From an optimization exercise on the open Yosys and OpenROAD flow, aimed at small area and a short achievable clock period; shortcuts taken in it are not production practice. RTL that was checked went through simulation tests only; none was proved equivalent to the original. Some runs may be left out. An edit can pass the tests and still lose a function that they never use. No functional check of the RTL was part of runs 2 and 3.

Run 1, wire density map:
Scale bar: 100 um. 24 x 24 tiles, from dark blue (low) to red (high), scaled to the fullest tile. Values are wire area over tile area, all layers added.
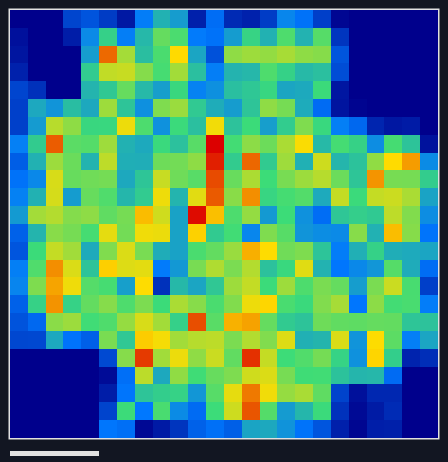
Run 1, placement density heat map:
Scale bar: 100 um. 24 x 24 tiles, from dark blue (low) to red (high), 0 to 100% covered.
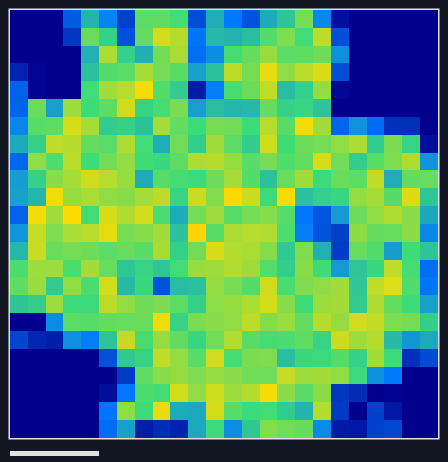
Run 1, routing view:
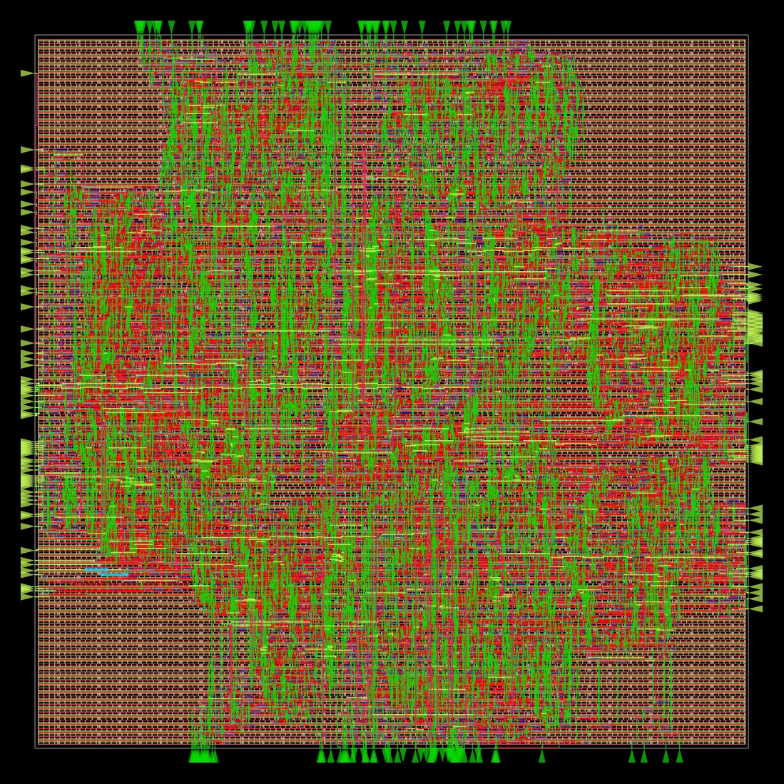
===== flow/design.v =====
(*use_dsp="yes"*) 
module cal_mult_int8_x2_dsp
(
	input clk,
	input signed [7:0]a, 
	input signed [7:0]b, 
	input signed [7:0]c, 
	output signed [15:0]ac, 
	output signed [15:0]bc  
);
	wire signed [26:0]A_PORT; 
	wire signed [26:0]D_PORT; 
	wire signed [17:0]B_PORT; 
	reg signed [26:0]A_PORT_REG;
	reg signed [26:0]D_PORT_REG;
	reg signed [17:0]B_PORT_REG_1;
	reg signed [17:0]B_PORT_REG_2;
	reg signed [26:0]A_Plus_D; 
	reg signed [44:0]MULT_RES;
	reg signed [44:0]DOUT;
	assign A_PORT={a[7],a[7:0],{18{1'b0}}};
	assign D_PORT={{19{b[7]}},b[7:0]};
	assign B_PORT={{10{c[7]}},c[7:0]};
	always@(posedge clk) begin
		A_PORT_REG<=A_PORT;
		D_PORT_REG<=D_PORT;
		B_PORT_REG_1<=B_PORT;
		B_PORT_REG_2<=B_PORT_REG_1;
		A_Plus_D<=A_PORT_REG+D_PORT_REG;
		MULT_RES<=A_Plus_D*B_PORT_REG_2;
		DOUT<=MULT_RES;
	end
	assign ac=DOUT[33:18];
	assign bc=DOUT[15:0];
endmodule
module cal_mult_int8_x2
(
	input clk,
	input signed [7:0]a,
	input signed [7:0]b,
	input signed [7:0]c,
	output signed [15:0]ac,
	output signed [15:0]bc
);
	wire signed [15:0] ac_tmp;
	wire signed [15:0] bc_tmp;
	wire signed [15:0] ac_comp;
	cal_mult_int8_x2_dsp u_cal_mult_int8_x2_dsp
	(
		.clk(clk),
		.a(a),
		.b(b),
		.c(c),
		.ac(ac_tmp),
		.bc(bc_tmp)
	);
	assign ac_comp=(bc_tmp[15]==1'b1)?(ac_tmp+1'b1):ac_tmp;
	assign ac=ac_comp;
	assign bc=bc_tmp;
endmodule
module cal_addtree_int16_x9
(
	input clk,
	input signed [15:0]a1,
	input signed [15:0]a2,
	input signed [15:0]a3,
	input signed [15:0]a4,
	input signed [15:0]a5,
	input signed [15:0]a6,
	input signed [15:0]a7,
	input signed [15:0]a8,
	input signed [15:0]a9,
	output reg signed [17:0] dout
);
	wire signed [17:0]a1_d1;
	wire signed [17:0]a2_d1;
	wire signed [17:0]a3_d1;
	wire signed [17:0]a4_d1;
	wire signed [17:0]a5_d1;
	wire signed [17:0]a6_d1;
	wire signed [17:0]a7_d1;
	wire signed [17:0]a8_d1;
	wire signed [17:0]a9_d1;
	reg signed [17:0]b1_d2;
	reg signed [17:0]b2_d2;
	reg signed [17:0]b3_d2;
	assign a1_d1={a1[15],a1[15],a1[15:0]};
	assign a2_d1={a2[15],a2[15],a2[15:0]};
	assign a3_d1={a3[15],a3[15],a3[15:0]};
	assign a4_d1={a4[15],a4[15],a4[15:0]};
	assign a5_d1={a5[15],a5[15],a5[15:0]};
	assign a6_d1={a6[15],a6[15],a6[15:0]};
	assign a7_d1={a7[15],a7[15],a7[15:0]};
	assign a8_d1={a8[15],a8[15],a8[15:0]};
	assign a9_d1={a9[15],a9[15],a9[15:0]};
	always@(posedge clk) begin
		b1_d2<=a1_d1+a2_d1+a3_d1;
		b2_d2<=a4_d1+a5_d1+a6_d1;
		b3_d2<=a7_d1+a8_d1+a9_d1;
		dout<=b1_d2+b2_d2+b3_d2;
	end
endmodule
module module_conv_kernel_1x2
(
	input clk,
	input [71:0] ifm_win3x3,
	input [71:0] weight_win3x3_ch1,
	input [71:0] weight_win3x3_ch2,
	output [17:0] ofm_stream_ch1,
	output [17:0] ofm_stream_ch2
);
	wire [7:0] win1_1;
	wire [7:0] win1_2;
	wire [7:0] win1_3;
	wire [7:0] win2_1;
	wire [7:0] win2_2;
	wire [7:0] win2_3;
	wire [7:0] win3_1;
	wire [7:0] win3_2;
	wire [7:0] win3_3;
	assign win1_1=ifm_win3x3[7:0];
	assign win1_2=ifm_win3x3[15:8];
	assign win1_3=ifm_win3x3[23:16];
	assign win2_1=ifm_win3x3[31:24];
	assign win2_2=ifm_win3x3[39:32];
	assign win2_3=ifm_win3x3[47:40];
	assign win3_1=ifm_win3x3[55:48];
	assign win3_2=ifm_win3x3[63:56];
	assign win3_3=ifm_win3x3[71:64];
	wire [7:0] weight_ch1_1_1;
	wire [7:0] weight_ch1_1_2;
	wire [7:0] weight_ch1_1_3;
	wire [7:0] weight_ch1_2_1;
	wire [7:0] weight_ch1_2_2;
	wire [7:0] weight_ch1_2_3;
	wire [7:0] weight_ch1_3_1;
	wire [7:0] weight_ch1_3_2;
	wire [7:0] weight_ch1_3_3;
	assign weight_ch1_1_1=weight_win3x3_ch1[7:0];
	assign weight_ch1_1_2=weight_win3x3_ch1[15:8];
	assign weight_ch1_1_3=weight_win3x3_ch1[23:16];
	assign weight_ch1_2_1=weight_win3x3_ch1[31:24];
	assign weight_ch1_2_2=weight_win3x3_ch1[39:32];
	assign weight_ch1_2_3=weight_win3x3_ch1[47:40];
	assign weight_ch1_3_1=weight_win3x3_ch1[55:48];
	assign weight_ch1_3_2=weight_win3x3_ch1[63:56];
	assign weight_ch1_3_3=weight_win3x3_ch1[71:64];
	wire [7:0] weight_ch2_1_1;
	wire [7:0] weight_ch2_1_2;
	wire [7:0] weight_ch2_1_3;
	wire [7:0] weight_ch2_2_1;
	wire [7:0] weight_ch2_2_2;
	wire [7:0] weight_ch2_2_3;
	wire [7:0] weight_ch2_3_1;
	wire [7:0] weight_ch2_3_2;
	wire [7:0] weight_ch2_3_3;
	assign weight_ch2_1_1=weight_win3x3_ch2[7:0];
	assign weight_ch2_1_2=weight_win3x3_ch2[15:8];
	assign weight_ch2_1_3=weight_win3x3_ch2[23:16];
	assign weight_ch2_2_1=weight_win3x3_ch2[31:24];
	assign weight_ch2_2_2=weight_win3x3_ch2[39:32];
	assign weight_ch2_2_3=weight_win3x3_ch2[47:40];
	assign weight_ch2_3_1=weight_win3x3_ch2[55:48];
	assign weight_ch2_3_2=weight_win3x3_ch2[63:56];
	assign weight_ch2_3_3=weight_win3x3_ch2[71:64];
	wire [15:0] ch1_out1_1;
	wire [15:0] ch1_out1_2;
	wire [15:0] ch1_out1_3;
	wire [15:0] ch1_out2_1;
	wire [15:0] ch1_out2_2;
	wire [15:0] ch1_out2_3;
	wire [15:0] ch1_out3_1;
	wire [15:0] ch1_out3_2;
	wire [15:0] ch1_out3_3;
	wire [15:0] ch2_out1_1;
	wire [15:0] ch2_out1_2;
	wire [15:0] ch2_out1_3;
	wire [15:0] ch2_out2_1;
	wire [15:0] ch2_out2_2;
	wire [15:0] ch2_out2_3;
	wire [15:0] ch2_out3_1;
	wire [15:0] ch2_out3_2;
	wire [15:0] ch2_out3_3;
	cal_mult_int8_x2 u_cal_mult_int8_x2_1_1
	(
		.clk(clk),
		.a(weight_ch1_1_1),
		.b(weight_ch2_1_1),
		.c(win1_1),
		.ac(ch1_out1_1),
		.bc(ch2_out1_1)
	);
	cal_mult_int8_x2 u_cal_mult_int8_x2_1_2
	(
		.clk(clk),
		.a(weight_ch1_1_2),
		.b(weight_ch2_1_2),
		.c(win1_2),
		.ac(ch1_out1_2),
		.bc(ch2_out1_2)
	);
	cal_mult_int8_x2 u_cal_mult_int8_x2_1_3
	(
		.clk(clk),
		.a(weight_ch1_1_3),
		.b(weight_ch2_1_3),
		.c(win1_3),
		.ac(ch1_out1_3),
		.bc(ch2_out1_3)
	);
	cal_mult_int8_x2 u_cal_mult_int8_x2_2_1
	(
		.clk(clk),
		.a(weight_ch1_2_1),
		.b(weight_ch2_2_1),
		.c(win2_1),
		.ac(ch1_out2_1),
		.bc(ch2_out2_1)
	);
	cal_mult_int8_x2 u_cal_mult_int8_x2_2_2
	(
		.clk(clk),
		.a(weight_ch1_2_2),
		.b(weight_ch2_2_2),
		.c(win2_2),
		.ac(ch1_out2_2),
		.bc(ch2_out2_2)
	);
	cal_mult_int8_x2 u_cal_mult_int8_x2_2_3
	(
		.clk(clk),
		.a(weight_ch1_2_3),
		.b(weight_ch2_2_3),
		.c(win2_3),
		.ac(ch1_out2_3),
		.bc(ch2_out2_3)
	);
	cal_mult_int8_x2 u_cal_mult_int8_x2_3_1
	(
		.clk(clk),
		.a(weight_ch1_3_1),
		.b(weight_ch2_3_1),
		.c(win3_1),
		.ac(ch1_out3_1),
		.bc(ch2_out3_1)
	);
	cal_mult_int8_x2 u_cal_mult_int8_x2_3_2
	(
		.clk(clk),
		.a(weight_ch1_3_2),
		.b(weight_ch2_3_2),
		.c(win3_2),
		.ac(ch1_out3_2),
		.bc(ch2_out3_2)
	);
	cal_mult_int8_x2 u_cal_mult_int8_x2_3_3
	(
		.clk(clk),
		.a(weight_ch1_3_3),
		.b(weight_ch2_3_3),
		.c(win3_3),
		.ac(ch1_out3_3),
		.bc(ch2_out3_3)
	);
	cal_addtree_int16_x9 u_cal_addtree_int16_x9_1
	(
		.clk(clk),
		.a1(ch1_out1_1),
		.a2(ch1_out1_2),
		.a3(ch1_out1_3),
		.a4(ch1_out2_1),
		.a5(ch1_out2_2),
		.a6(ch1_out2_3),
		.a7(ch1_out3_1),
		.a8(ch1_out3_2),
		.a9(ch1_out3_3),
		.dout(ofm_stream_ch1)
	);
	cal_addtree_int16_x9 u_cal_addtree_int16_x9_2
	(
		.clk(clk),
		.a1(ch2_out1_1),
		.a2(ch2_out1_2),
		.a3(ch2_out1_3),
		.a4(ch2_out2_1),
		.a5(ch2_out2_2),
		.a6(ch2_out2_3),
		.a7(ch2_out3_1),
		.a8(ch2_out3_2),
		.a9(ch2_out3_3),
		.dout(ofm_stream_ch2)
	);
endmodule

===== flow/run.sh =====
#!/bin/bash
# synth_recipe.tcl (not shown) runs the flow's synth.tcl, then flattens the netlist and writes it again
# the make line also repeats each setting of config.mk as NAME=value (left out here)
make -C /OpenROAD-flow-scripts/flow DESIGN_CONFIG=/design/flow/config.mk WORK_HOME=/design/flow/orfs CLKGATE_MAP_FILE= SYNTH_SCRIPT=/design/flow/synth_recipe.tcl finish

===== flow/config.mk =====
export PLATFORM = sky130hd
export DESIGN_NAME = module_conv_kernel_1x2
export DESIGN_NICKNAME = module_conv_kernel_1x2
export VERILOG_FILES = /design/flow/design.v
export SDC_FILE = /design/flow/constraint.sdc
export NUM_CORES = 4
export LEC_CHECK = 0
export CAP_MARGIN = 20
export CORE_MARGIN = 2
export CORE_UTILIZATION = 40
export PLACE_DENSITY = 0.6
export SLEW_MARGIN = 20

===== flow/constraint.sdc =====
create_clock -name core_clock -period 6.0 [get_ports {clk}]
set_input_delay 1.2000 -clock core_clock [delete_from_list [all_inputs] [get_ports {clk}]]
set_output_delay 1.2000 -clock core_clock [all_outputs]
set_load 0.01 [all_outputs]

==> flow_summary_export.csv, run 1 <==
group,metric,value,unit
worst_setup_path,critPathCaptureType,"flop",
layout,layout.nets,11800,
min_path,hold-path-cell-count,0,
floorplan,die_x,482,um
routing,drt_iter0_drc,2798,
cts,cts_sinks,1161,
yosys,yosys-top-cells-count,"2066 x inv_1, 1374 x fa_1, 1161 x dfxtp_1",
placed_design,io_buffers,252,
routing,wl_per_cell,16.3,um
yosys,synth_area,91300,sq um
floorplan,die_h,482,um
placed_design,placed_cells,12400,
outcome,outcome,"timing/DRC/antenna clean",
yosys,yosysUniqueCellTypes,84,
cts,cts_made_buffers,131,
timing,tightest_slew,0.783,ns
yosys,synth-seq-cells,1161,
timing,holdWs,0.305,ns
yosys,synth-edff-count,0,
floorplan,rows,175,
timing,finalWorstSetupSlack,0.390,ns
yosys,synth.most_common_cell,"inv_1",
timing,maxSlewViolCount,0,
layout,fin_util,45.0,%
yosys,synth_top_area_share,30.1,%
timing,fin_crit_sh,93.5,%
grt,antenna_found_initial,13,
layout,drive_gt1_share,3.47,%
floorplan,dieArea,232000,sq um
placed_design,placed_area,97600,sq um
yosys,syn_avg_cell_area,9.95,sq um
timing,setup_viol,0,
cts,clock-root-buffer,"clkbuf_16",
routing,ant_nets,0,
floorplan,io_pins,253,
timing,timing.setup.tns,0,ns
timing,rsz0062_at_grt,"no",
yosys,yosysWarnings,2,
cts,htree_levels,4,
timing,slew_headroom,46.4,%
routing,drc,0,
layout,fin_area,102000,sq um
job,cap_violations,0,
worst_setup_path,rr_worst_depth,20,
grt,grt_pass1_wl,338,mm
placed_design,hpwl,173,mm
timing,finClkSkew,0.0320,ns
worst_setup_path,worstSetupPathType,"reg -> reg",
yosys,synthTopCellsByArea,"fa_1 30%, dfxtp_1 25%, ha_1 10%",
yosys,ys_seq_area_share,25.4,%
cts,clkTransAtPathRegs,0.06,ns
floorplan,core_area,227000,sq um
yosys,yosys.area.top_type,"fa_1",
cts,cts_tree,"built",
grt,grt.overflow.total,0,
layout,fin_cells,12600,
cts,clock_path_buffers,3,
grt,grt_pass1_vias,63700,
grt,grt_max_degree,19,
layout,synthToLayoutAreaGrowth,12.0,%
placed_design,post-place-ws,0.320,ns
worst_setup_path,worstSetupStartpointType,"flop",
routing,routed_via_density,4.68,
timing,finalCriticalPeriod,5.61,ns
routing,first_pass_iters,8,
cts,cts_post_setup_buffers_inserted,0,
yosys,syn_inst,9180,
timing,max_freq,0.178,GHz
worst_setup_path,worst_ep_required_time,6.69,ns
timing,finalHoldViolations,0,
cts,hold_buffers,0,
worst_setup_path,cp_data_arrival_time,6.30,ns
min_path,hp-class,"reg -> reg",
yosys,synthArstFlopShare,0,%
floorplan,start_util,40.2,%
placed_design,globalplace.congestion,0.878,
yosys,yosys_most_used_dff,"dfxtp_1",
worst_setup_path,reg2reg_slack,0.39,ns
worst_setup_path,worstPathMaxFanout,17,
cts,clock_latency,0.81,ns
-- 'wire density map' (at the start) --
emptiest ninth of the die = top right
tiles over half the peak = 41%
nearly empty tiles = 14%
mean over tiles = 0.14
fullest tile = 0.34
gr usage total: 18.2%
vias after detailed routing: 59.1k

-- 'placement density heat map' (at the start) --
tiles over 75% full = 0.30%
nearly empty tiles = 15%
mean over tiles = 42%
fullest tile = 76%

-- 'routing view' (at the start) --
WL final: 206 mm
Max Used Layer: met5
DRT met1 WL: 95.8 mm

run 1: how the worst min path moves through the flow:
stage	to	start	slack [ns]
2_1_floorplan	flop	flop	0.31
3_3_place_gp	flop	flop	0.31
6_report	flop	flop	0.31
3_5_place_dp	flop	flop	0.31
4_1_cts	flop	flop	0.30
5_1_grt	flop	flop	0.32
run 1: kinds of logic after synthesis:
kind of cell    share of synthesized area, %
fa+ha+maj                               40.3
compound gates                          7.02
simple gates                            12.5
flops                                   25.4
mux                                    0.193
xor+xnor                                5.54
buf+inv                                 8.97
run 1: final cells by class:
class	instances	area [sq um]
Antenna cell	6	15.0
Clock buffer	169	3650
Clock inverter	72	920
Fill cell	21500	125000
Inverter	2067	7760
Multi-Input combinational cell	5836	59900
Sequential cell	1161	23200
Tap cell	3009	3760
Timing Repair Buffer	314	2990
run 1: layout by cell type, fill, tap and decap left out, types with 136 or more instances in the layout:
cell and count:
a21oi_1 293, and2_1 811, clkdlybuf4s50_1 252, dfxtp_1 1159, fa_1 1374, ha_1 746
inv_1 2066, nand2_1 464, nor2_1 247, nor2b_1 136, o21ai_0 147, xnor2_1 382
xor2_1 196
run 1: per-layer routing:
metal | wire length, um | track usage (%) | share of wire, % | vias up
li1 | - | - | - | 28800
met1 | 95800 | 24.7 | 47 | 29100
met2 | 96800 | 30.3 | 47 | 902
met3 | 6970 | 2.30 | 3.4 | 257
met4 | 6120 | 5.59 | 3.0 | 4
met5 | 30 | 0 | 0.015 | -
run 1: critical path, cell delays in order (launching register included):
cell and delay (ns):
dfxtp_1 0.50, nand2_1 0.19, inv_1 0.10, fa_1 0.59, inv_1 0.13, fa_1 0.60, inv_1 0.12, fa_1 0.58
inv_1 0.08, fa_1 0.55, inv_1 0.04, ha_1 0.32, nand2_1 0.09, or2_1 0.27, nor2_1 0.14, a2bb2oi_1 0.30
a221oi_1 0.15, o311ai_1 0.38, a31o_1 0.20, a21oi_1 0.07, xnor2_1 0.12
run 1: timing repair:
item	in CTS	in global routing
resized for setup	0	6
setup endpoints to repair	0	6
hold endpoints to repair	0	0
--- run 2: outline of the changes from run 1 ---
flow/design.v: 293 -> 3365 lines; modules unchanged: 0
  cal_ha: new, 4 lines
  cal_booth_enc: new, 6 lines
  cal_booth_row: new, 6 lines
  cal_fa: new, 4 lines
  cal_hai: new, 4 lines
  module_conv_kernel_1x2: edited, 191 -> 3341 lines
  removed: cal_mult_int8_x2_dsp, cal_mult_int8_x2, cal_addtree_int16_x9
==> module cal_ha as of run 2 <==
module cal_ha(input a, input b, output s, output co);
	assign s = a ^ b;
	assign co = a & b;
endmodule
==> module cal_fa as of run 2 <==
module cal_fa(input a, input b, input c, output s, output co);
	assign s = a ^ b ^ c;
	assign co = (a & b) | (a & c) | (b & c);
endmodule
==> module cal_booth_enc as of run 2 <==
module cal_booth_enc(input x1, input x0, input xm1, output one, output two, output negp, output nnegp);
	assign one = x0 ^ xm1;
	assign two = (x1 & ~x0 & ~xm1) | (~x1 & x0 & xm1);
	assign negp = x1 & ~(x0 & xm1);
	assign nnegp = ~negp;
endmodule
==> module cal_booth_row as of run 2 <==
module cal_booth_row(input [7:0] w, input one, input two, input negp, output [8:0] pp);
	wire [7:0] t = w ^ {8{negp}};
	assign pp[0] = ~(one & t[0] | two & negp);
	assign pp[7:1] = ~(({7{one}} & t[7:1]) | ({7{two}} & t[6:0]));
	assign pp[8] = (one | two) & t[7];
endmodule
==> module cal_hai as of run 2 <==
module cal_hai(input a, input b, output s, output co);
	assign s = ~(a ^ b);
	assign co = a | b;
endmodule
--- a/flow/config.mk
+++ b/flow/config.mk
@@ -8,5 +8,7 @@
 export CAP_MARGIN = 20
 export CORE_MARGIN = 2
-export CORE_UTILIZATION = 40
-export PLACE_DENSITY = 0.6
+export CORE_UTILIZATION = 50
+export PLACE_DENSITY = 0.65
 export SLEW_MARGIN = 20
+export SYNTH_HIERARCHICAL = 1
+export SYNTH_MINIMUM_KEEP_SIZE = 0
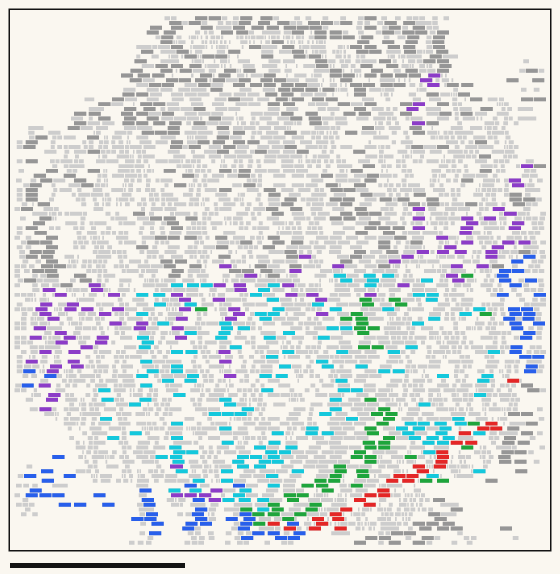
Run 2: sequential cells coloured by netlist name
Scale bar: 100 um.
st1_ch1 -> cyan  # flops 162
st2_ch1 -> green  # flops 62
w1_r -> blue  # flops 72
st3_ch1 -> red  # flops 31
enc_r -> purple  # flops 108

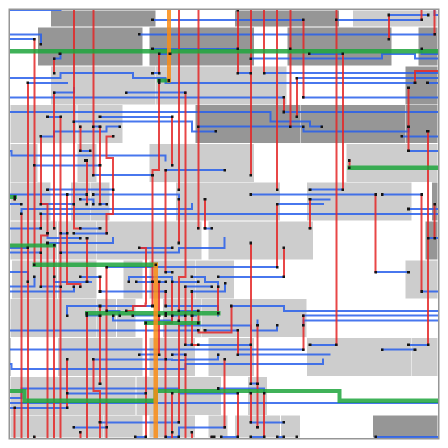
Run 2: a small window of the routed layout
Window x 62 to 92, y 216 to 246 um. Cells in grey, sequential cells in the stronger grey; small squares are vias.
met2 -> red
met4 -> orange
met3 -> green
met1 -> blue
sequential cells in the window = 6
netlist names of flops here include = st1_ch2 (6)
most frequent = fa_1 (10), nor2_1 (6), dfxtp_1 (6)
cells with their middle in the window = 44

==> run 2 against run 1 <==
  * First-iteration DRC count down 26%
  * Utilization up 12 points
  * Hold slack better by 0.0087 ns
  * Critical path type unchanged
  * Final cell count down 60%
  * Die area down 59%
  * Largest cell class unchanged
==> flow_summary_export.csv, run 2 <==
group,metric,value,unit
worst_setup_path,worstSetupPathType,"reg -> reg",
routing,drt_iter0_drc,2061,
floorplan,rows,111,
worst_setup_path,crit_slowest_cell,"dfxtp_1",
yosys,synth_area,46200,sq um
routing,first_pass_iters,5,
cts,cts_sinks,834,
yosys,syn_inst,3645,
min_path,worst_hold_path.endpoint,"st5_ch2[17]",
timing,maxSlewViolCount,0,
timing,slew_headroom,22.7,%
grt,grt.overflow.total,0,
grt,grt_use_total,27.2,%
worst_setup_path,critPathCaptureType,"flop",
layout,num_antenna_cells,0,
floorplan,die_x,308,um
routing,routed_via_density,5.48,
worst_setup_path,crit_buf_inv,0,
floorplan,io_pins,253,
worst_setup_path,cp_data_arrival_time,3.40,ns
timing,tightest_slew,1.16,ns
routing,drt_wl_total,127,mm
worst_setup_path,reg2reg_slack,3.15,ns
routing,dr.max_layer_used,"met5",
cts,clock_path_buffers,3,
cts,cts_resized,0,
worst_setup_path,worstSetupStartpointType,"flop",
floorplan,die_h,308,um
job,cap_violations,0,
timing,rsz0062_at_grt,"no",
timing,setup_viol,0,
grt,grt_pass1_wl,187,mm
routing,wl_met2,56.9,mm
min_path,hp-start,"st4_ch2[17]",
cts,cts_tree,"built",
layout,layout.nets,4777,
worst_setup_path,worstPathMaxFanout,19,
cts,clock-root-buffer,"clkbuf_16",
routing,met3_length,10.2,mm
worst_setup_path,cp_cell_sequence,"xor2_1 -> a22oi_1 -> fa_1 -> fa_1",
floorplan,dieArea,94900,sq um
layout,final_cell_mix,"827 x dfxtp_1, 662 x fa_1, 512 x xor2_1",
grt,grt_max_degree,20,
timing,timing.setup.tns,0,ns
layout,drive_gt1_share,8.59,%
timing,finalCriticalPeriod,2.85,ns
worst_setup_path,critPathMostFrequentCell,"fa_1",
min_path,hold-path-cell-count,0,
placed_design,hpwl,105,mm
min_path,hp-class,"reg -> reg",
timing,finClkSkew,0.0186,ns
cts,clock_latency,0.68,ns
yosys,yosysWarnings,7,
layout,synthToLayoutAreaGrowth,13.4,%
worst_setup_path,critical_path.top_delay_family,"flip-flops",
cts,hold_buffers,0,
routing,ant_nets,0,
grt,antenna_found_initial,2,
timing,max_freq,0.351,GHz
yosys,syn_avg_cell_area,12.7,sq um
timing,finalHoldViolations,0,
floorplan,core_area,91700,sq um
grt,grt_pass1_vias,29200,
cts,cts_post_setup_buffers_inserted,0,
timing,fin_crit_sh,47.4,%
outcome,outcome,"timing/DRC/antenna clean",
cts,cts_made_buffers,92,
layout,fin_area,52400,sq um
worst_setup_path,rr_worst_depth,4,
routing,wl_per_cell,25.0,um
cts,htree_levels,3,
layout,layout_commonest_cell,"dfxtp_1",
placed_design,globalplace.congestion,0.935,
worst_setup_path,worst_ep_required_time,6.55,ns
placed_design,placed_area,49100,sq um
placed_design,io_buffers,252,
routing,drt-met1-wl,56.3,mm
-- run 2: layer usage --
metal  GRT usage, %  up-vias
met5              0        -
met4           7.46        2
met3           5.42      213
met2           42.4     1064
met1           38.9    14200
li1               -    12300
-- run 2: how the worst max path moves through the flow --
stage,start,to,slack [ns],cells after the start
6_report,enc_r[38],st1_ch1[6],3.15,4
5_1_grt,enc_r[2],st1_ch1[6],3.06,4
4_1_cts,enc_r[14],st1_ch1[6],3.09,4
3_5_place_dp,enc_r[14],st1_ch1[6],3.09,4
3_3_place_gp,enc_r[14],st1_ch1[6],3.17,4
2_1_floorplan,enc_r[2],st1_ch1[57],4.07,5
-- run 2: cell type report --
type	count	area, sq um
Clock buffer	115	2580
Clock inverter	53	753
Fill cell	7495	39300
Inverter	258	968
Multi-Input combinational cell	2361	27300
Sequential cell	834	16700
Tap cell	1186	1480
Timing Repair Buffer	265	2620
-- run 2: per-stage QoR --
stage	setup slack, ns	util [%]	instances	hold slack, ns
2_1_floorplan	4.07	-	3671	0.310
3_3_place_gp	3.17	53.5	4904	0.311
6_report	3.15	57.2	5072	0.314
4_1_cts	3.09	57.2	5072	0.321
5_1_grt	3.06	57.2	5072	0.324
3_5_place_dp	3.09	53.5	4904	0.312
==> inputs of run 3 (changes only) <==
--- a/flow/config.mk
+++ b/flow/config.mk
@@ -11,2 +11,3 @@
 export PLACE_DENSITY = 0.65
+export SETUP_SLACK_MARGIN = 3.8
 export SLEW_MARGIN = 20
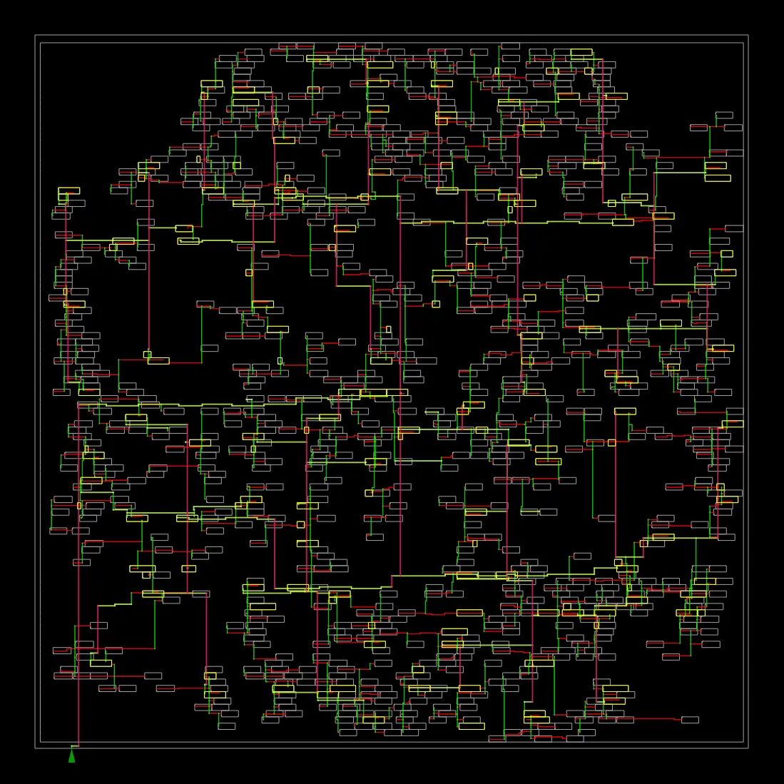
Run 3: clock nets
Setup Skew: 0.0196 ns
Num CTS Buffers: 92
CTS sink cnt: 834

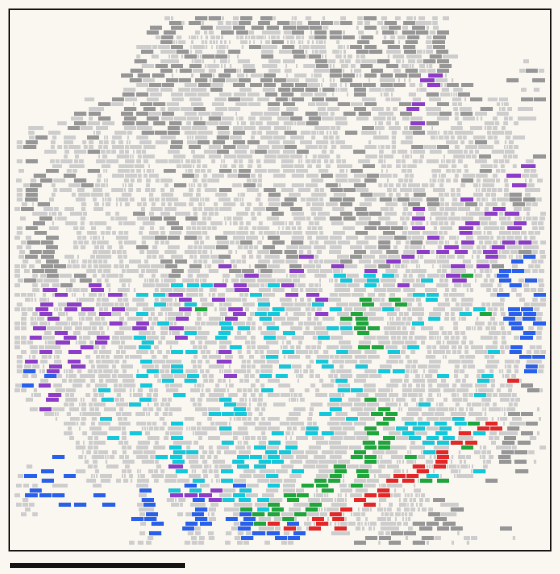
Run 3: sequential cells coloured by netlist name
Scale bar: 100 um.
enc_r -> purple  # flops 108
st3_ch1 -> red  # flops 31
st2_ch1 -> green  # flops 62
w1_r -> blue  # flops 72
st1_ch1 -> cyan  # flops 162
not coloured = 399

==> run 3 against run 2 <==
  * Still clean on timing, DRC and antenna
  * Non-clock buffer count is 95 higher
  * Largest cell class unchanged
  * Register-to-register slack better by 0.66 ns
  * Die area stayed put
  * Utilization is 2.1 points higher
  * Worst setup slack better by 0.54 ns
  * Synthesized cell count stayed put
  * Final area is 3.6% higher
  * Sequential cell count stayed put
  * Sequential share of layout area is 0.65 points lower
==> flow_summary_export.csv, run 3 <==
group,metric,value,unit
timing,finalHoldViolations,0,
layout,fin_area,54300,sq um
cts,htree_levels,3,
floorplan,die_x,308,um
placed_design,globalplace.congestion,0.935,
routing,num_vias,28300,
worst_setup_path,worstSetupStartpointType,"flop",
floorplan,start_util,50.4,%
layout,layout.nets,4872,
routing,routed_via_density,5.49,
cts,hold_buffers,0,
timing,max_freq,0.434,GHz
cts,clock-root-buffer,"clkbuf_16",
cts,clkTransAtPathRegs,0.06,ns
worst_setup_path,crit_buf_inv,1,
grt,grt_pass1_vias,29300,
grt,grt.overflow.total,0,
yosys,syn_inst,3645,
floorplan,die_h,308,um
min_path,hp-class,"reg -> reg",
grt,grt_use_total,27.4,%
routing,drt_wl_total,130,mm
layout,drive_gt1_share,17.0,%
floorplan,rows,111,
outcome,outcome,"timing/DRC/antenna clean",
worst_setup_path,crit_slowest_cell,"dfxtp_1",
timing,maxSlewViolCount,0,
worst_setup_path,critPathCaptureType,"primary output",
yosys,synth_area,46200,sq um
cts,clock_latency,0.69,ns
floorplan,dieArea,94900,sq um
job,cap_violations,0,
cts,clock_path_buffers,3,
routing,wl_per_cell,25.2,um
worst_setup_path,worstSetupPathType,"reg -> out",
worst_setup_path,max_stage_delay,0.31,ns
routing,drt_iter0_drc,2106,
routing,drc,0,
routing,first_pass_iters,5,
placed_design,post-place-ws,3.09,ns
layout,top_regs,"st1_ch1 x162, st1_ch2 x162, enc_r x108",
timing,tightest_slew,0.617,ns
timing,slew_headroom,58.8,%
placed_design,placed_area,49100,sq um
worst_setup_path,worst_ep_required_time,4.80,ns
timing,finalWorstSetupSlack,3.70,ns
layout,num_antenna_cells,0,
layout,final_cell_mix,"690 x dfxtp_1, 654 x fa_1, 486 x a22oi_1",
routing,ant_nets,0,
floorplan,core_area,91700,sq um
layout,synthToLayoutAreaGrowth,17.5,%
placed_design,hpwl,105,mm
grt,grt_max_degree,20,
layout,layout_commonest_cell,"dfxtp_1",
grt,grt_pass1_wl,188,mm
grt,antenna_found_initial,2,
timing,fin_crit_sh,38.4,%
floorplan,io_pins,253,
worst_setup_path,cp_data_arrival_time,1.10,ns
timing,timing.setup.tns,0,ns
worst_setup_path,cp_cell_sequence,"buf_2",
timing,rsz0062_at_grt,"yes",
cts,cts_tree,"built",
worst_setup_path,worstPathMaxFanout,1,
yosys,yosysWarnings,7,
yosys,syn_avg_cell_area,12.7,sq um
worst_setup_path,critical_path.top_delay_family,"flip-flops",
timing,finalCriticalPeriod,2.30,ns
timing,setup_viol,0,
placed_design,io_buffers,252,
==> run 3: cell count changes in the layout (fill, tap and decap cells not counted), moves of 31 or more <==
cell,previous run,this run
buf_12,0,39
buf_4,13,60
clkdlybuf4s50_1,252,216
dfxtp_1,827,690
dfxtp_2,7,113
dfxtp_4,0,31
xor2_1,512,475
xor2_2,0,37
==> run 3: worst register-to-register path, stage by stage, from the launching register on <==
cell and delay (ns):
dfxtp_4 0.37, clkbuf_16 0.18, xnor2_2 0.16, nor2_1 0.29, fa_1 0.60, fa_1 0.48
==> run 3: final timing paths <==
kind               start                 end  slack (ns)  cells past startpoint
min          st4_ch2[17]         st5_ch2[17]        0.31                      0
max reg2reg   enc_r[107]        st1_ch1[157]        3.81                      5
min reg2reg  st4_ch2[17]         st5_ch2[17]        0.31                      0
max          st5_ch2[17]  ofm_stream_ch2[17]        3.70                      1
==> run 3: final cells by class <==
type                            instances  area, sq um
Clock inverter                         53          753
Fill cell                            7269        37400
Timing Repair Buffer                  360         3800
Tap cell                             1186         1480
Inverter                              258          968
Clock buffer                          115         2580
Sequential cell                       834        17000
Multi-Input combinational cell       2361        27700
==> run 3: metal layers <==
metal	routed length (um)	track usage [%]
met1	56800	39.0
met2	59000	42.7
met3	10600	5.40
met4	4080	7.54
met5	13	0
==> run 3: stage by stage <==
| stage | hold slack [ns] | instances | util [%] |
|---|---|---|---|
| 3_3_place_gp | 0.311 | 4904 | 53.5 |
| 5_1_grt | 0.323 | 5167 | 59.2 |
| 4_1_cts | 0.321 | 5083 | 57.5 |
| 2_1_floorplan | 0.310 | 3671 | - |
| 3_5_place_dp | 0.312 | 4904 | 53.5 |
| 6_report | 0.313 | 5167 | 59.2 |
==> run 3: what timing repair did <==
item | 4_1_cts | 5_1_grt
buffers inserted | 11 | 80
resized for setup | 288 | 152
gates cloned | 0 | 4
pin swaps | 2 | 17
endpoints found under the setup margin | 359 | 161
--- run 4: outline of the changes from run 3 ---
flow/design.v: 3365 -> 3740 lines; modules unchanged: 4
  cal_bsel: new, 3 lines
  cal_xor: new, 3 lines
  cal_and: new, 3 lines
  cal_hai: edited, 4 -> 4 lines
  cal_xnor: new, 3 lines
  cal_or: new, 3 lines
  module_conv_kernel_1x2: edited, 3341 -> 3701 lines
==> module cal_hai as of run 4 <==
module cal_hai(input a, input b, output s, output co);
	cal_xnor u_s (.a(a), .b(b), .y(s));
	cal_or u_co (.a(a), .b(b), .y(co));
endmodule
==> module cal_xnor as of run 4 <==
module cal_xnor(input a, input b, output y);
	assign y = ~(a ^ b);
endmodule
==> module cal_xor as of run 4 <==
module cal_xor(input a, input b, output y);
	assign y = a ^ b;
endmodule
==> module cal_or as of run 4 <==
module cal_or(input a, input b, output y);
	assign y = a | b;
endmodule
==> module cal_and as of run 4 <==
module cal_and(input a, input b, output y);
	assign y = a & b;
endmodule
==> module cal_bsel as of run 4 <==
module cal_bsel(input one, input two, input a, input b, output y);
	assign y = ~((one & a) | (two & b));
endmodule
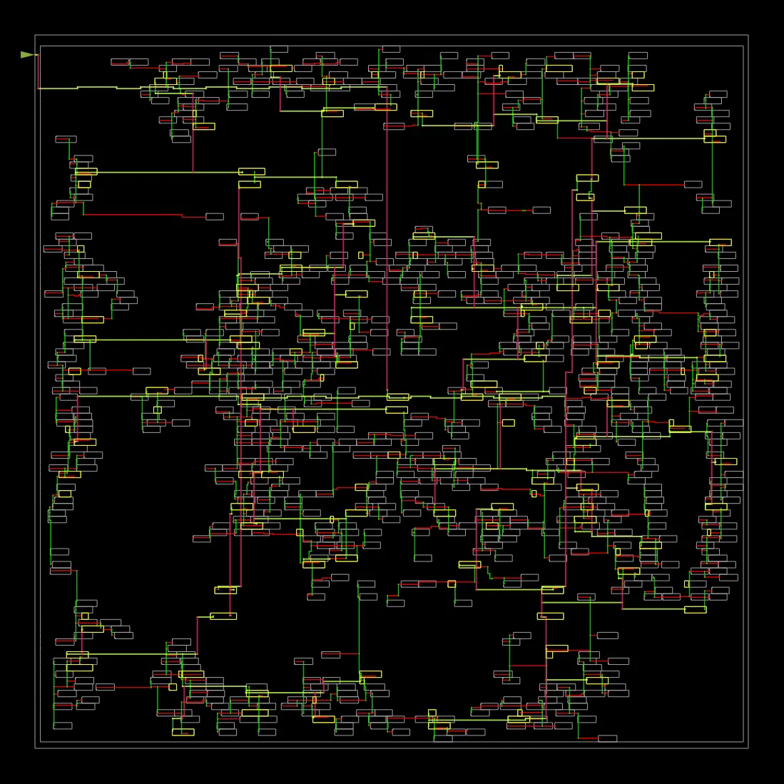
Run 4: clock nets
Num CTS Buffers: 87
seq_cells: 834
Setup Skew: 0.0325 ns
CLK BUF: 121

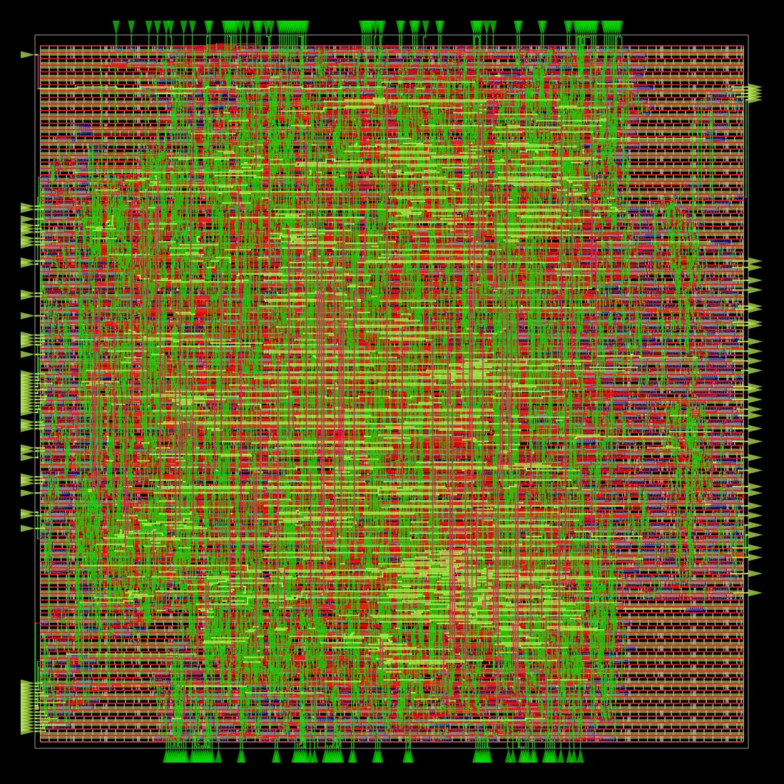
Run 4: routing view
DRT met1 WL: 58.7 mm
WL/cell: 28.6 um
gr usage total: 31.3%

==> run 4 against run 3 <==
  * Still clean
  * Final cell count down 2.4%
  * First-iteration DRC count up 46%
  * Sequential cell count unchanged
  * Critical path depth unchanged
  * Synthesized cell count down 3.1%
  * Worst setup slack better by 0.0093 ns
  * Register-to-register slack worse by 0.07 ns
  * Global-route usage up 3.9 points
  * Critical path type unchanged
  * Critical endpoint is now ofm_stream_ch1[4]
==> flow_summary_export.csv, run 4 <==
group,metric,value,unit
outcome,outcome,"timing/DRC/antenna clean",
timing,maxSlewViolCount,0,
min_path,worst_hold_path.endpoint,"st5_ch1[2]",
yosys,synth_top_area_share,37.8,%
timing,max_freq,0.436,GHz
cts,cts_sinks,834,
placed_design,hpwl,116,mm
grt,antenna_found_initial,6,
cts,clock_latency,0.68,ns
cts,hold_buffers,0,
timing,finalHoldViolations,0,
cts,clock-root-buffer,"clkbuf_16",
min_path,hp-class,"reg -> reg",
layout,fin_util,61.4,%
cts,cts_tree,"built",
floorplan,dieArea,90700,sq um
job,cap_violations,0,
routing,drc,0,
floorplan,core_area,87200,sq um
layout,synthToLayoutAreaGrowth,21.2,%
worst_setup_path,cp_data_arrival_time,1.10,ns
yosys,synthTopCellsByArea,"dfxtp_1 38%, fa_1 30%, xor2_1 10%",
layout,layout.nets,4751,
floorplan,die_h,301,um
yosys,yosys-top-cells-count,"834 x dfxtp_1, 662 x fa_1, 511 x xor2_1",
routing,first_pass_iters,6,
yosys,synthArstFlopShare,0,%
layout,final_cell_mix,"661 x dfxtp_1, 610 x fa_1, 438 x xor2_1",
placed_design,globalplace.congestion,1.02,
worst_setup_path,reg2reg_slack,3.74,ns
routing,routed_via_density,5.67,
floorplan,start_util,50.6,%
floorplan,rows,108,
yosys,synth-edff-count,0,
placed_design,io_buffers,252,
timing,tightest_slew,0.488,ns
floorplan,io_pins,253,
timing,fin_crit_sh,38.3,%
yosys,yosys.area.top_type,"dfxtp_1",
layout,layout_commonest_cell,"dfxtp_1",
layout,drive_gt1_share,20.8,%
timing,setup_viol,0,
worst_setup_path,worstSetupEndpoint,"ofm_stream_ch1[4]",
grt,grt_pass1_wl,199,mm
timing,timing.setup.tns,0,ns
worst_setup_path,crit_buf_inv,1,
floorplan,die_x,301,um
worst_setup_path,max_stage_delay,0.31,ns
worst_setup_path,r2r-end,"st1_ch1[44]",
yosys,synth.most_common_cell,"dfxtp_1",
worst_setup_path,critPathCaptureType,"primary output",
layout,fin_area,53500,sq um
yosys,yosysUniqueCellTypes,60,
worst_setup_path,reg2reg_from,"enc_r[26]",
yosys,yosys_most_used_dff,"dfxtp_1",
yosys,syn_inst,3531,
yosys,syn_avg_cell_area,12.5,sq um
grt,grt.overflow.total,0,
timing,slew_headroom,67.2,%
worst_setup_path,crit_start,"st5_ch1[4]",
timing,holdWs,0.323,ns
timing,rsz0062_at_grt,"yes",
worst_setup_path,path_depth,1,
worst_setup_path,worstPathMaxFanout,1,
cts,clock_path_buffers,3,
worst_setup_path,rr_worst_depth,5,
layout,top_regs,"st1_ch1 x162, st1_ch2 x162, enc_r x108",
routing,drt_iter0_drc,3067,
placed_design,placed_area,47100,sq um
yosys,yosysWarnings,7,
yosys,ys_seq_area_share,37.8,%
grt,grt_pass1_vias,28400,
cts,htree_levels,3,
worst_setup_path,worst_ep_required_time,4.80,ns
worst_setup_path,cp_cell_sequence,"buf_6",
timing,finalCriticalPeriod,2.30,ns
cts,clkTransAtPathRegs,0.06,ns
worst_setup_path,crit_slowest_cell,"dfxtp_2",
worst_setup_path,critical_path.top_delay_family,"flip-flops",
routing,num_vias,28600,
routing,ant_nets,0,
yosys,synth-seq-cells,834,
yosys,synth_area,44100,sq um
min_path,hold-path-cell-count,0,
worst_setup_path,worstSetupPathType,"reg -> out",
routing,drt_wl_total,144,mm
grt,grt_max_degree,20,
min_path,hp-start,"st4_ch1[2]",
worst_setup_path,worstSetupStartpointType,"flop",
run 4: changes by cell type in the layout (fill, tap and decap cells not counted), sizes merged, moves of 23 or more:
cell	change
inv	-165
conb	-27
a2bb2oi	-72
or2	+23
nand2	-38
a21oi	+73
o21ai	+26
o22ai	-36
nor2b	+72
buf	+77
nand3b	+26
nor2	-38
ha	-31
run 4: cells by family (layout without fill, tap and decap cells):
| group | after synthesis | count (layout) | share of synthesized area, % |
|---|---|---|---|
| AOI/OAI and AO/OA | 669 | 669 | 10.8 |
| xor gates and xnor gates | 622 | 622 | 12.3 |
| adders and majority gates | 717 | 717 | 31.6 |
| buffers and inverters | 335 | 687 | 3.08 |
| DFF | 834 | 834 | 37.8 |
| muxes | 1 | 1 | 0.0255 |
| other | 0 | 4 | 0 |
| and+or+nand+nor | 353 | 353 | 4.37 |
run 4: final cells by class:
type,count,area (sq um)
fillers,6824,33700
multi-input cells,2362,27500
flip-flops and latches,834,17000
repair buffers,434,4200
clock buffers,121,2530
well taps,1155,1450
clock inverters,34,434
inverters,98,368
diodes,4,10.0
run 4: timing repair:
action / 4_1_cts / 5_1_grt
setup endpoints to repair: 356 / 185
hold endpoints to repair: 0 / 0
pin swaps: 1 / 48
buffers inserted: 52 / 129
gates resized for setup: 330 / 333
gates cloned: 0 / 0
run 4: per-stage QoR:
step	instances	setup slack, ns
after floorplan	3531	3.80
after global placement	4702	3.12
after detailed placement	4702	3.18
after CTS	4909	3.66
after global routing	5038	3.66
final	5042	3.70
run 4: per-module statistics from Yosys, one instance, submodules excluded, a selection:
module                  flops+latches  copies in the design  area, sq um  cells
cal_or                              0                    22         6.26      1
cal_fa                              0                   662         20.0      1
cal_ha                              0                     2         12.5      1
module_conv_kernel_1x2            834                     1        30500   2823
cal_xnor                            0                    22         8.76      1
run 4: metal layers:
layer / up-vias / wire (um) / global-route usage (%)
met4: 0 / 6040 / 11.5
met3: 269 / 13500 / 6.74
met2: 1464 / 65700 / 48.6
li1: 12300 / - / -
met1: 14600 / 58700 / 43.3
met5: - / 0 / 0
==> inputs of run 5 (changes only) <==
--- a/flow/config.mk
+++ b/flow/config.mk
@@ -10,4 +10,5 @@
 export CORE_UTILIZATION = 50
+export CTS_CLUSTER_SIZE = 25
 export PLACE_DENSITY = 0.65
-export SETUP_SLACK_MARGIN = 3.8
+export SETUP_SLACK_MARGIN = 3.72
 export SLEW_MARGIN = 20
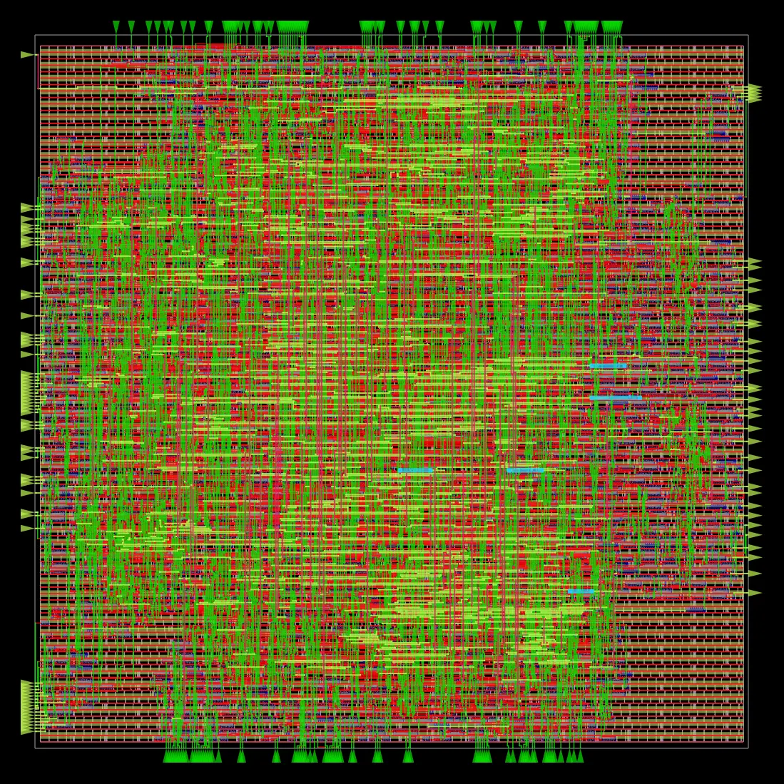
Run 5: routing view
WL/cell: 28.4 um
met3 WL: 14.2 mm
gr usage total: 31.1%

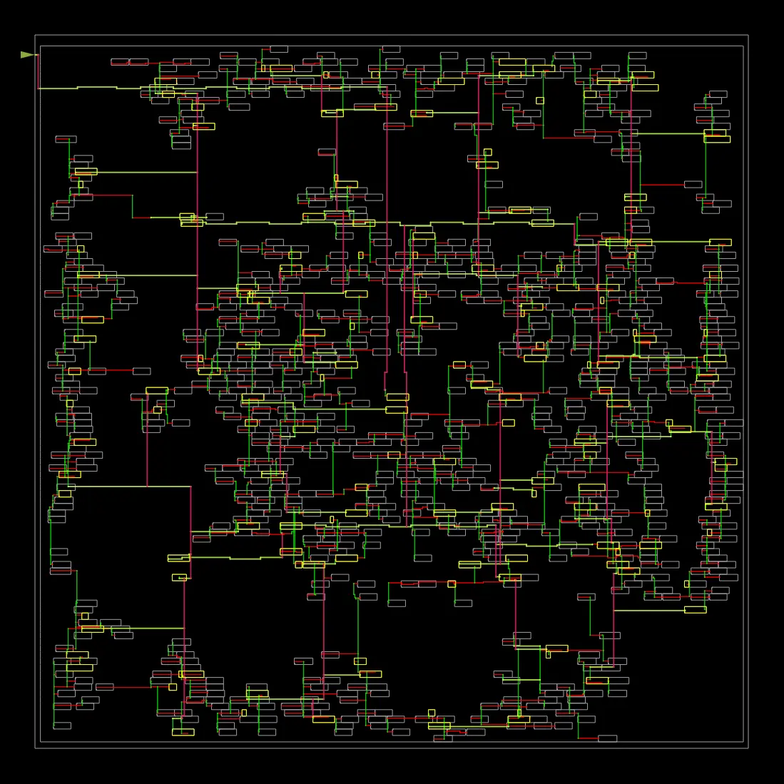
Run 5: clock nets
Clk Latency, worst-skew pair: 0.67 ns
Setup Skew: 0.0277 ns

==> run 5 against run 4 <==
  * Still clean
  * Utilization decreased by 2.6 points
  * Register-to-register slack got worse by 0.097 ns
  * Critical path depth increased by 4
  * Via count decreased by 1.8%
  * Die area unchanged
==> flow_summary_export.csv, run 5 <==
group,metric,value,unit
grt,grt_use_met1,43.0,%
yosys,synthTopCellsByArea,"dfxtp_1 38%, fa_1 30%, xor2_1 10%",
timing,maxSlewViolCount,0,
job,cap_violations,0,
timing,tightest_slew,0.674,ns
timing,holdWs,0.323,ns
worst_setup_path,crit_start,"enc_r[2]",
worst_setup_path,crit_slowest_cell,"fa_1",
cts,htree_levels,3,
worst_setup_path,cp_data_arrival_time,2.89,ns
layout,synthToLayoutAreaGrowth,16.0,%
layout,drive_gt1_share,11.5,%
cts,clkTransAtPathRegs,0.06,ns
cts,cts_made_buffers,87,
floorplan,dieArea,90700,sq um
worst_setup_path,cp_cell_sequence,"buf_4 -> xor2_1 -> a22oi_1 -> fa_1 -> fa_1",
floorplan,start_util,50.6,%
yosys,yosysWarnings,7,
floorplan,rows,108,
placed_design,placed_area,47100,sq um
grt,antenna_found_initial,7,
cts,cts_sinks,834,
layout,fin_area,51200,sq um
yosys,synth.most_common_cell,"dfxtp_1",
worst_setup_path,critPathMostFrequentCell,"fa_1",
grt,grt_pass1_vias,28100,
cts,cts_tree,"built",
yosys,yosys.area.top_type,"dfxtp_1",
timing,fin_crit_sh,39.3,%
cts,clock-root-buffer,"clkbuf_16",
placed_design,placed_cells,4702,
worst_setup_path,reg2reg_slack,3.64,ns
timing,setup_viol,0,
routing,drc,0,
cts,hold_buffers,0,
grt,grt_max_degree,20,
routing,num_vias,28100,
timing,finalHoldViolations,0,
yosys,yosys_most_used_dff,"dfxtp_1",
min_path,hp-class,"reg -> reg",
placed_design,globalplace.congestion,1.02,
timing,finalWorstSetupSlack,3.64,ns
outcome,outcome,"timing/DRC/antenna clean",
worst_setup_path,worstSetupPathType,"reg -> reg",
yosys,syn_inst,3531,
yosys,syn_avg_cell_area,12.5,sq um
grt,grtUsageMet3,7.59,%
yosys,yosys-top-cells-count,"834 x dfxtp_1, 662 x fa_1, 511 x xor2_1",
placed_design,io_buffers,252,
cts,clock_path_buffers,3,
timing,finalCriticalPeriod,2.36,ns
worst_setup_path,worst_ep_required_time,6.54,ns
yosys,synth_top_area_share,37.8,%
worst_setup_path,critPathCaptureType,"flop",
worst_setup_path,max_stage_delay,0.54,ns
floorplan,io_pins,253,
worst_setup_path,worstSetupEndpoint,"st1_ch2[6]",
placed_design,post-place-ws,3.18,ns
routing,ant_nets,0,
timing,timing.setup.tns,0,ns
timing,max_freq,0.424,GHz
yosys,yosysUniqueCellTypes,60,
worst_setup_path,worstPathMaxFanout,10,
worst_setup_path,r2r-end,"st1_ch2[6]",
yosys,synth-seq-cells,834,
floorplan,die_x,301,um
layout,fill_cells,7066,
layout,fin_cells,4954,
yosys,ys_seq_area_share,37.8,%
layout,final_cell_mix,"720 x dfxtp_1, 654 x fa_1, 500 x xor2_1",
layout,layout_commonest_cell,"dfxtp_1",
layout,top_regs,"st1_ch1 x162, st1_ch2 x162, enc_r x108",
routing,first_pass_iters,6,
worst_setup_path,rr_worst_depth,5,
layout,layout.nets,4662,
routing,drt_iter0_drc,3156,
-- run 5: cell count changes in the layout (fill, tap and decap cells not counted), moves of 44 or more --
cell     previous run  this run
xor2_1            438       500
buf_4             138        88
fa_1              610       654
a22oi_2           100        11
fa_2               52         8
a22oi_1           404       493
xor2_2             70        11
dfxtp_2           135        79
dfxtp_1           661       720
-- run 5: how the worst min path moves through the flow --
stage,startpoint,end,cells past startpoint
global route,st4_ch1[2],st5_ch1[2],0
floorplan,st1_ch1[0],st2_ch1[0],0
global placement,st4_ch1[12],st5_ch1[12],0
detailed placement,st2_ch2[2],st3_ch2[2],0
CTS,st4_ch1[1],st5_ch1[1],0
finish,st4_ch1[1],st5_ch1[1],0
-- run 5: cells by family (layout without fill, tap and decap cells) --
| kind of cell | count (synthesis) | in the layout | share of synthesized area, % |
|---|---|---|---|
| AOI/OAI and AO/OA | 669 | 669 | 10.8 |
| DFF | 834 | 834 | 37.8 |
| other | 0 | 1 | 0 |
| xor gates and xnor gates | 622 | 622 | 12.3 |
| buffers and inverters | 335 | 602 | 3.08 |
| adders and majority gates | 717 | 717 | 31.6 |
| and+or+nand+nor | 353 | 353 | 4.37 |
| muxes | 1 | 1 | 0.0255 |
-- run 5: timing repair --
item | in CTS | in global routing
setup endpoints to repair | 356 | 150
buffers inserted | 0 | 92
gates resized for setup | 246 | 101
cloned | 0 | 0
pin swaps | 0 | 3
-- run 5: metal layers --
metal	vias up	share of wire (%)
li1	12100	-
met1	14300	41
met2	1393	46
met3	235	10
met4	10	3.7
met5	-	0.049
-- run 5: area by class of cell --
type                            instances  area [sq um]  area share (%)
Inverter                               98           368           0.719
Multi-Input combinational cell       2362         26300            51.4
Tap cell                             1155          1450            2.82
Timing Repair Buffer                  345          3160            6.17
Antenna cell                            1          2.50         0.00489
Sequential cell                       834         16900            33.1
Clock inverter                         36           394           0.770
Clock buffer                          123          2600            5.07
-- run 5: worst max-delay path, delay by kind of cell, from the launching register on --
family	cells	cell delay, ns
fa+ha+maj	2	1.04
compound gates	1	0.42
flops	1	0.43
buf+inv	1	0.23
xor+xnor	1	0.12
==> inputs of run 6 (changes only) <==
--- a/flow/config.mk
+++ b/flow/config.mk
@@ -10,3 +10,4 @@
 export CORE_UTILIZATION = 50
-export CTS_CLUSTER_SIZE = 25
+export CTS_CLUSTER_DIAMETER = 60
+export CTS_CLUSTER_SIZE = 30
 export PLACE_DENSITY = 0.65
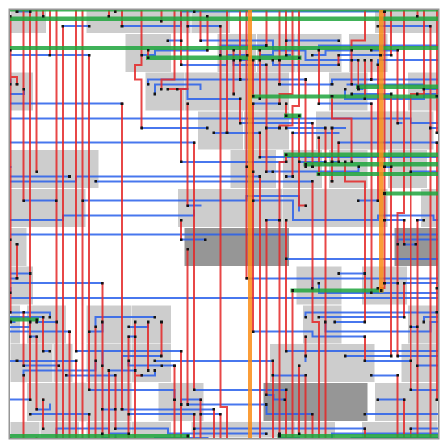
Run 6: a small window of the routed layout
Window x 60 to 90, y 211 to 241 um. Cells in grey, sequential cells in the stronger grey; small squares are vias.
met1 -> blue
met3 -> green
met2 -> red
met4 -> orange
netlist names of flops here include = st1_ch1 (2)
most frequent = xor2_1 (16), a22oi_1 (12), fa_1 (9)
sequential cells in the window = 2
cells with their middle in the window = 43

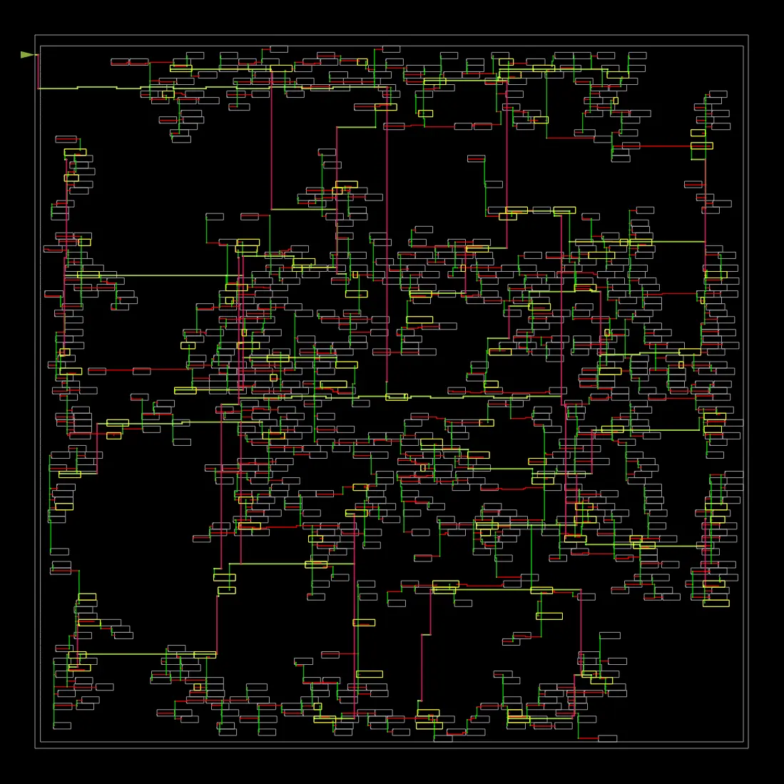
Run 6: clock nets
Clk Latency, worst-skew pair: 0.71 ns
Setup Skew: 0.0337 ns

==> run 6 against run 5 <==
  * Critical path depth did not move
  * Register-to-register slack improved by 0.02 ns
  * Fmax increased by 0.80%
  * Worst setup slack improved by 0.019 ns
  * First-iteration DRC count fell by 1.2%
  * Critical path type unchanged
  * Highest routed layer unchanged
  * Final cell count decreased by 1.2%
==> flow_summary_export.csv, run 6 <==
group,metric,value,unit
grt,grt_pass1_vias,27800,
routing,drt_wl_total,140,mm
cts,clock_path_buffers,3,
worst_setup_path,worstSetupPathType,"reg -> reg",
yosys,synth-seq-cells,834,
routing,wl_per_cell,28.5,um
yosys,yosysWarnings,7,
floorplan,dieArea,90700,sq um
placed_design,globalplace.congestion,1.02,
cts,cts_tree,"built",
yosys,yosys_most_used_dff,"dfxtp_1",
worst_setup_path,cp_cell_sequence,"buf_4 -> xor2_1 -> a22oi_1 -> fa_1 -> fa_1",
yosys,synth_fa_ha_area_share,31.6,%
timing,max_freq,0.428,GHz
worst_setup_path,worstPathMaxFanout,10,
worst_setup_path,critPathCaptureType,"flop",
min_path,hp-start,"st4_ch1[1]",
job,cap_violations,0,
layout,layout.nets,4623,
cts,clkTransAtPathRegs,0.10,ns
yosys,synth_area,44100,sq um
floorplan,die_h,301,um
routing,dr.max_layer_used,"met5",
floorplan,core_area,87200,sq um
worst_setup_path,rr_worst_depth,5,
yosys,synth.most_common_cell,"dfxtp_1",
layout,drive_gt1_share,11.0,%
yosys,synthTopCellsByArea,"dfxtp_1 38%, fa_1 30%, xor2_1 10%",
worst_setup_path,worst_ep_required_time,6.57,ns
routing,drc,0,
yosys,yosysUniqueCellTypes,60,
timing,tightest_slew,0.693,ns
routing,wl_met2,63.6,mm
floorplan,rows,108,
layout,final_cell_mix,"717 x dfxtp_1, 648 x fa_1, 500 x xor2_1",
routing,drt-met1-wl,57.5,mm
routing,ant_nets,0,
yosys,yosys.area_share.simple,4.37,%
yosys,ys_seq_area_share,37.8,%
grt,grt_use_total,30.8,%
cts,cts_made_buffers,60,
timing,timing.setup.tns,0,ns
grt,grt_max_degree,31,
yosys,syn_inst,3531,
grt,grt.busiest_layer,"met2",
yosys,syn_avg_cell_area,12.5,sq um
routing,drt_iter0_drc,3119,
worst_setup_path,reg2reg_slack,3.66,ns
worst_setup_path,cp_data_arrival_time,2.91,ns
routing,met3_length,13.4,mm
yosys,synth_top_area_share,37.8,%
worst_setup_path,reg2reg_from,"enc_r[62]",
grt,grtUsageMet3,6.28,%
outcome,outcome,"timing/DRC/antenna clean",
timing,fin_crit_sh,39.0,%
worst_setup_path,worstSetupStartpointType,"flop",
floorplan,die_x,301,um
placed_design,io_buffers,252,
yosys,synthArstFlopShare,0,%
timing,maxSlewViolCount,0,
worst_setup_path,critical_path.top_delay_family,"adder cells",
worst_setup_path,critPathMostFrequentCell,"fa_1",
grt,antenna_found_initial,6,
worst_setup_path,r2r-end,"st1_ch2[45]",
yosys,synth-xor-area-share,12.3,%
run 6: kinds of logic after synthesis:
logic type	Yosys count
muxes	1
DFF	834
adders and majority gates	717
xor gates and xnor gates	622
and+or+nand+nor	353
buffers and inverters	335
AOI/OAI and AO/OA	669
run 6: worst max path at each step:
stage	startpoint	end	slack, ns	depth (start not counted)
2_1_floorplan	enc_r[2]	st1_ch2[21]	3.80	6
3_3_place_gp	enc_r[11]	st1_ch2[135]	3.12	4
3_5_place_dp	enc_r[74]	st1_ch2[46]	3.18	4
4_1_cts	st5_ch2[5]	ofm_stream_ch2[5]	3.63	1
5_1_grt	st5_ch1[6]	ofm_stream_ch1[6]	3.62	1
6_report	enc_r[62]	st1_ch2[45]	3.66	5
run 6: Yosys stat by module (local to each module, per instance), excerpt:
module	copies in the design	cell area, sq um	cells inside
cal_fa	662	20.0	1
cal_ha	2	12.5	1
cal_or	22	6.26	1
cal_xnor	22	8.76	1
module_conv_kernel_1x2	1	30500	2823
run 6: stage by stage:
stage          std cells  util [%]  cell area, sq um  setup slack (ns)
4_1_cts             4819      56.9             49600              3.63
2_1_floorplan       3531         -             44100              3.80
3_3_place_gp        4702      54.1             47100              3.12
3_5_place_dp        4702      54.1             47100              3.18
5_1_grt             4895      57.9             50500              3.62
6_report            4896      57.9             50500              3.66
run 6: worst reg2reg max path, cell delays in order (launching register included):
cell and delay [ns]:
dfxtp_4 0.44, buf_4 0.23, xor2_1 0.23, a22oi_1 0.13
fa_1 0.72, fa_1 0.46
run 6: repair_timing:
| action | 4_1_cts | 5_1_grt |
|---|---|---|
| cloned | 0 | 0 |
| gates resized for setup | 262 | 103 |
| hold buffers | 0 | 0 |
| pin swaps | 0 | 2 |
| buffers inserted | 4 | 76 |
| setup endpoints to repair | 356 | 141 |
| hold endpoints to repair | 0 | 0 |
run 6: layout make-up:
type,count,area [sq um]
antenna,1,2.50
clock buffer,65,1570
clock inverter,48,777
fill,7127,36700
inverter,98,368
multi-input combinational,2362,26300
sequential,834,16900
tap,1155,1450
timing repair buffer,333,3060
==> inputs of run 7 (changes only) <==
--- a/flow/config.mk
+++ b/flow/config.mk
@@ -12,3 +12,3 @@
 export CTS_CLUSTER_SIZE = 30
-export PLACE_DENSITY = 0.65
+export PLACE_DENSITY = 0.75
 export SETUP_SLACK_MARGIN = 3.72
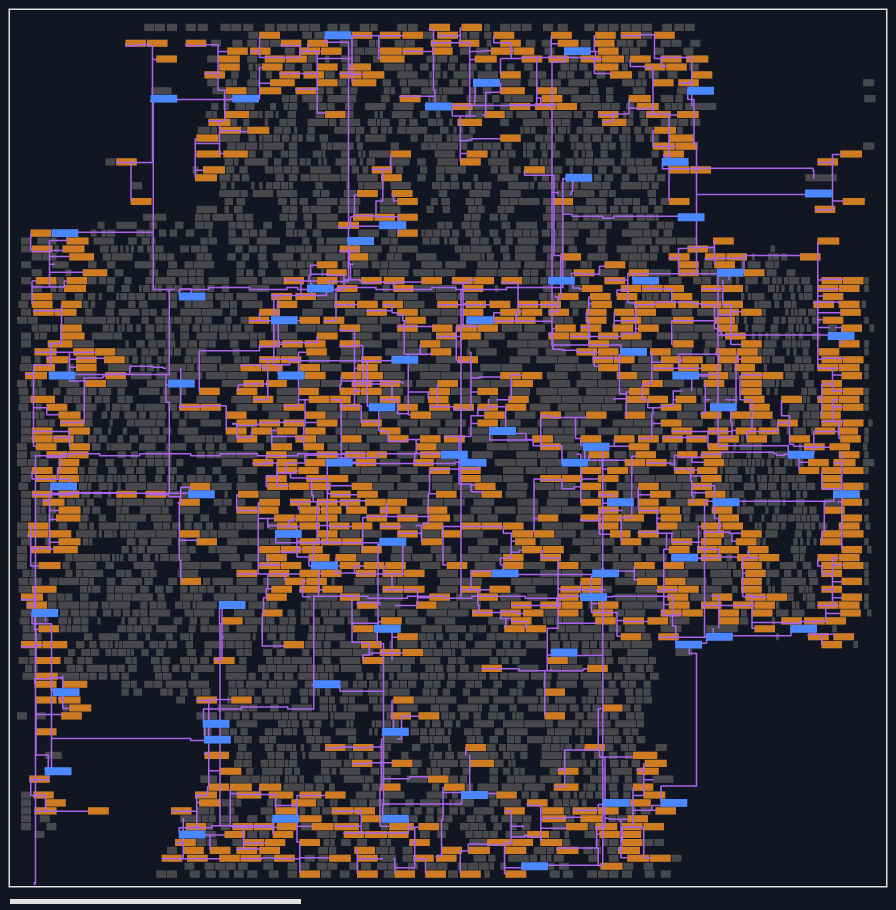
Run 7: clock network drawn from the DEF
Scale bar: 100 um.
flip-flops -> orange  # count 834
clock wires -> purple  # length 9420 um
cells driving clock nets -> blue  # count 69
flops lie = all over the die
routed clock nets = 70

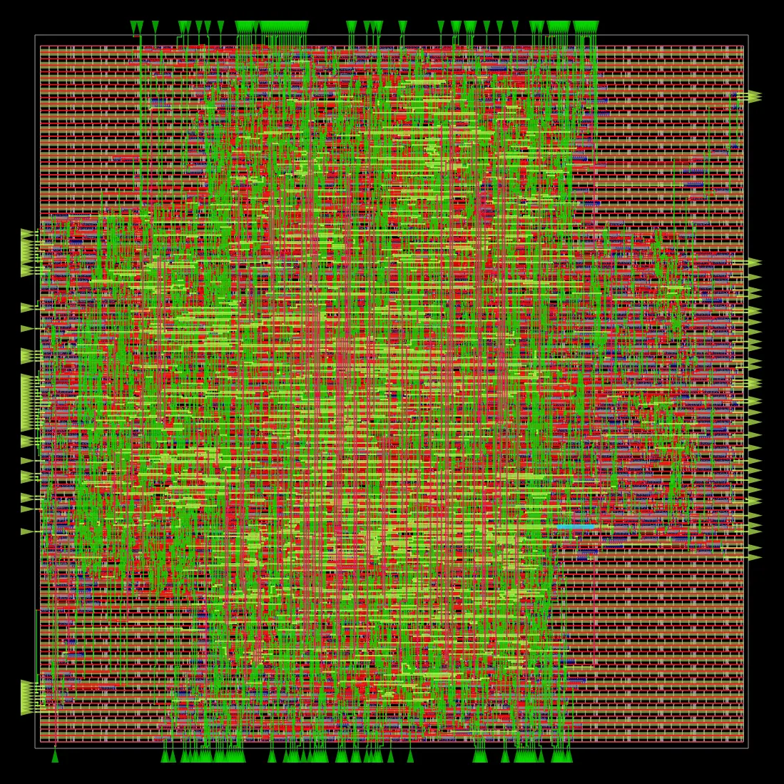
Run 7: routing view
met3 WL: 13.8 mm
DR WL met2: 61.1 mm
DRT met1 WL: 53.0 mm

==> run 7 against run 6 <==
  * Still clean on timing, DRC and antenna
  * Global-route usage is 0.79 points lower
  * Fmax is 1.3% higher
  * Synthesized cell count stayed put
  * Largest cell class unchanged
  * Highest routed layer unchanged
==> flow_summary_export.csv, run 7 <==
group,metric,value,unit
yosys,synth_area,44100,sq um
worst_setup_path,worstPathMaxFanout,4,
worst_setup_path,max_stage_delay,0.71,ns
worst_setup_path,cp_cell_sequence,"xor2_1 -> a22oi_1 -> fa_1 -> fa_1",
cts,clock_latency,0.68,ns
cts,clkTransAtPathRegs,0.09,ns
yosys,synth.most_common_cell,"dfxtp_1",
timing,tightest_slew,0.693,ns
yosys,ys_seq_area_share,37.8,%
grt,grt_pass1_wl,193,mm
yosys,synth-edff-count,0,
routing,drt_iter0_drc,3739,
floorplan,die_x,301,um
routing,drt_wl_total,136,mm
layout,layout.nets,4621,
layout,fin_cells,4897,
worst_setup_path,crit_slowest_cell,"fa_1",
layout,layout_commonest_cell,"dfxtp_1",
yosys,yosys-top-cells-count,"834 x dfxtp_1, 662 x fa_1, 511 x xor2_1",
routing,routed_via_density,5.77,
timing,finClkSkew,0.0580,ns
cts,htree_levels,3,
yosys,synthTopCellsByArea,"dfxtp_1 38%, fa_1 30%, xor2_1 10%",
floorplan,core_area,87200,sq um
layout,top_regs,"st1_ch1 x162, st1_ch2 x162, enc_r x108",
yosys,syn_avg_cell_area,12.5,sq um
placed_design,io_buffers,252,
floorplan,rows,108,
worst_setup_path,worstSetupPathType,"reg -> reg",
outcome,outcome,"timing/DRC/antenna clean",
routing,first_pass_iters,6,
yosys,yosysUniqueCellTypes,60,
yosys,yosys.area.top_type,"dfxtp_1",
worst_setup_path,critPathCaptureType,"flop",
worst_setup_path,reg2reg_slack,3.69,ns
layout,final_cell_mix,"722 x dfxtp_1, 657 x fa_1, 507 x xor2_1",
cts,cts_made_buffers,69,
timing,setup_viol,0,
min_path,hp-class,"reg -> reg",
routing,wl_per_cell,27.8,um
floorplan,io_pins,253,
timing,rsz0062_at_grt,"yes",
grt,antenna_found_initial,1,
placed_design,globalplace.congestion,1.04,
yosys,yosys_most_used_dff,"dfxtp_1",
job,cap_violations,0,
timing,finalCriticalPeriod,2.31,ns
[run 7: per-module statistics from Yosys, one instance, submodules excluded, excerpt]
module | flops+latches | cells inside
cal_fa | 0 | 1
cal_ha | 0 | 1
cal_or | 0 | 1
cal_xnor | 0 | 1
module_conv_kernel_1x2 | 834 | 2823
[run 7: cells by family (layout without fill, tap and decap cells)]
logic type,Yosys count,count (layout),share of synthesized area (%)
flops,834,834,37.8
fa+ha+maj,717,717,31.6
compound gates,669,669,10.8
xor+xnor,622,622,12.3
simple gates,353,353,4.37
buf+inv,335,546,3.08
mux,1,1,0.0255
[run 7: worst max-delay path, delay by kind of cell, from the launching register on]
| family | cells | cell delay, ns |
|---|---|---|
| fa+ha+maj | 2 | 1.16 |
| flops | 1 | 0.54 |
| xor+xnor | 1 | 0.31 |
| compound gates | 1 | 0.19 |
[run 7: stage by stage]
step	setup slack [ns]	instance area [sq um]
after floorplan	3.80	44100
after global placement	3.21	47100
after detailed placement	3.19	47100
after CTS	3.63	49800
after global routing	3.64	50500
final	3.69	50500
[run 7: layout make-up]
cell class	count	area, sq um	share of cell area [%]
Timing Repair Buffer	322	2950	5.84
Multi-Input combinational cell	2362	26200	51.9
Clock inverter	56	892	1.76
Clock buffer	70	1730	3.42
Inverter	98	368	0.728
Tap cell	1155	1450	2.86
Sequential cell	834	16900	33.5
[run 7: worst paths after layout]
path,start,end,depth (start not counted)
min,st4_ch1[16],st5_ch1[16],0
min reg2reg,st4_ch1[16],st5_ch1[16],0
max reg2reg,w2_r[2],st1_ch2[11],4
max,w2_r[2],st1_ch2[11],4
[run 7: timing repair]
action | CTS | global route
pin swaps | 0 | 2
setup buffers | 3 | 67
setup endpoints to repair | 356 | 144
gates resized for setup | 232 | 99
[run 7: metal layers]
| metal | up-vias | share of wire (%) | track usage (%) |
|---|---|---|---|
| met5 | - | 0.0096 | 0 |
| met4 | 2 | 6.0 | 15.2 |
| met3 | 296 | 10 | 6.89 |
| met2 | 1638 | 45 | 46.2 |
| met1 | 14300 | 39 | 40.1 |
| li1 | 12000 | - | - |
==> inputs of run 8 (changes only) <==
--- a/flow/config.mk
+++ b/flow/config.mk
@@ -7,9 +7,8 @@
 export LEC_CHECK = 0
+export ABC_CLOCK_PERIOD_IN_PS = 2200
 export CAP_MARGIN = 20
 export CORE_MARGIN = 2
-export CORE_UTILIZATION = 50
-export CTS_CLUSTER_DIAMETER = 60
-export CTS_CLUSTER_SIZE = 30
+export CORE_UTILIZATION = 65
 export PLACE_DENSITY = 0.75
-export SETUP_SLACK_MARGIN = 3.72
+export SETUP_SLACK_MARGIN = 3.8
 export SLEW_MARGIN = 20
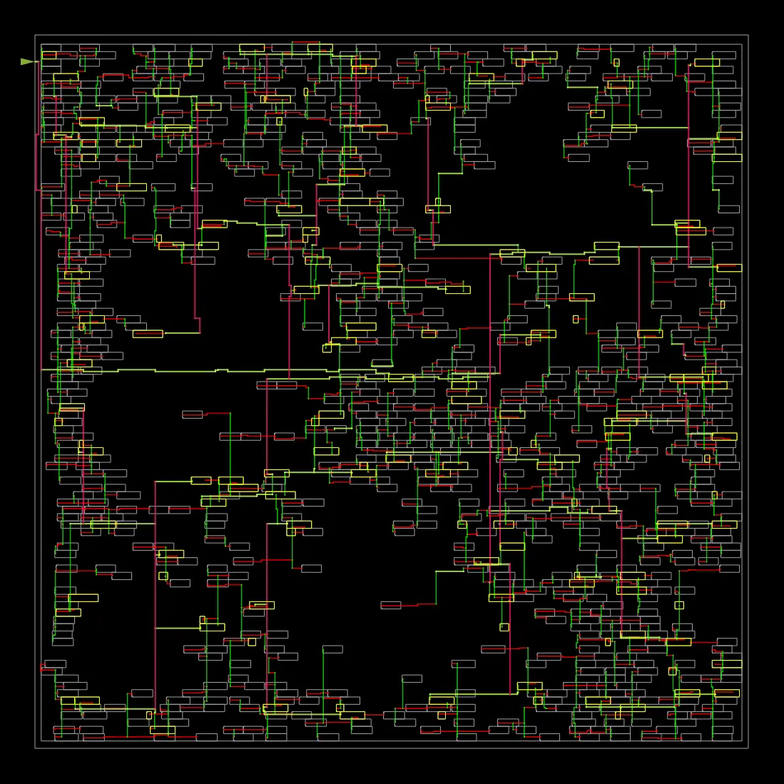
Run 8: clock nets
Clk Latency, worst-skew pair: 0.68 ns
Setup Skew: 0.0569 ns
Num CTS Buffers: 86
CLK BUF: 104

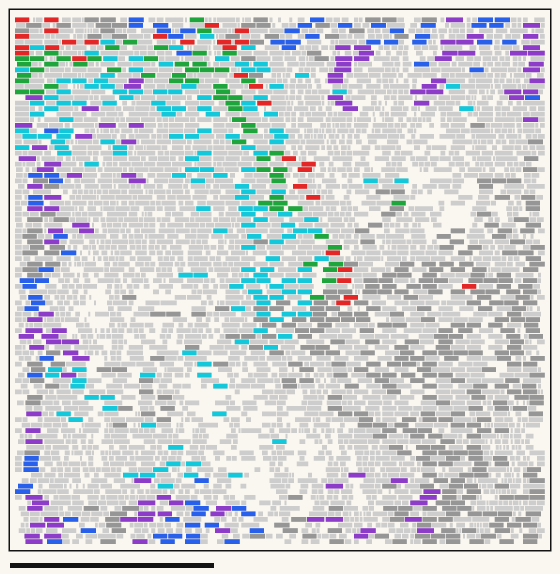
Run 8: sequential cells coloured by netlist name
Scale bar: 100 um.
st3_ch1 -> red  # flops 31
enc_r -> purple  # flops 108, where all over the die
w1_r -> blue  # flops 72, where all over the die
st1_ch1 -> cyan  # flops 162
st2_ch1 -> green  # flops 62

==> run 8 against run 7 <==
  * Sequential share of layout area shrank 2.6 points
  * Utilization grew 24 points
  * Final area grew 9.3%
  * Final cell count shrank 2.6%
  * Worst setup slack lost 0.54 ns
  * Highest routed layer unchanged
==> flow_summary_export.csv, run 8 <==
group,metric,value,unit
cts,clock-root-buffer,"clkbuf_16",
routing,routed_via_density,6.81,
timing,timing.setup.tns,0,ns
layout,final_cell_mix,"631 x dfxtp_1, 595 x fa_1, 358 x a22oi_1",
placed_design,io_buffers,252,
timing,finalHoldViolations,0,
grt,antenna_found_initial,17,
min_path,hold-path-cell-count,0,
routing,drc,0,
routing,num_vias,32500,
worst_setup_path,critPathMostFrequentCell,"fa_1",
outcome,outcome,"timing/DRC/antenna clean",
grt,grt_max_degree,20,
layout,seq_share,30.9,%
worst_setup_path,crit_buf_inv,1,
layout,regArea,17100,sq um
layout,multi_input_area,29100,sq um
yosys,syn_avg_cell_area,12.5,sq um
layout,layout_commonest_cell,"dfxtp_1",
worst_setup_path,worstPathMaxFanout,6,
routing,ant_nets,0,
worst_setup_path,critical_path.top_delay_family,"adder cells",
layout,drive_gt1_share,27.4,%
timing,fin_crit_sh,47.5,%
layout,largestClassByArea,"multi-input gates",
cts,clock_path_buffers,3,
yosys,yosysWarnings,7,
worst_setup_path,crit_slowest_cell,"a21oi_2",
layout,nNonClkInverters,98,
floorplan,core_area,67200,sq um
timing,rsz0062_at_grt,"yes",
min_path,worst_hold_path.endpoint,"st3_ch1[2]",
routing,first_pass_iters,9,
timing,finalCriticalPeriod,2.85,ns
yosys,yosys_most_used_dff,"dfxtp_1",
timing,setup_viol,0,
grt,grt_pass1_vias,33300,
layout,flops_and_latches,834,
worst_setup_path,reg2reg_slack,3.15,ns
## run 8: cell counts after synthesis
Identical to the previous run, type by type.
## run 8: per-module statistics from Yosys, one instance, submodules excluded, excerpt
module                  cells  cell area, sq um  flip-flops and latches  copies in the design
cal_ha                      1              12.5                       0                     2
cal_or                      1              6.26                       0                    22
module_conv_kernel_1x2   2823             30500                     834                     1
cal_xnor                    1              8.76                       0                    22
cal_fa                      1              20.0                       0                   662
## run 8: per-stage QoR
| step | hold slack, ns | cell area, sq um | utilization [%] | setup slack (ns) | std cells |
|---|---|---|---|---|---|
| finish | 0.305 | 55200 | 82.2 | 3.15 | 4772 |
| CTS | 0.317 | 52000 | 77.4 | 3.66 | 4699 |
| global route | 0.311 | 55200 | 82.2 | 3.28 | 4768 |
| global placement | 0.311 | 46800 | 69.7 | 3.07 | 4425 |
| floorplan | 0.310 | 44100 | - | 3.80 | 3531 |
| detailed placement | 0.312 | 46800 | 69.7 | 3.03 | 4425 |
## run 8: cell families after synthesis
logic type | Yosys count | synth area share, %
multiplexers | 1 | 0.0255
XOR/XNOR | 622 | 12.3
adder cells (fa/ha/maj) | 717 | 31.6
AO/OA/AOI/OAI | 669 | 10.8
buffers and inverters | 335 | 3.08
AND/OR/NAND/NOR | 353 | 4.37
flip-flops | 834 | 37.8
## run 8: worst max path at each step
stage / end / slack (ns) / startpoint / cells after the start
finish: st1_ch1[109] / 3.15 / enc_r[65] / 6
global route: st1_ch1[109] / 3.28 / enc_r[65] / 6
CTS: ofm_stream_ch1[14] / 3.66 / st5_ch1[14] / 1
detailed placement: st1_ch2[58] / 3.03 / enc_r[26] / 4
global placement: st1_ch2[152] / 3.07 / enc_r[95] / 5
floorplan: st1_ch2[21] / 3.80 / enc_r[2] / 6
## run 8: routing by layer
metal	GRT usage [%]	share of wire (%)
met1	56.1	32
met2	70.1	43
met3	16.3	14
met4	30.7	9.8
met5	0.0693	0.15
## run 8: what timing repair did
item | CTS | global route
hold buffers | 0 | 0
resized for setup | 479 | 504
pin swaps | 22 | 111
setup endpoints to repair | 367 | 229
buffers inserted | 116 | 65
gates cloned | 0 | 2
endpoints found under the hold margin | 0 | 0

==> screenshots <==
Placement density heat map.
Plate I
Scale bar: 100 um. 30 x 30 tiles, from dark blue (low) to red (high), 0 to 100% covered.
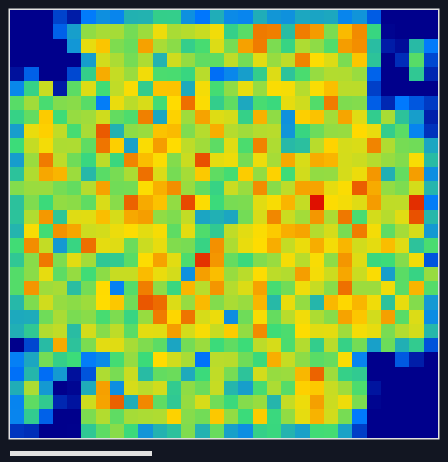
Plate II
Scale bar: 100 um. 30 x 30 tiles, from dark blue (low) to red (high), 0 to 100% covered.
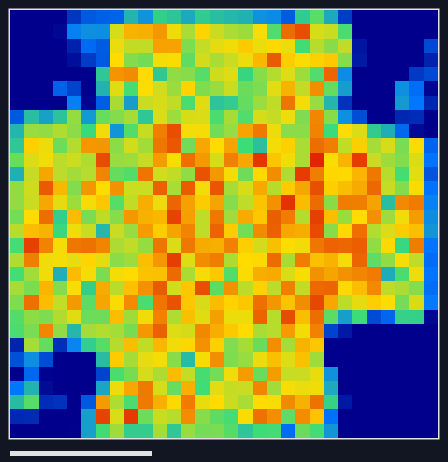
Plate III
Scale bar: 100 um. 31 x 31 tiles, from dark blue (low) to red (high), 0 to 100% covered.
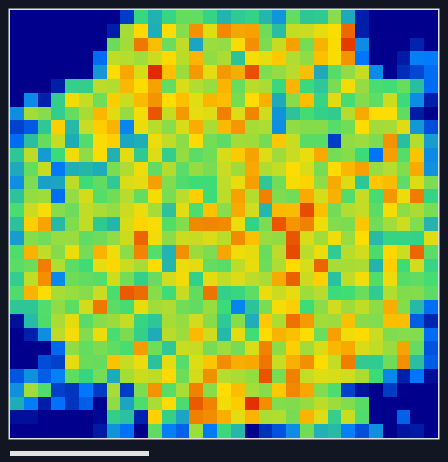
Plate IV
Scale bar: 100 um. 26 x 26 tiles, from dark blue (low) to red (high), 0 to 100% covered.
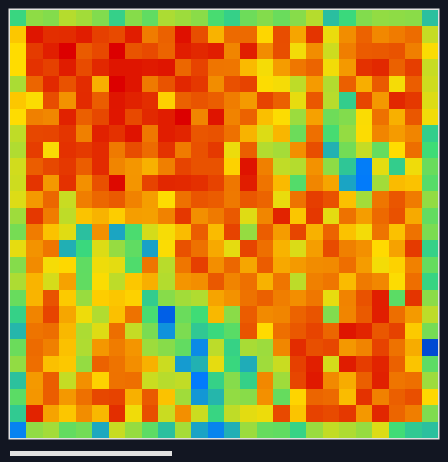
- Plate III = run 2
- Plate IV = run 8
- Plate II = run 7
- Plate I = run 5
The one with the smallest die is Plate IV.
The one with the highest utilization is Plate IV.

Key to Plate I:
nearly empty tiles = 7.4%
tiles over 75% full = 16%
fullest tile = 98%
mean over tiles = 55%


==> screenshots <==
Clock network drawn from the DEF.
Scale bar: 100 um.
panel A
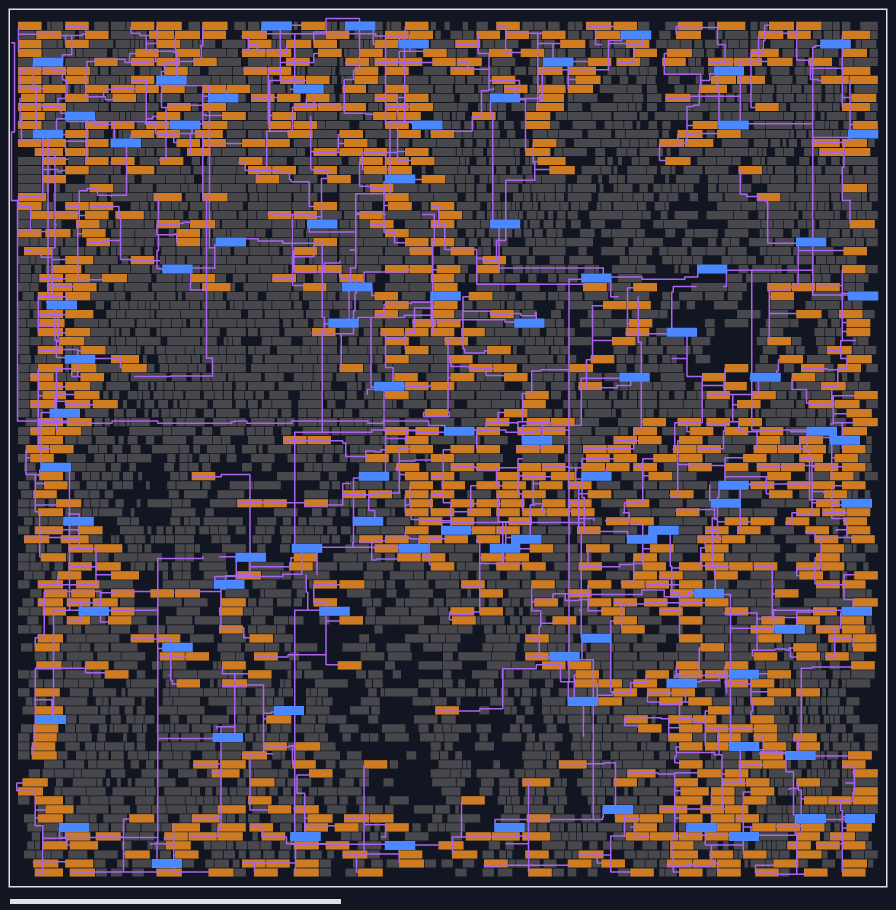
panel B
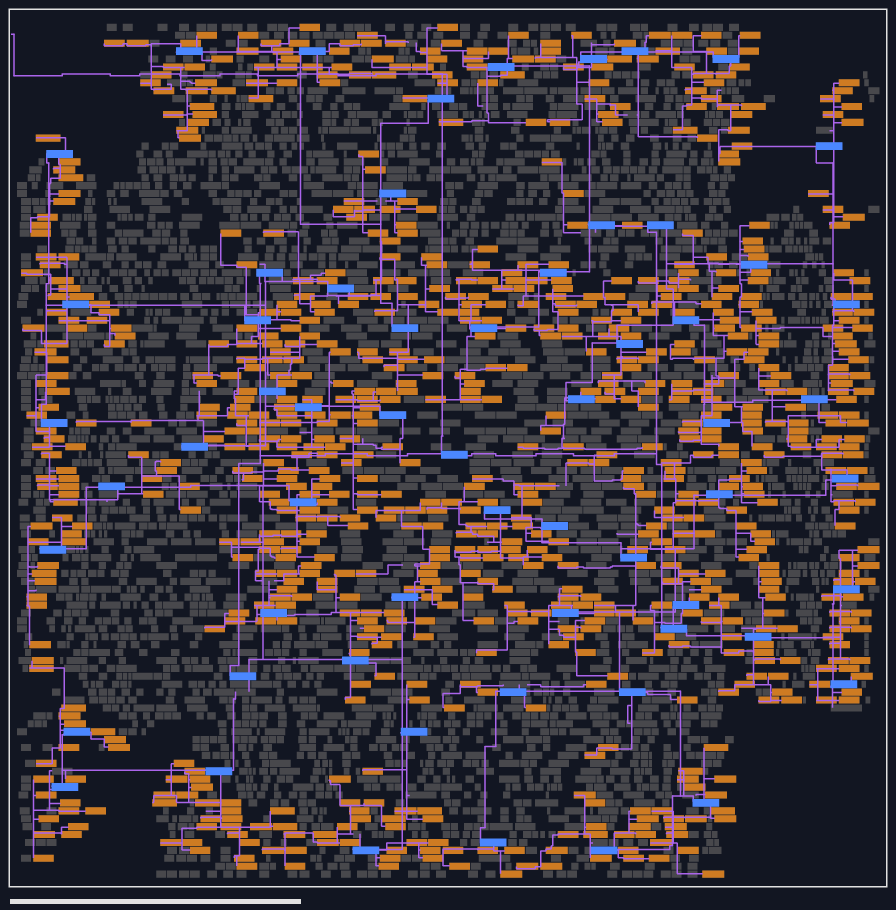
panel C
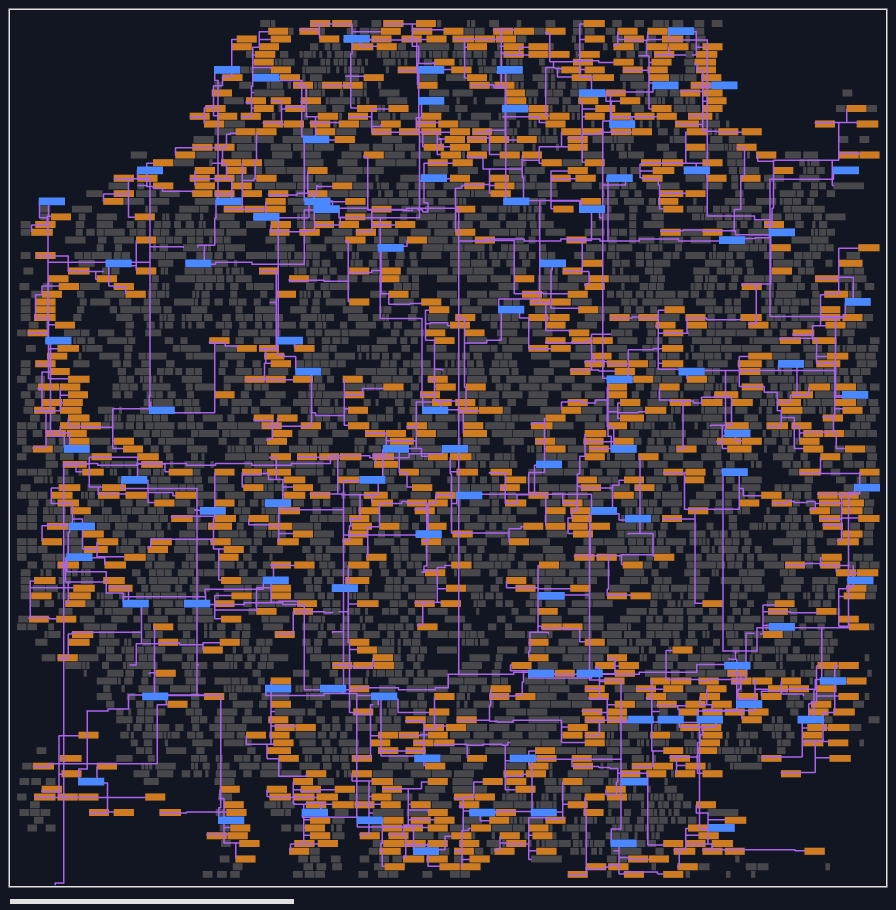
panel D
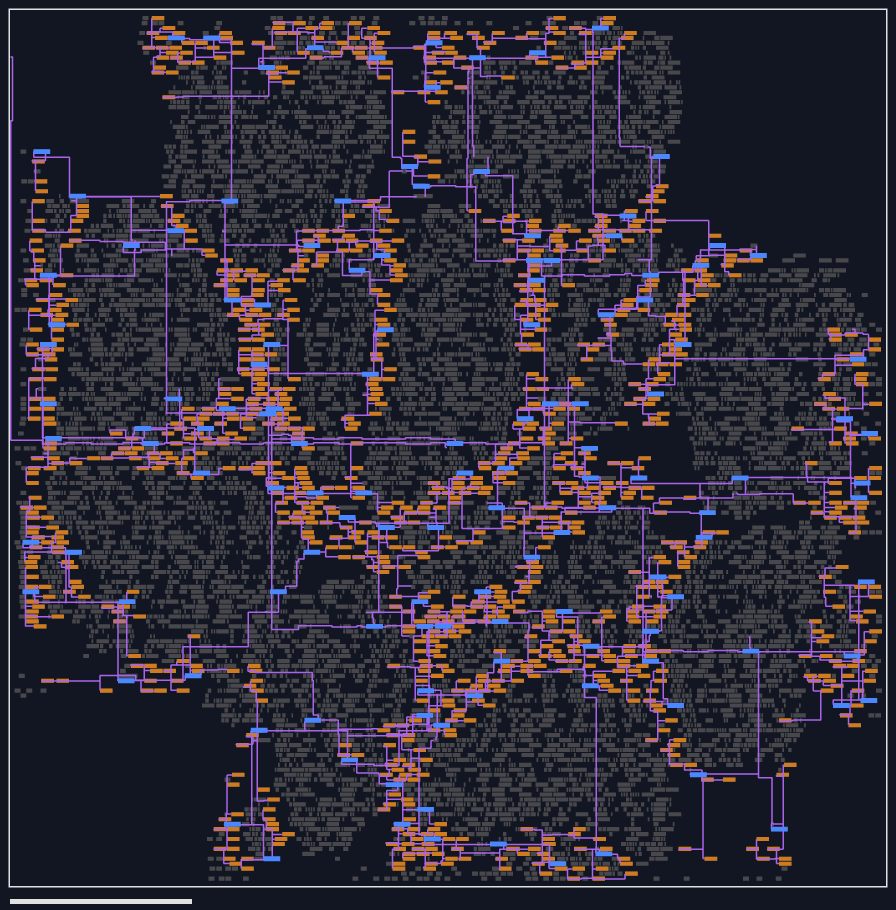
- largest die: panel D
- smallest die: panel A
run 8: panel A
run 3: panel C
run 1: panel D
run 6: panel B

==> re-timing with driven ports <==
The results above use ideal ports. As a check the final layouts listed here were re-extracted and re-timed, cells and wires unchanged. Step 1: set_driving_cell puts a clkbuf_16 on clk and a buf_2 on each other input, an assumption about the parent block. Step 2 adds t to the input delays and takes it off the output delays; t is the mean of the earliest and latest rising clock arrival at the registers after step 1. Input paths then give back, and output paths get back, about the clock's delay inside the block. a / b / c = ideal / step 1 / step 2; a / b = the first two.
run	t, ns	slack for setup (ns)	worst setup path after step 2	slew at the worst register clock pin (ns)	worst data-port slew with drivers (ns)
run 1	0.879	0.390 / 0.390 / 0.390	register to register	0.07 / 0.07	0.17
run 2	0.742	3.154 / 3.154 / 3.154	register to register	0.07 / 0.07	0.10
run 3	0.747	3.695 / 3.624 / 3.553	input to register	0.07 / 0.07	0.10
run 4	0.732	3.705 / 3.633 / 3.736	register to register	0.07 / 0.07	0.06
run 5	0.722	3.643 / 3.643 / 3.643	register to register	0.07 / 0.07	0.07
run 6	0.762	3.662 / 3.597 / 3.662	register to register	0.11 / 0.11	0.06
run 7	0.726	3.691 / 3.619 / 3.691	register to register	0.11 / 0.11	0.07
run 8	0.725	3.149 / 3.149 / 3.149	register to register	0.08 / 0.08	0.07
After both steps setup and hold are still met in every run listed. For run 3, which loses most, drivers alone change the setup slack by -0.071 ns; drivers and shift together by -0.142 ns.
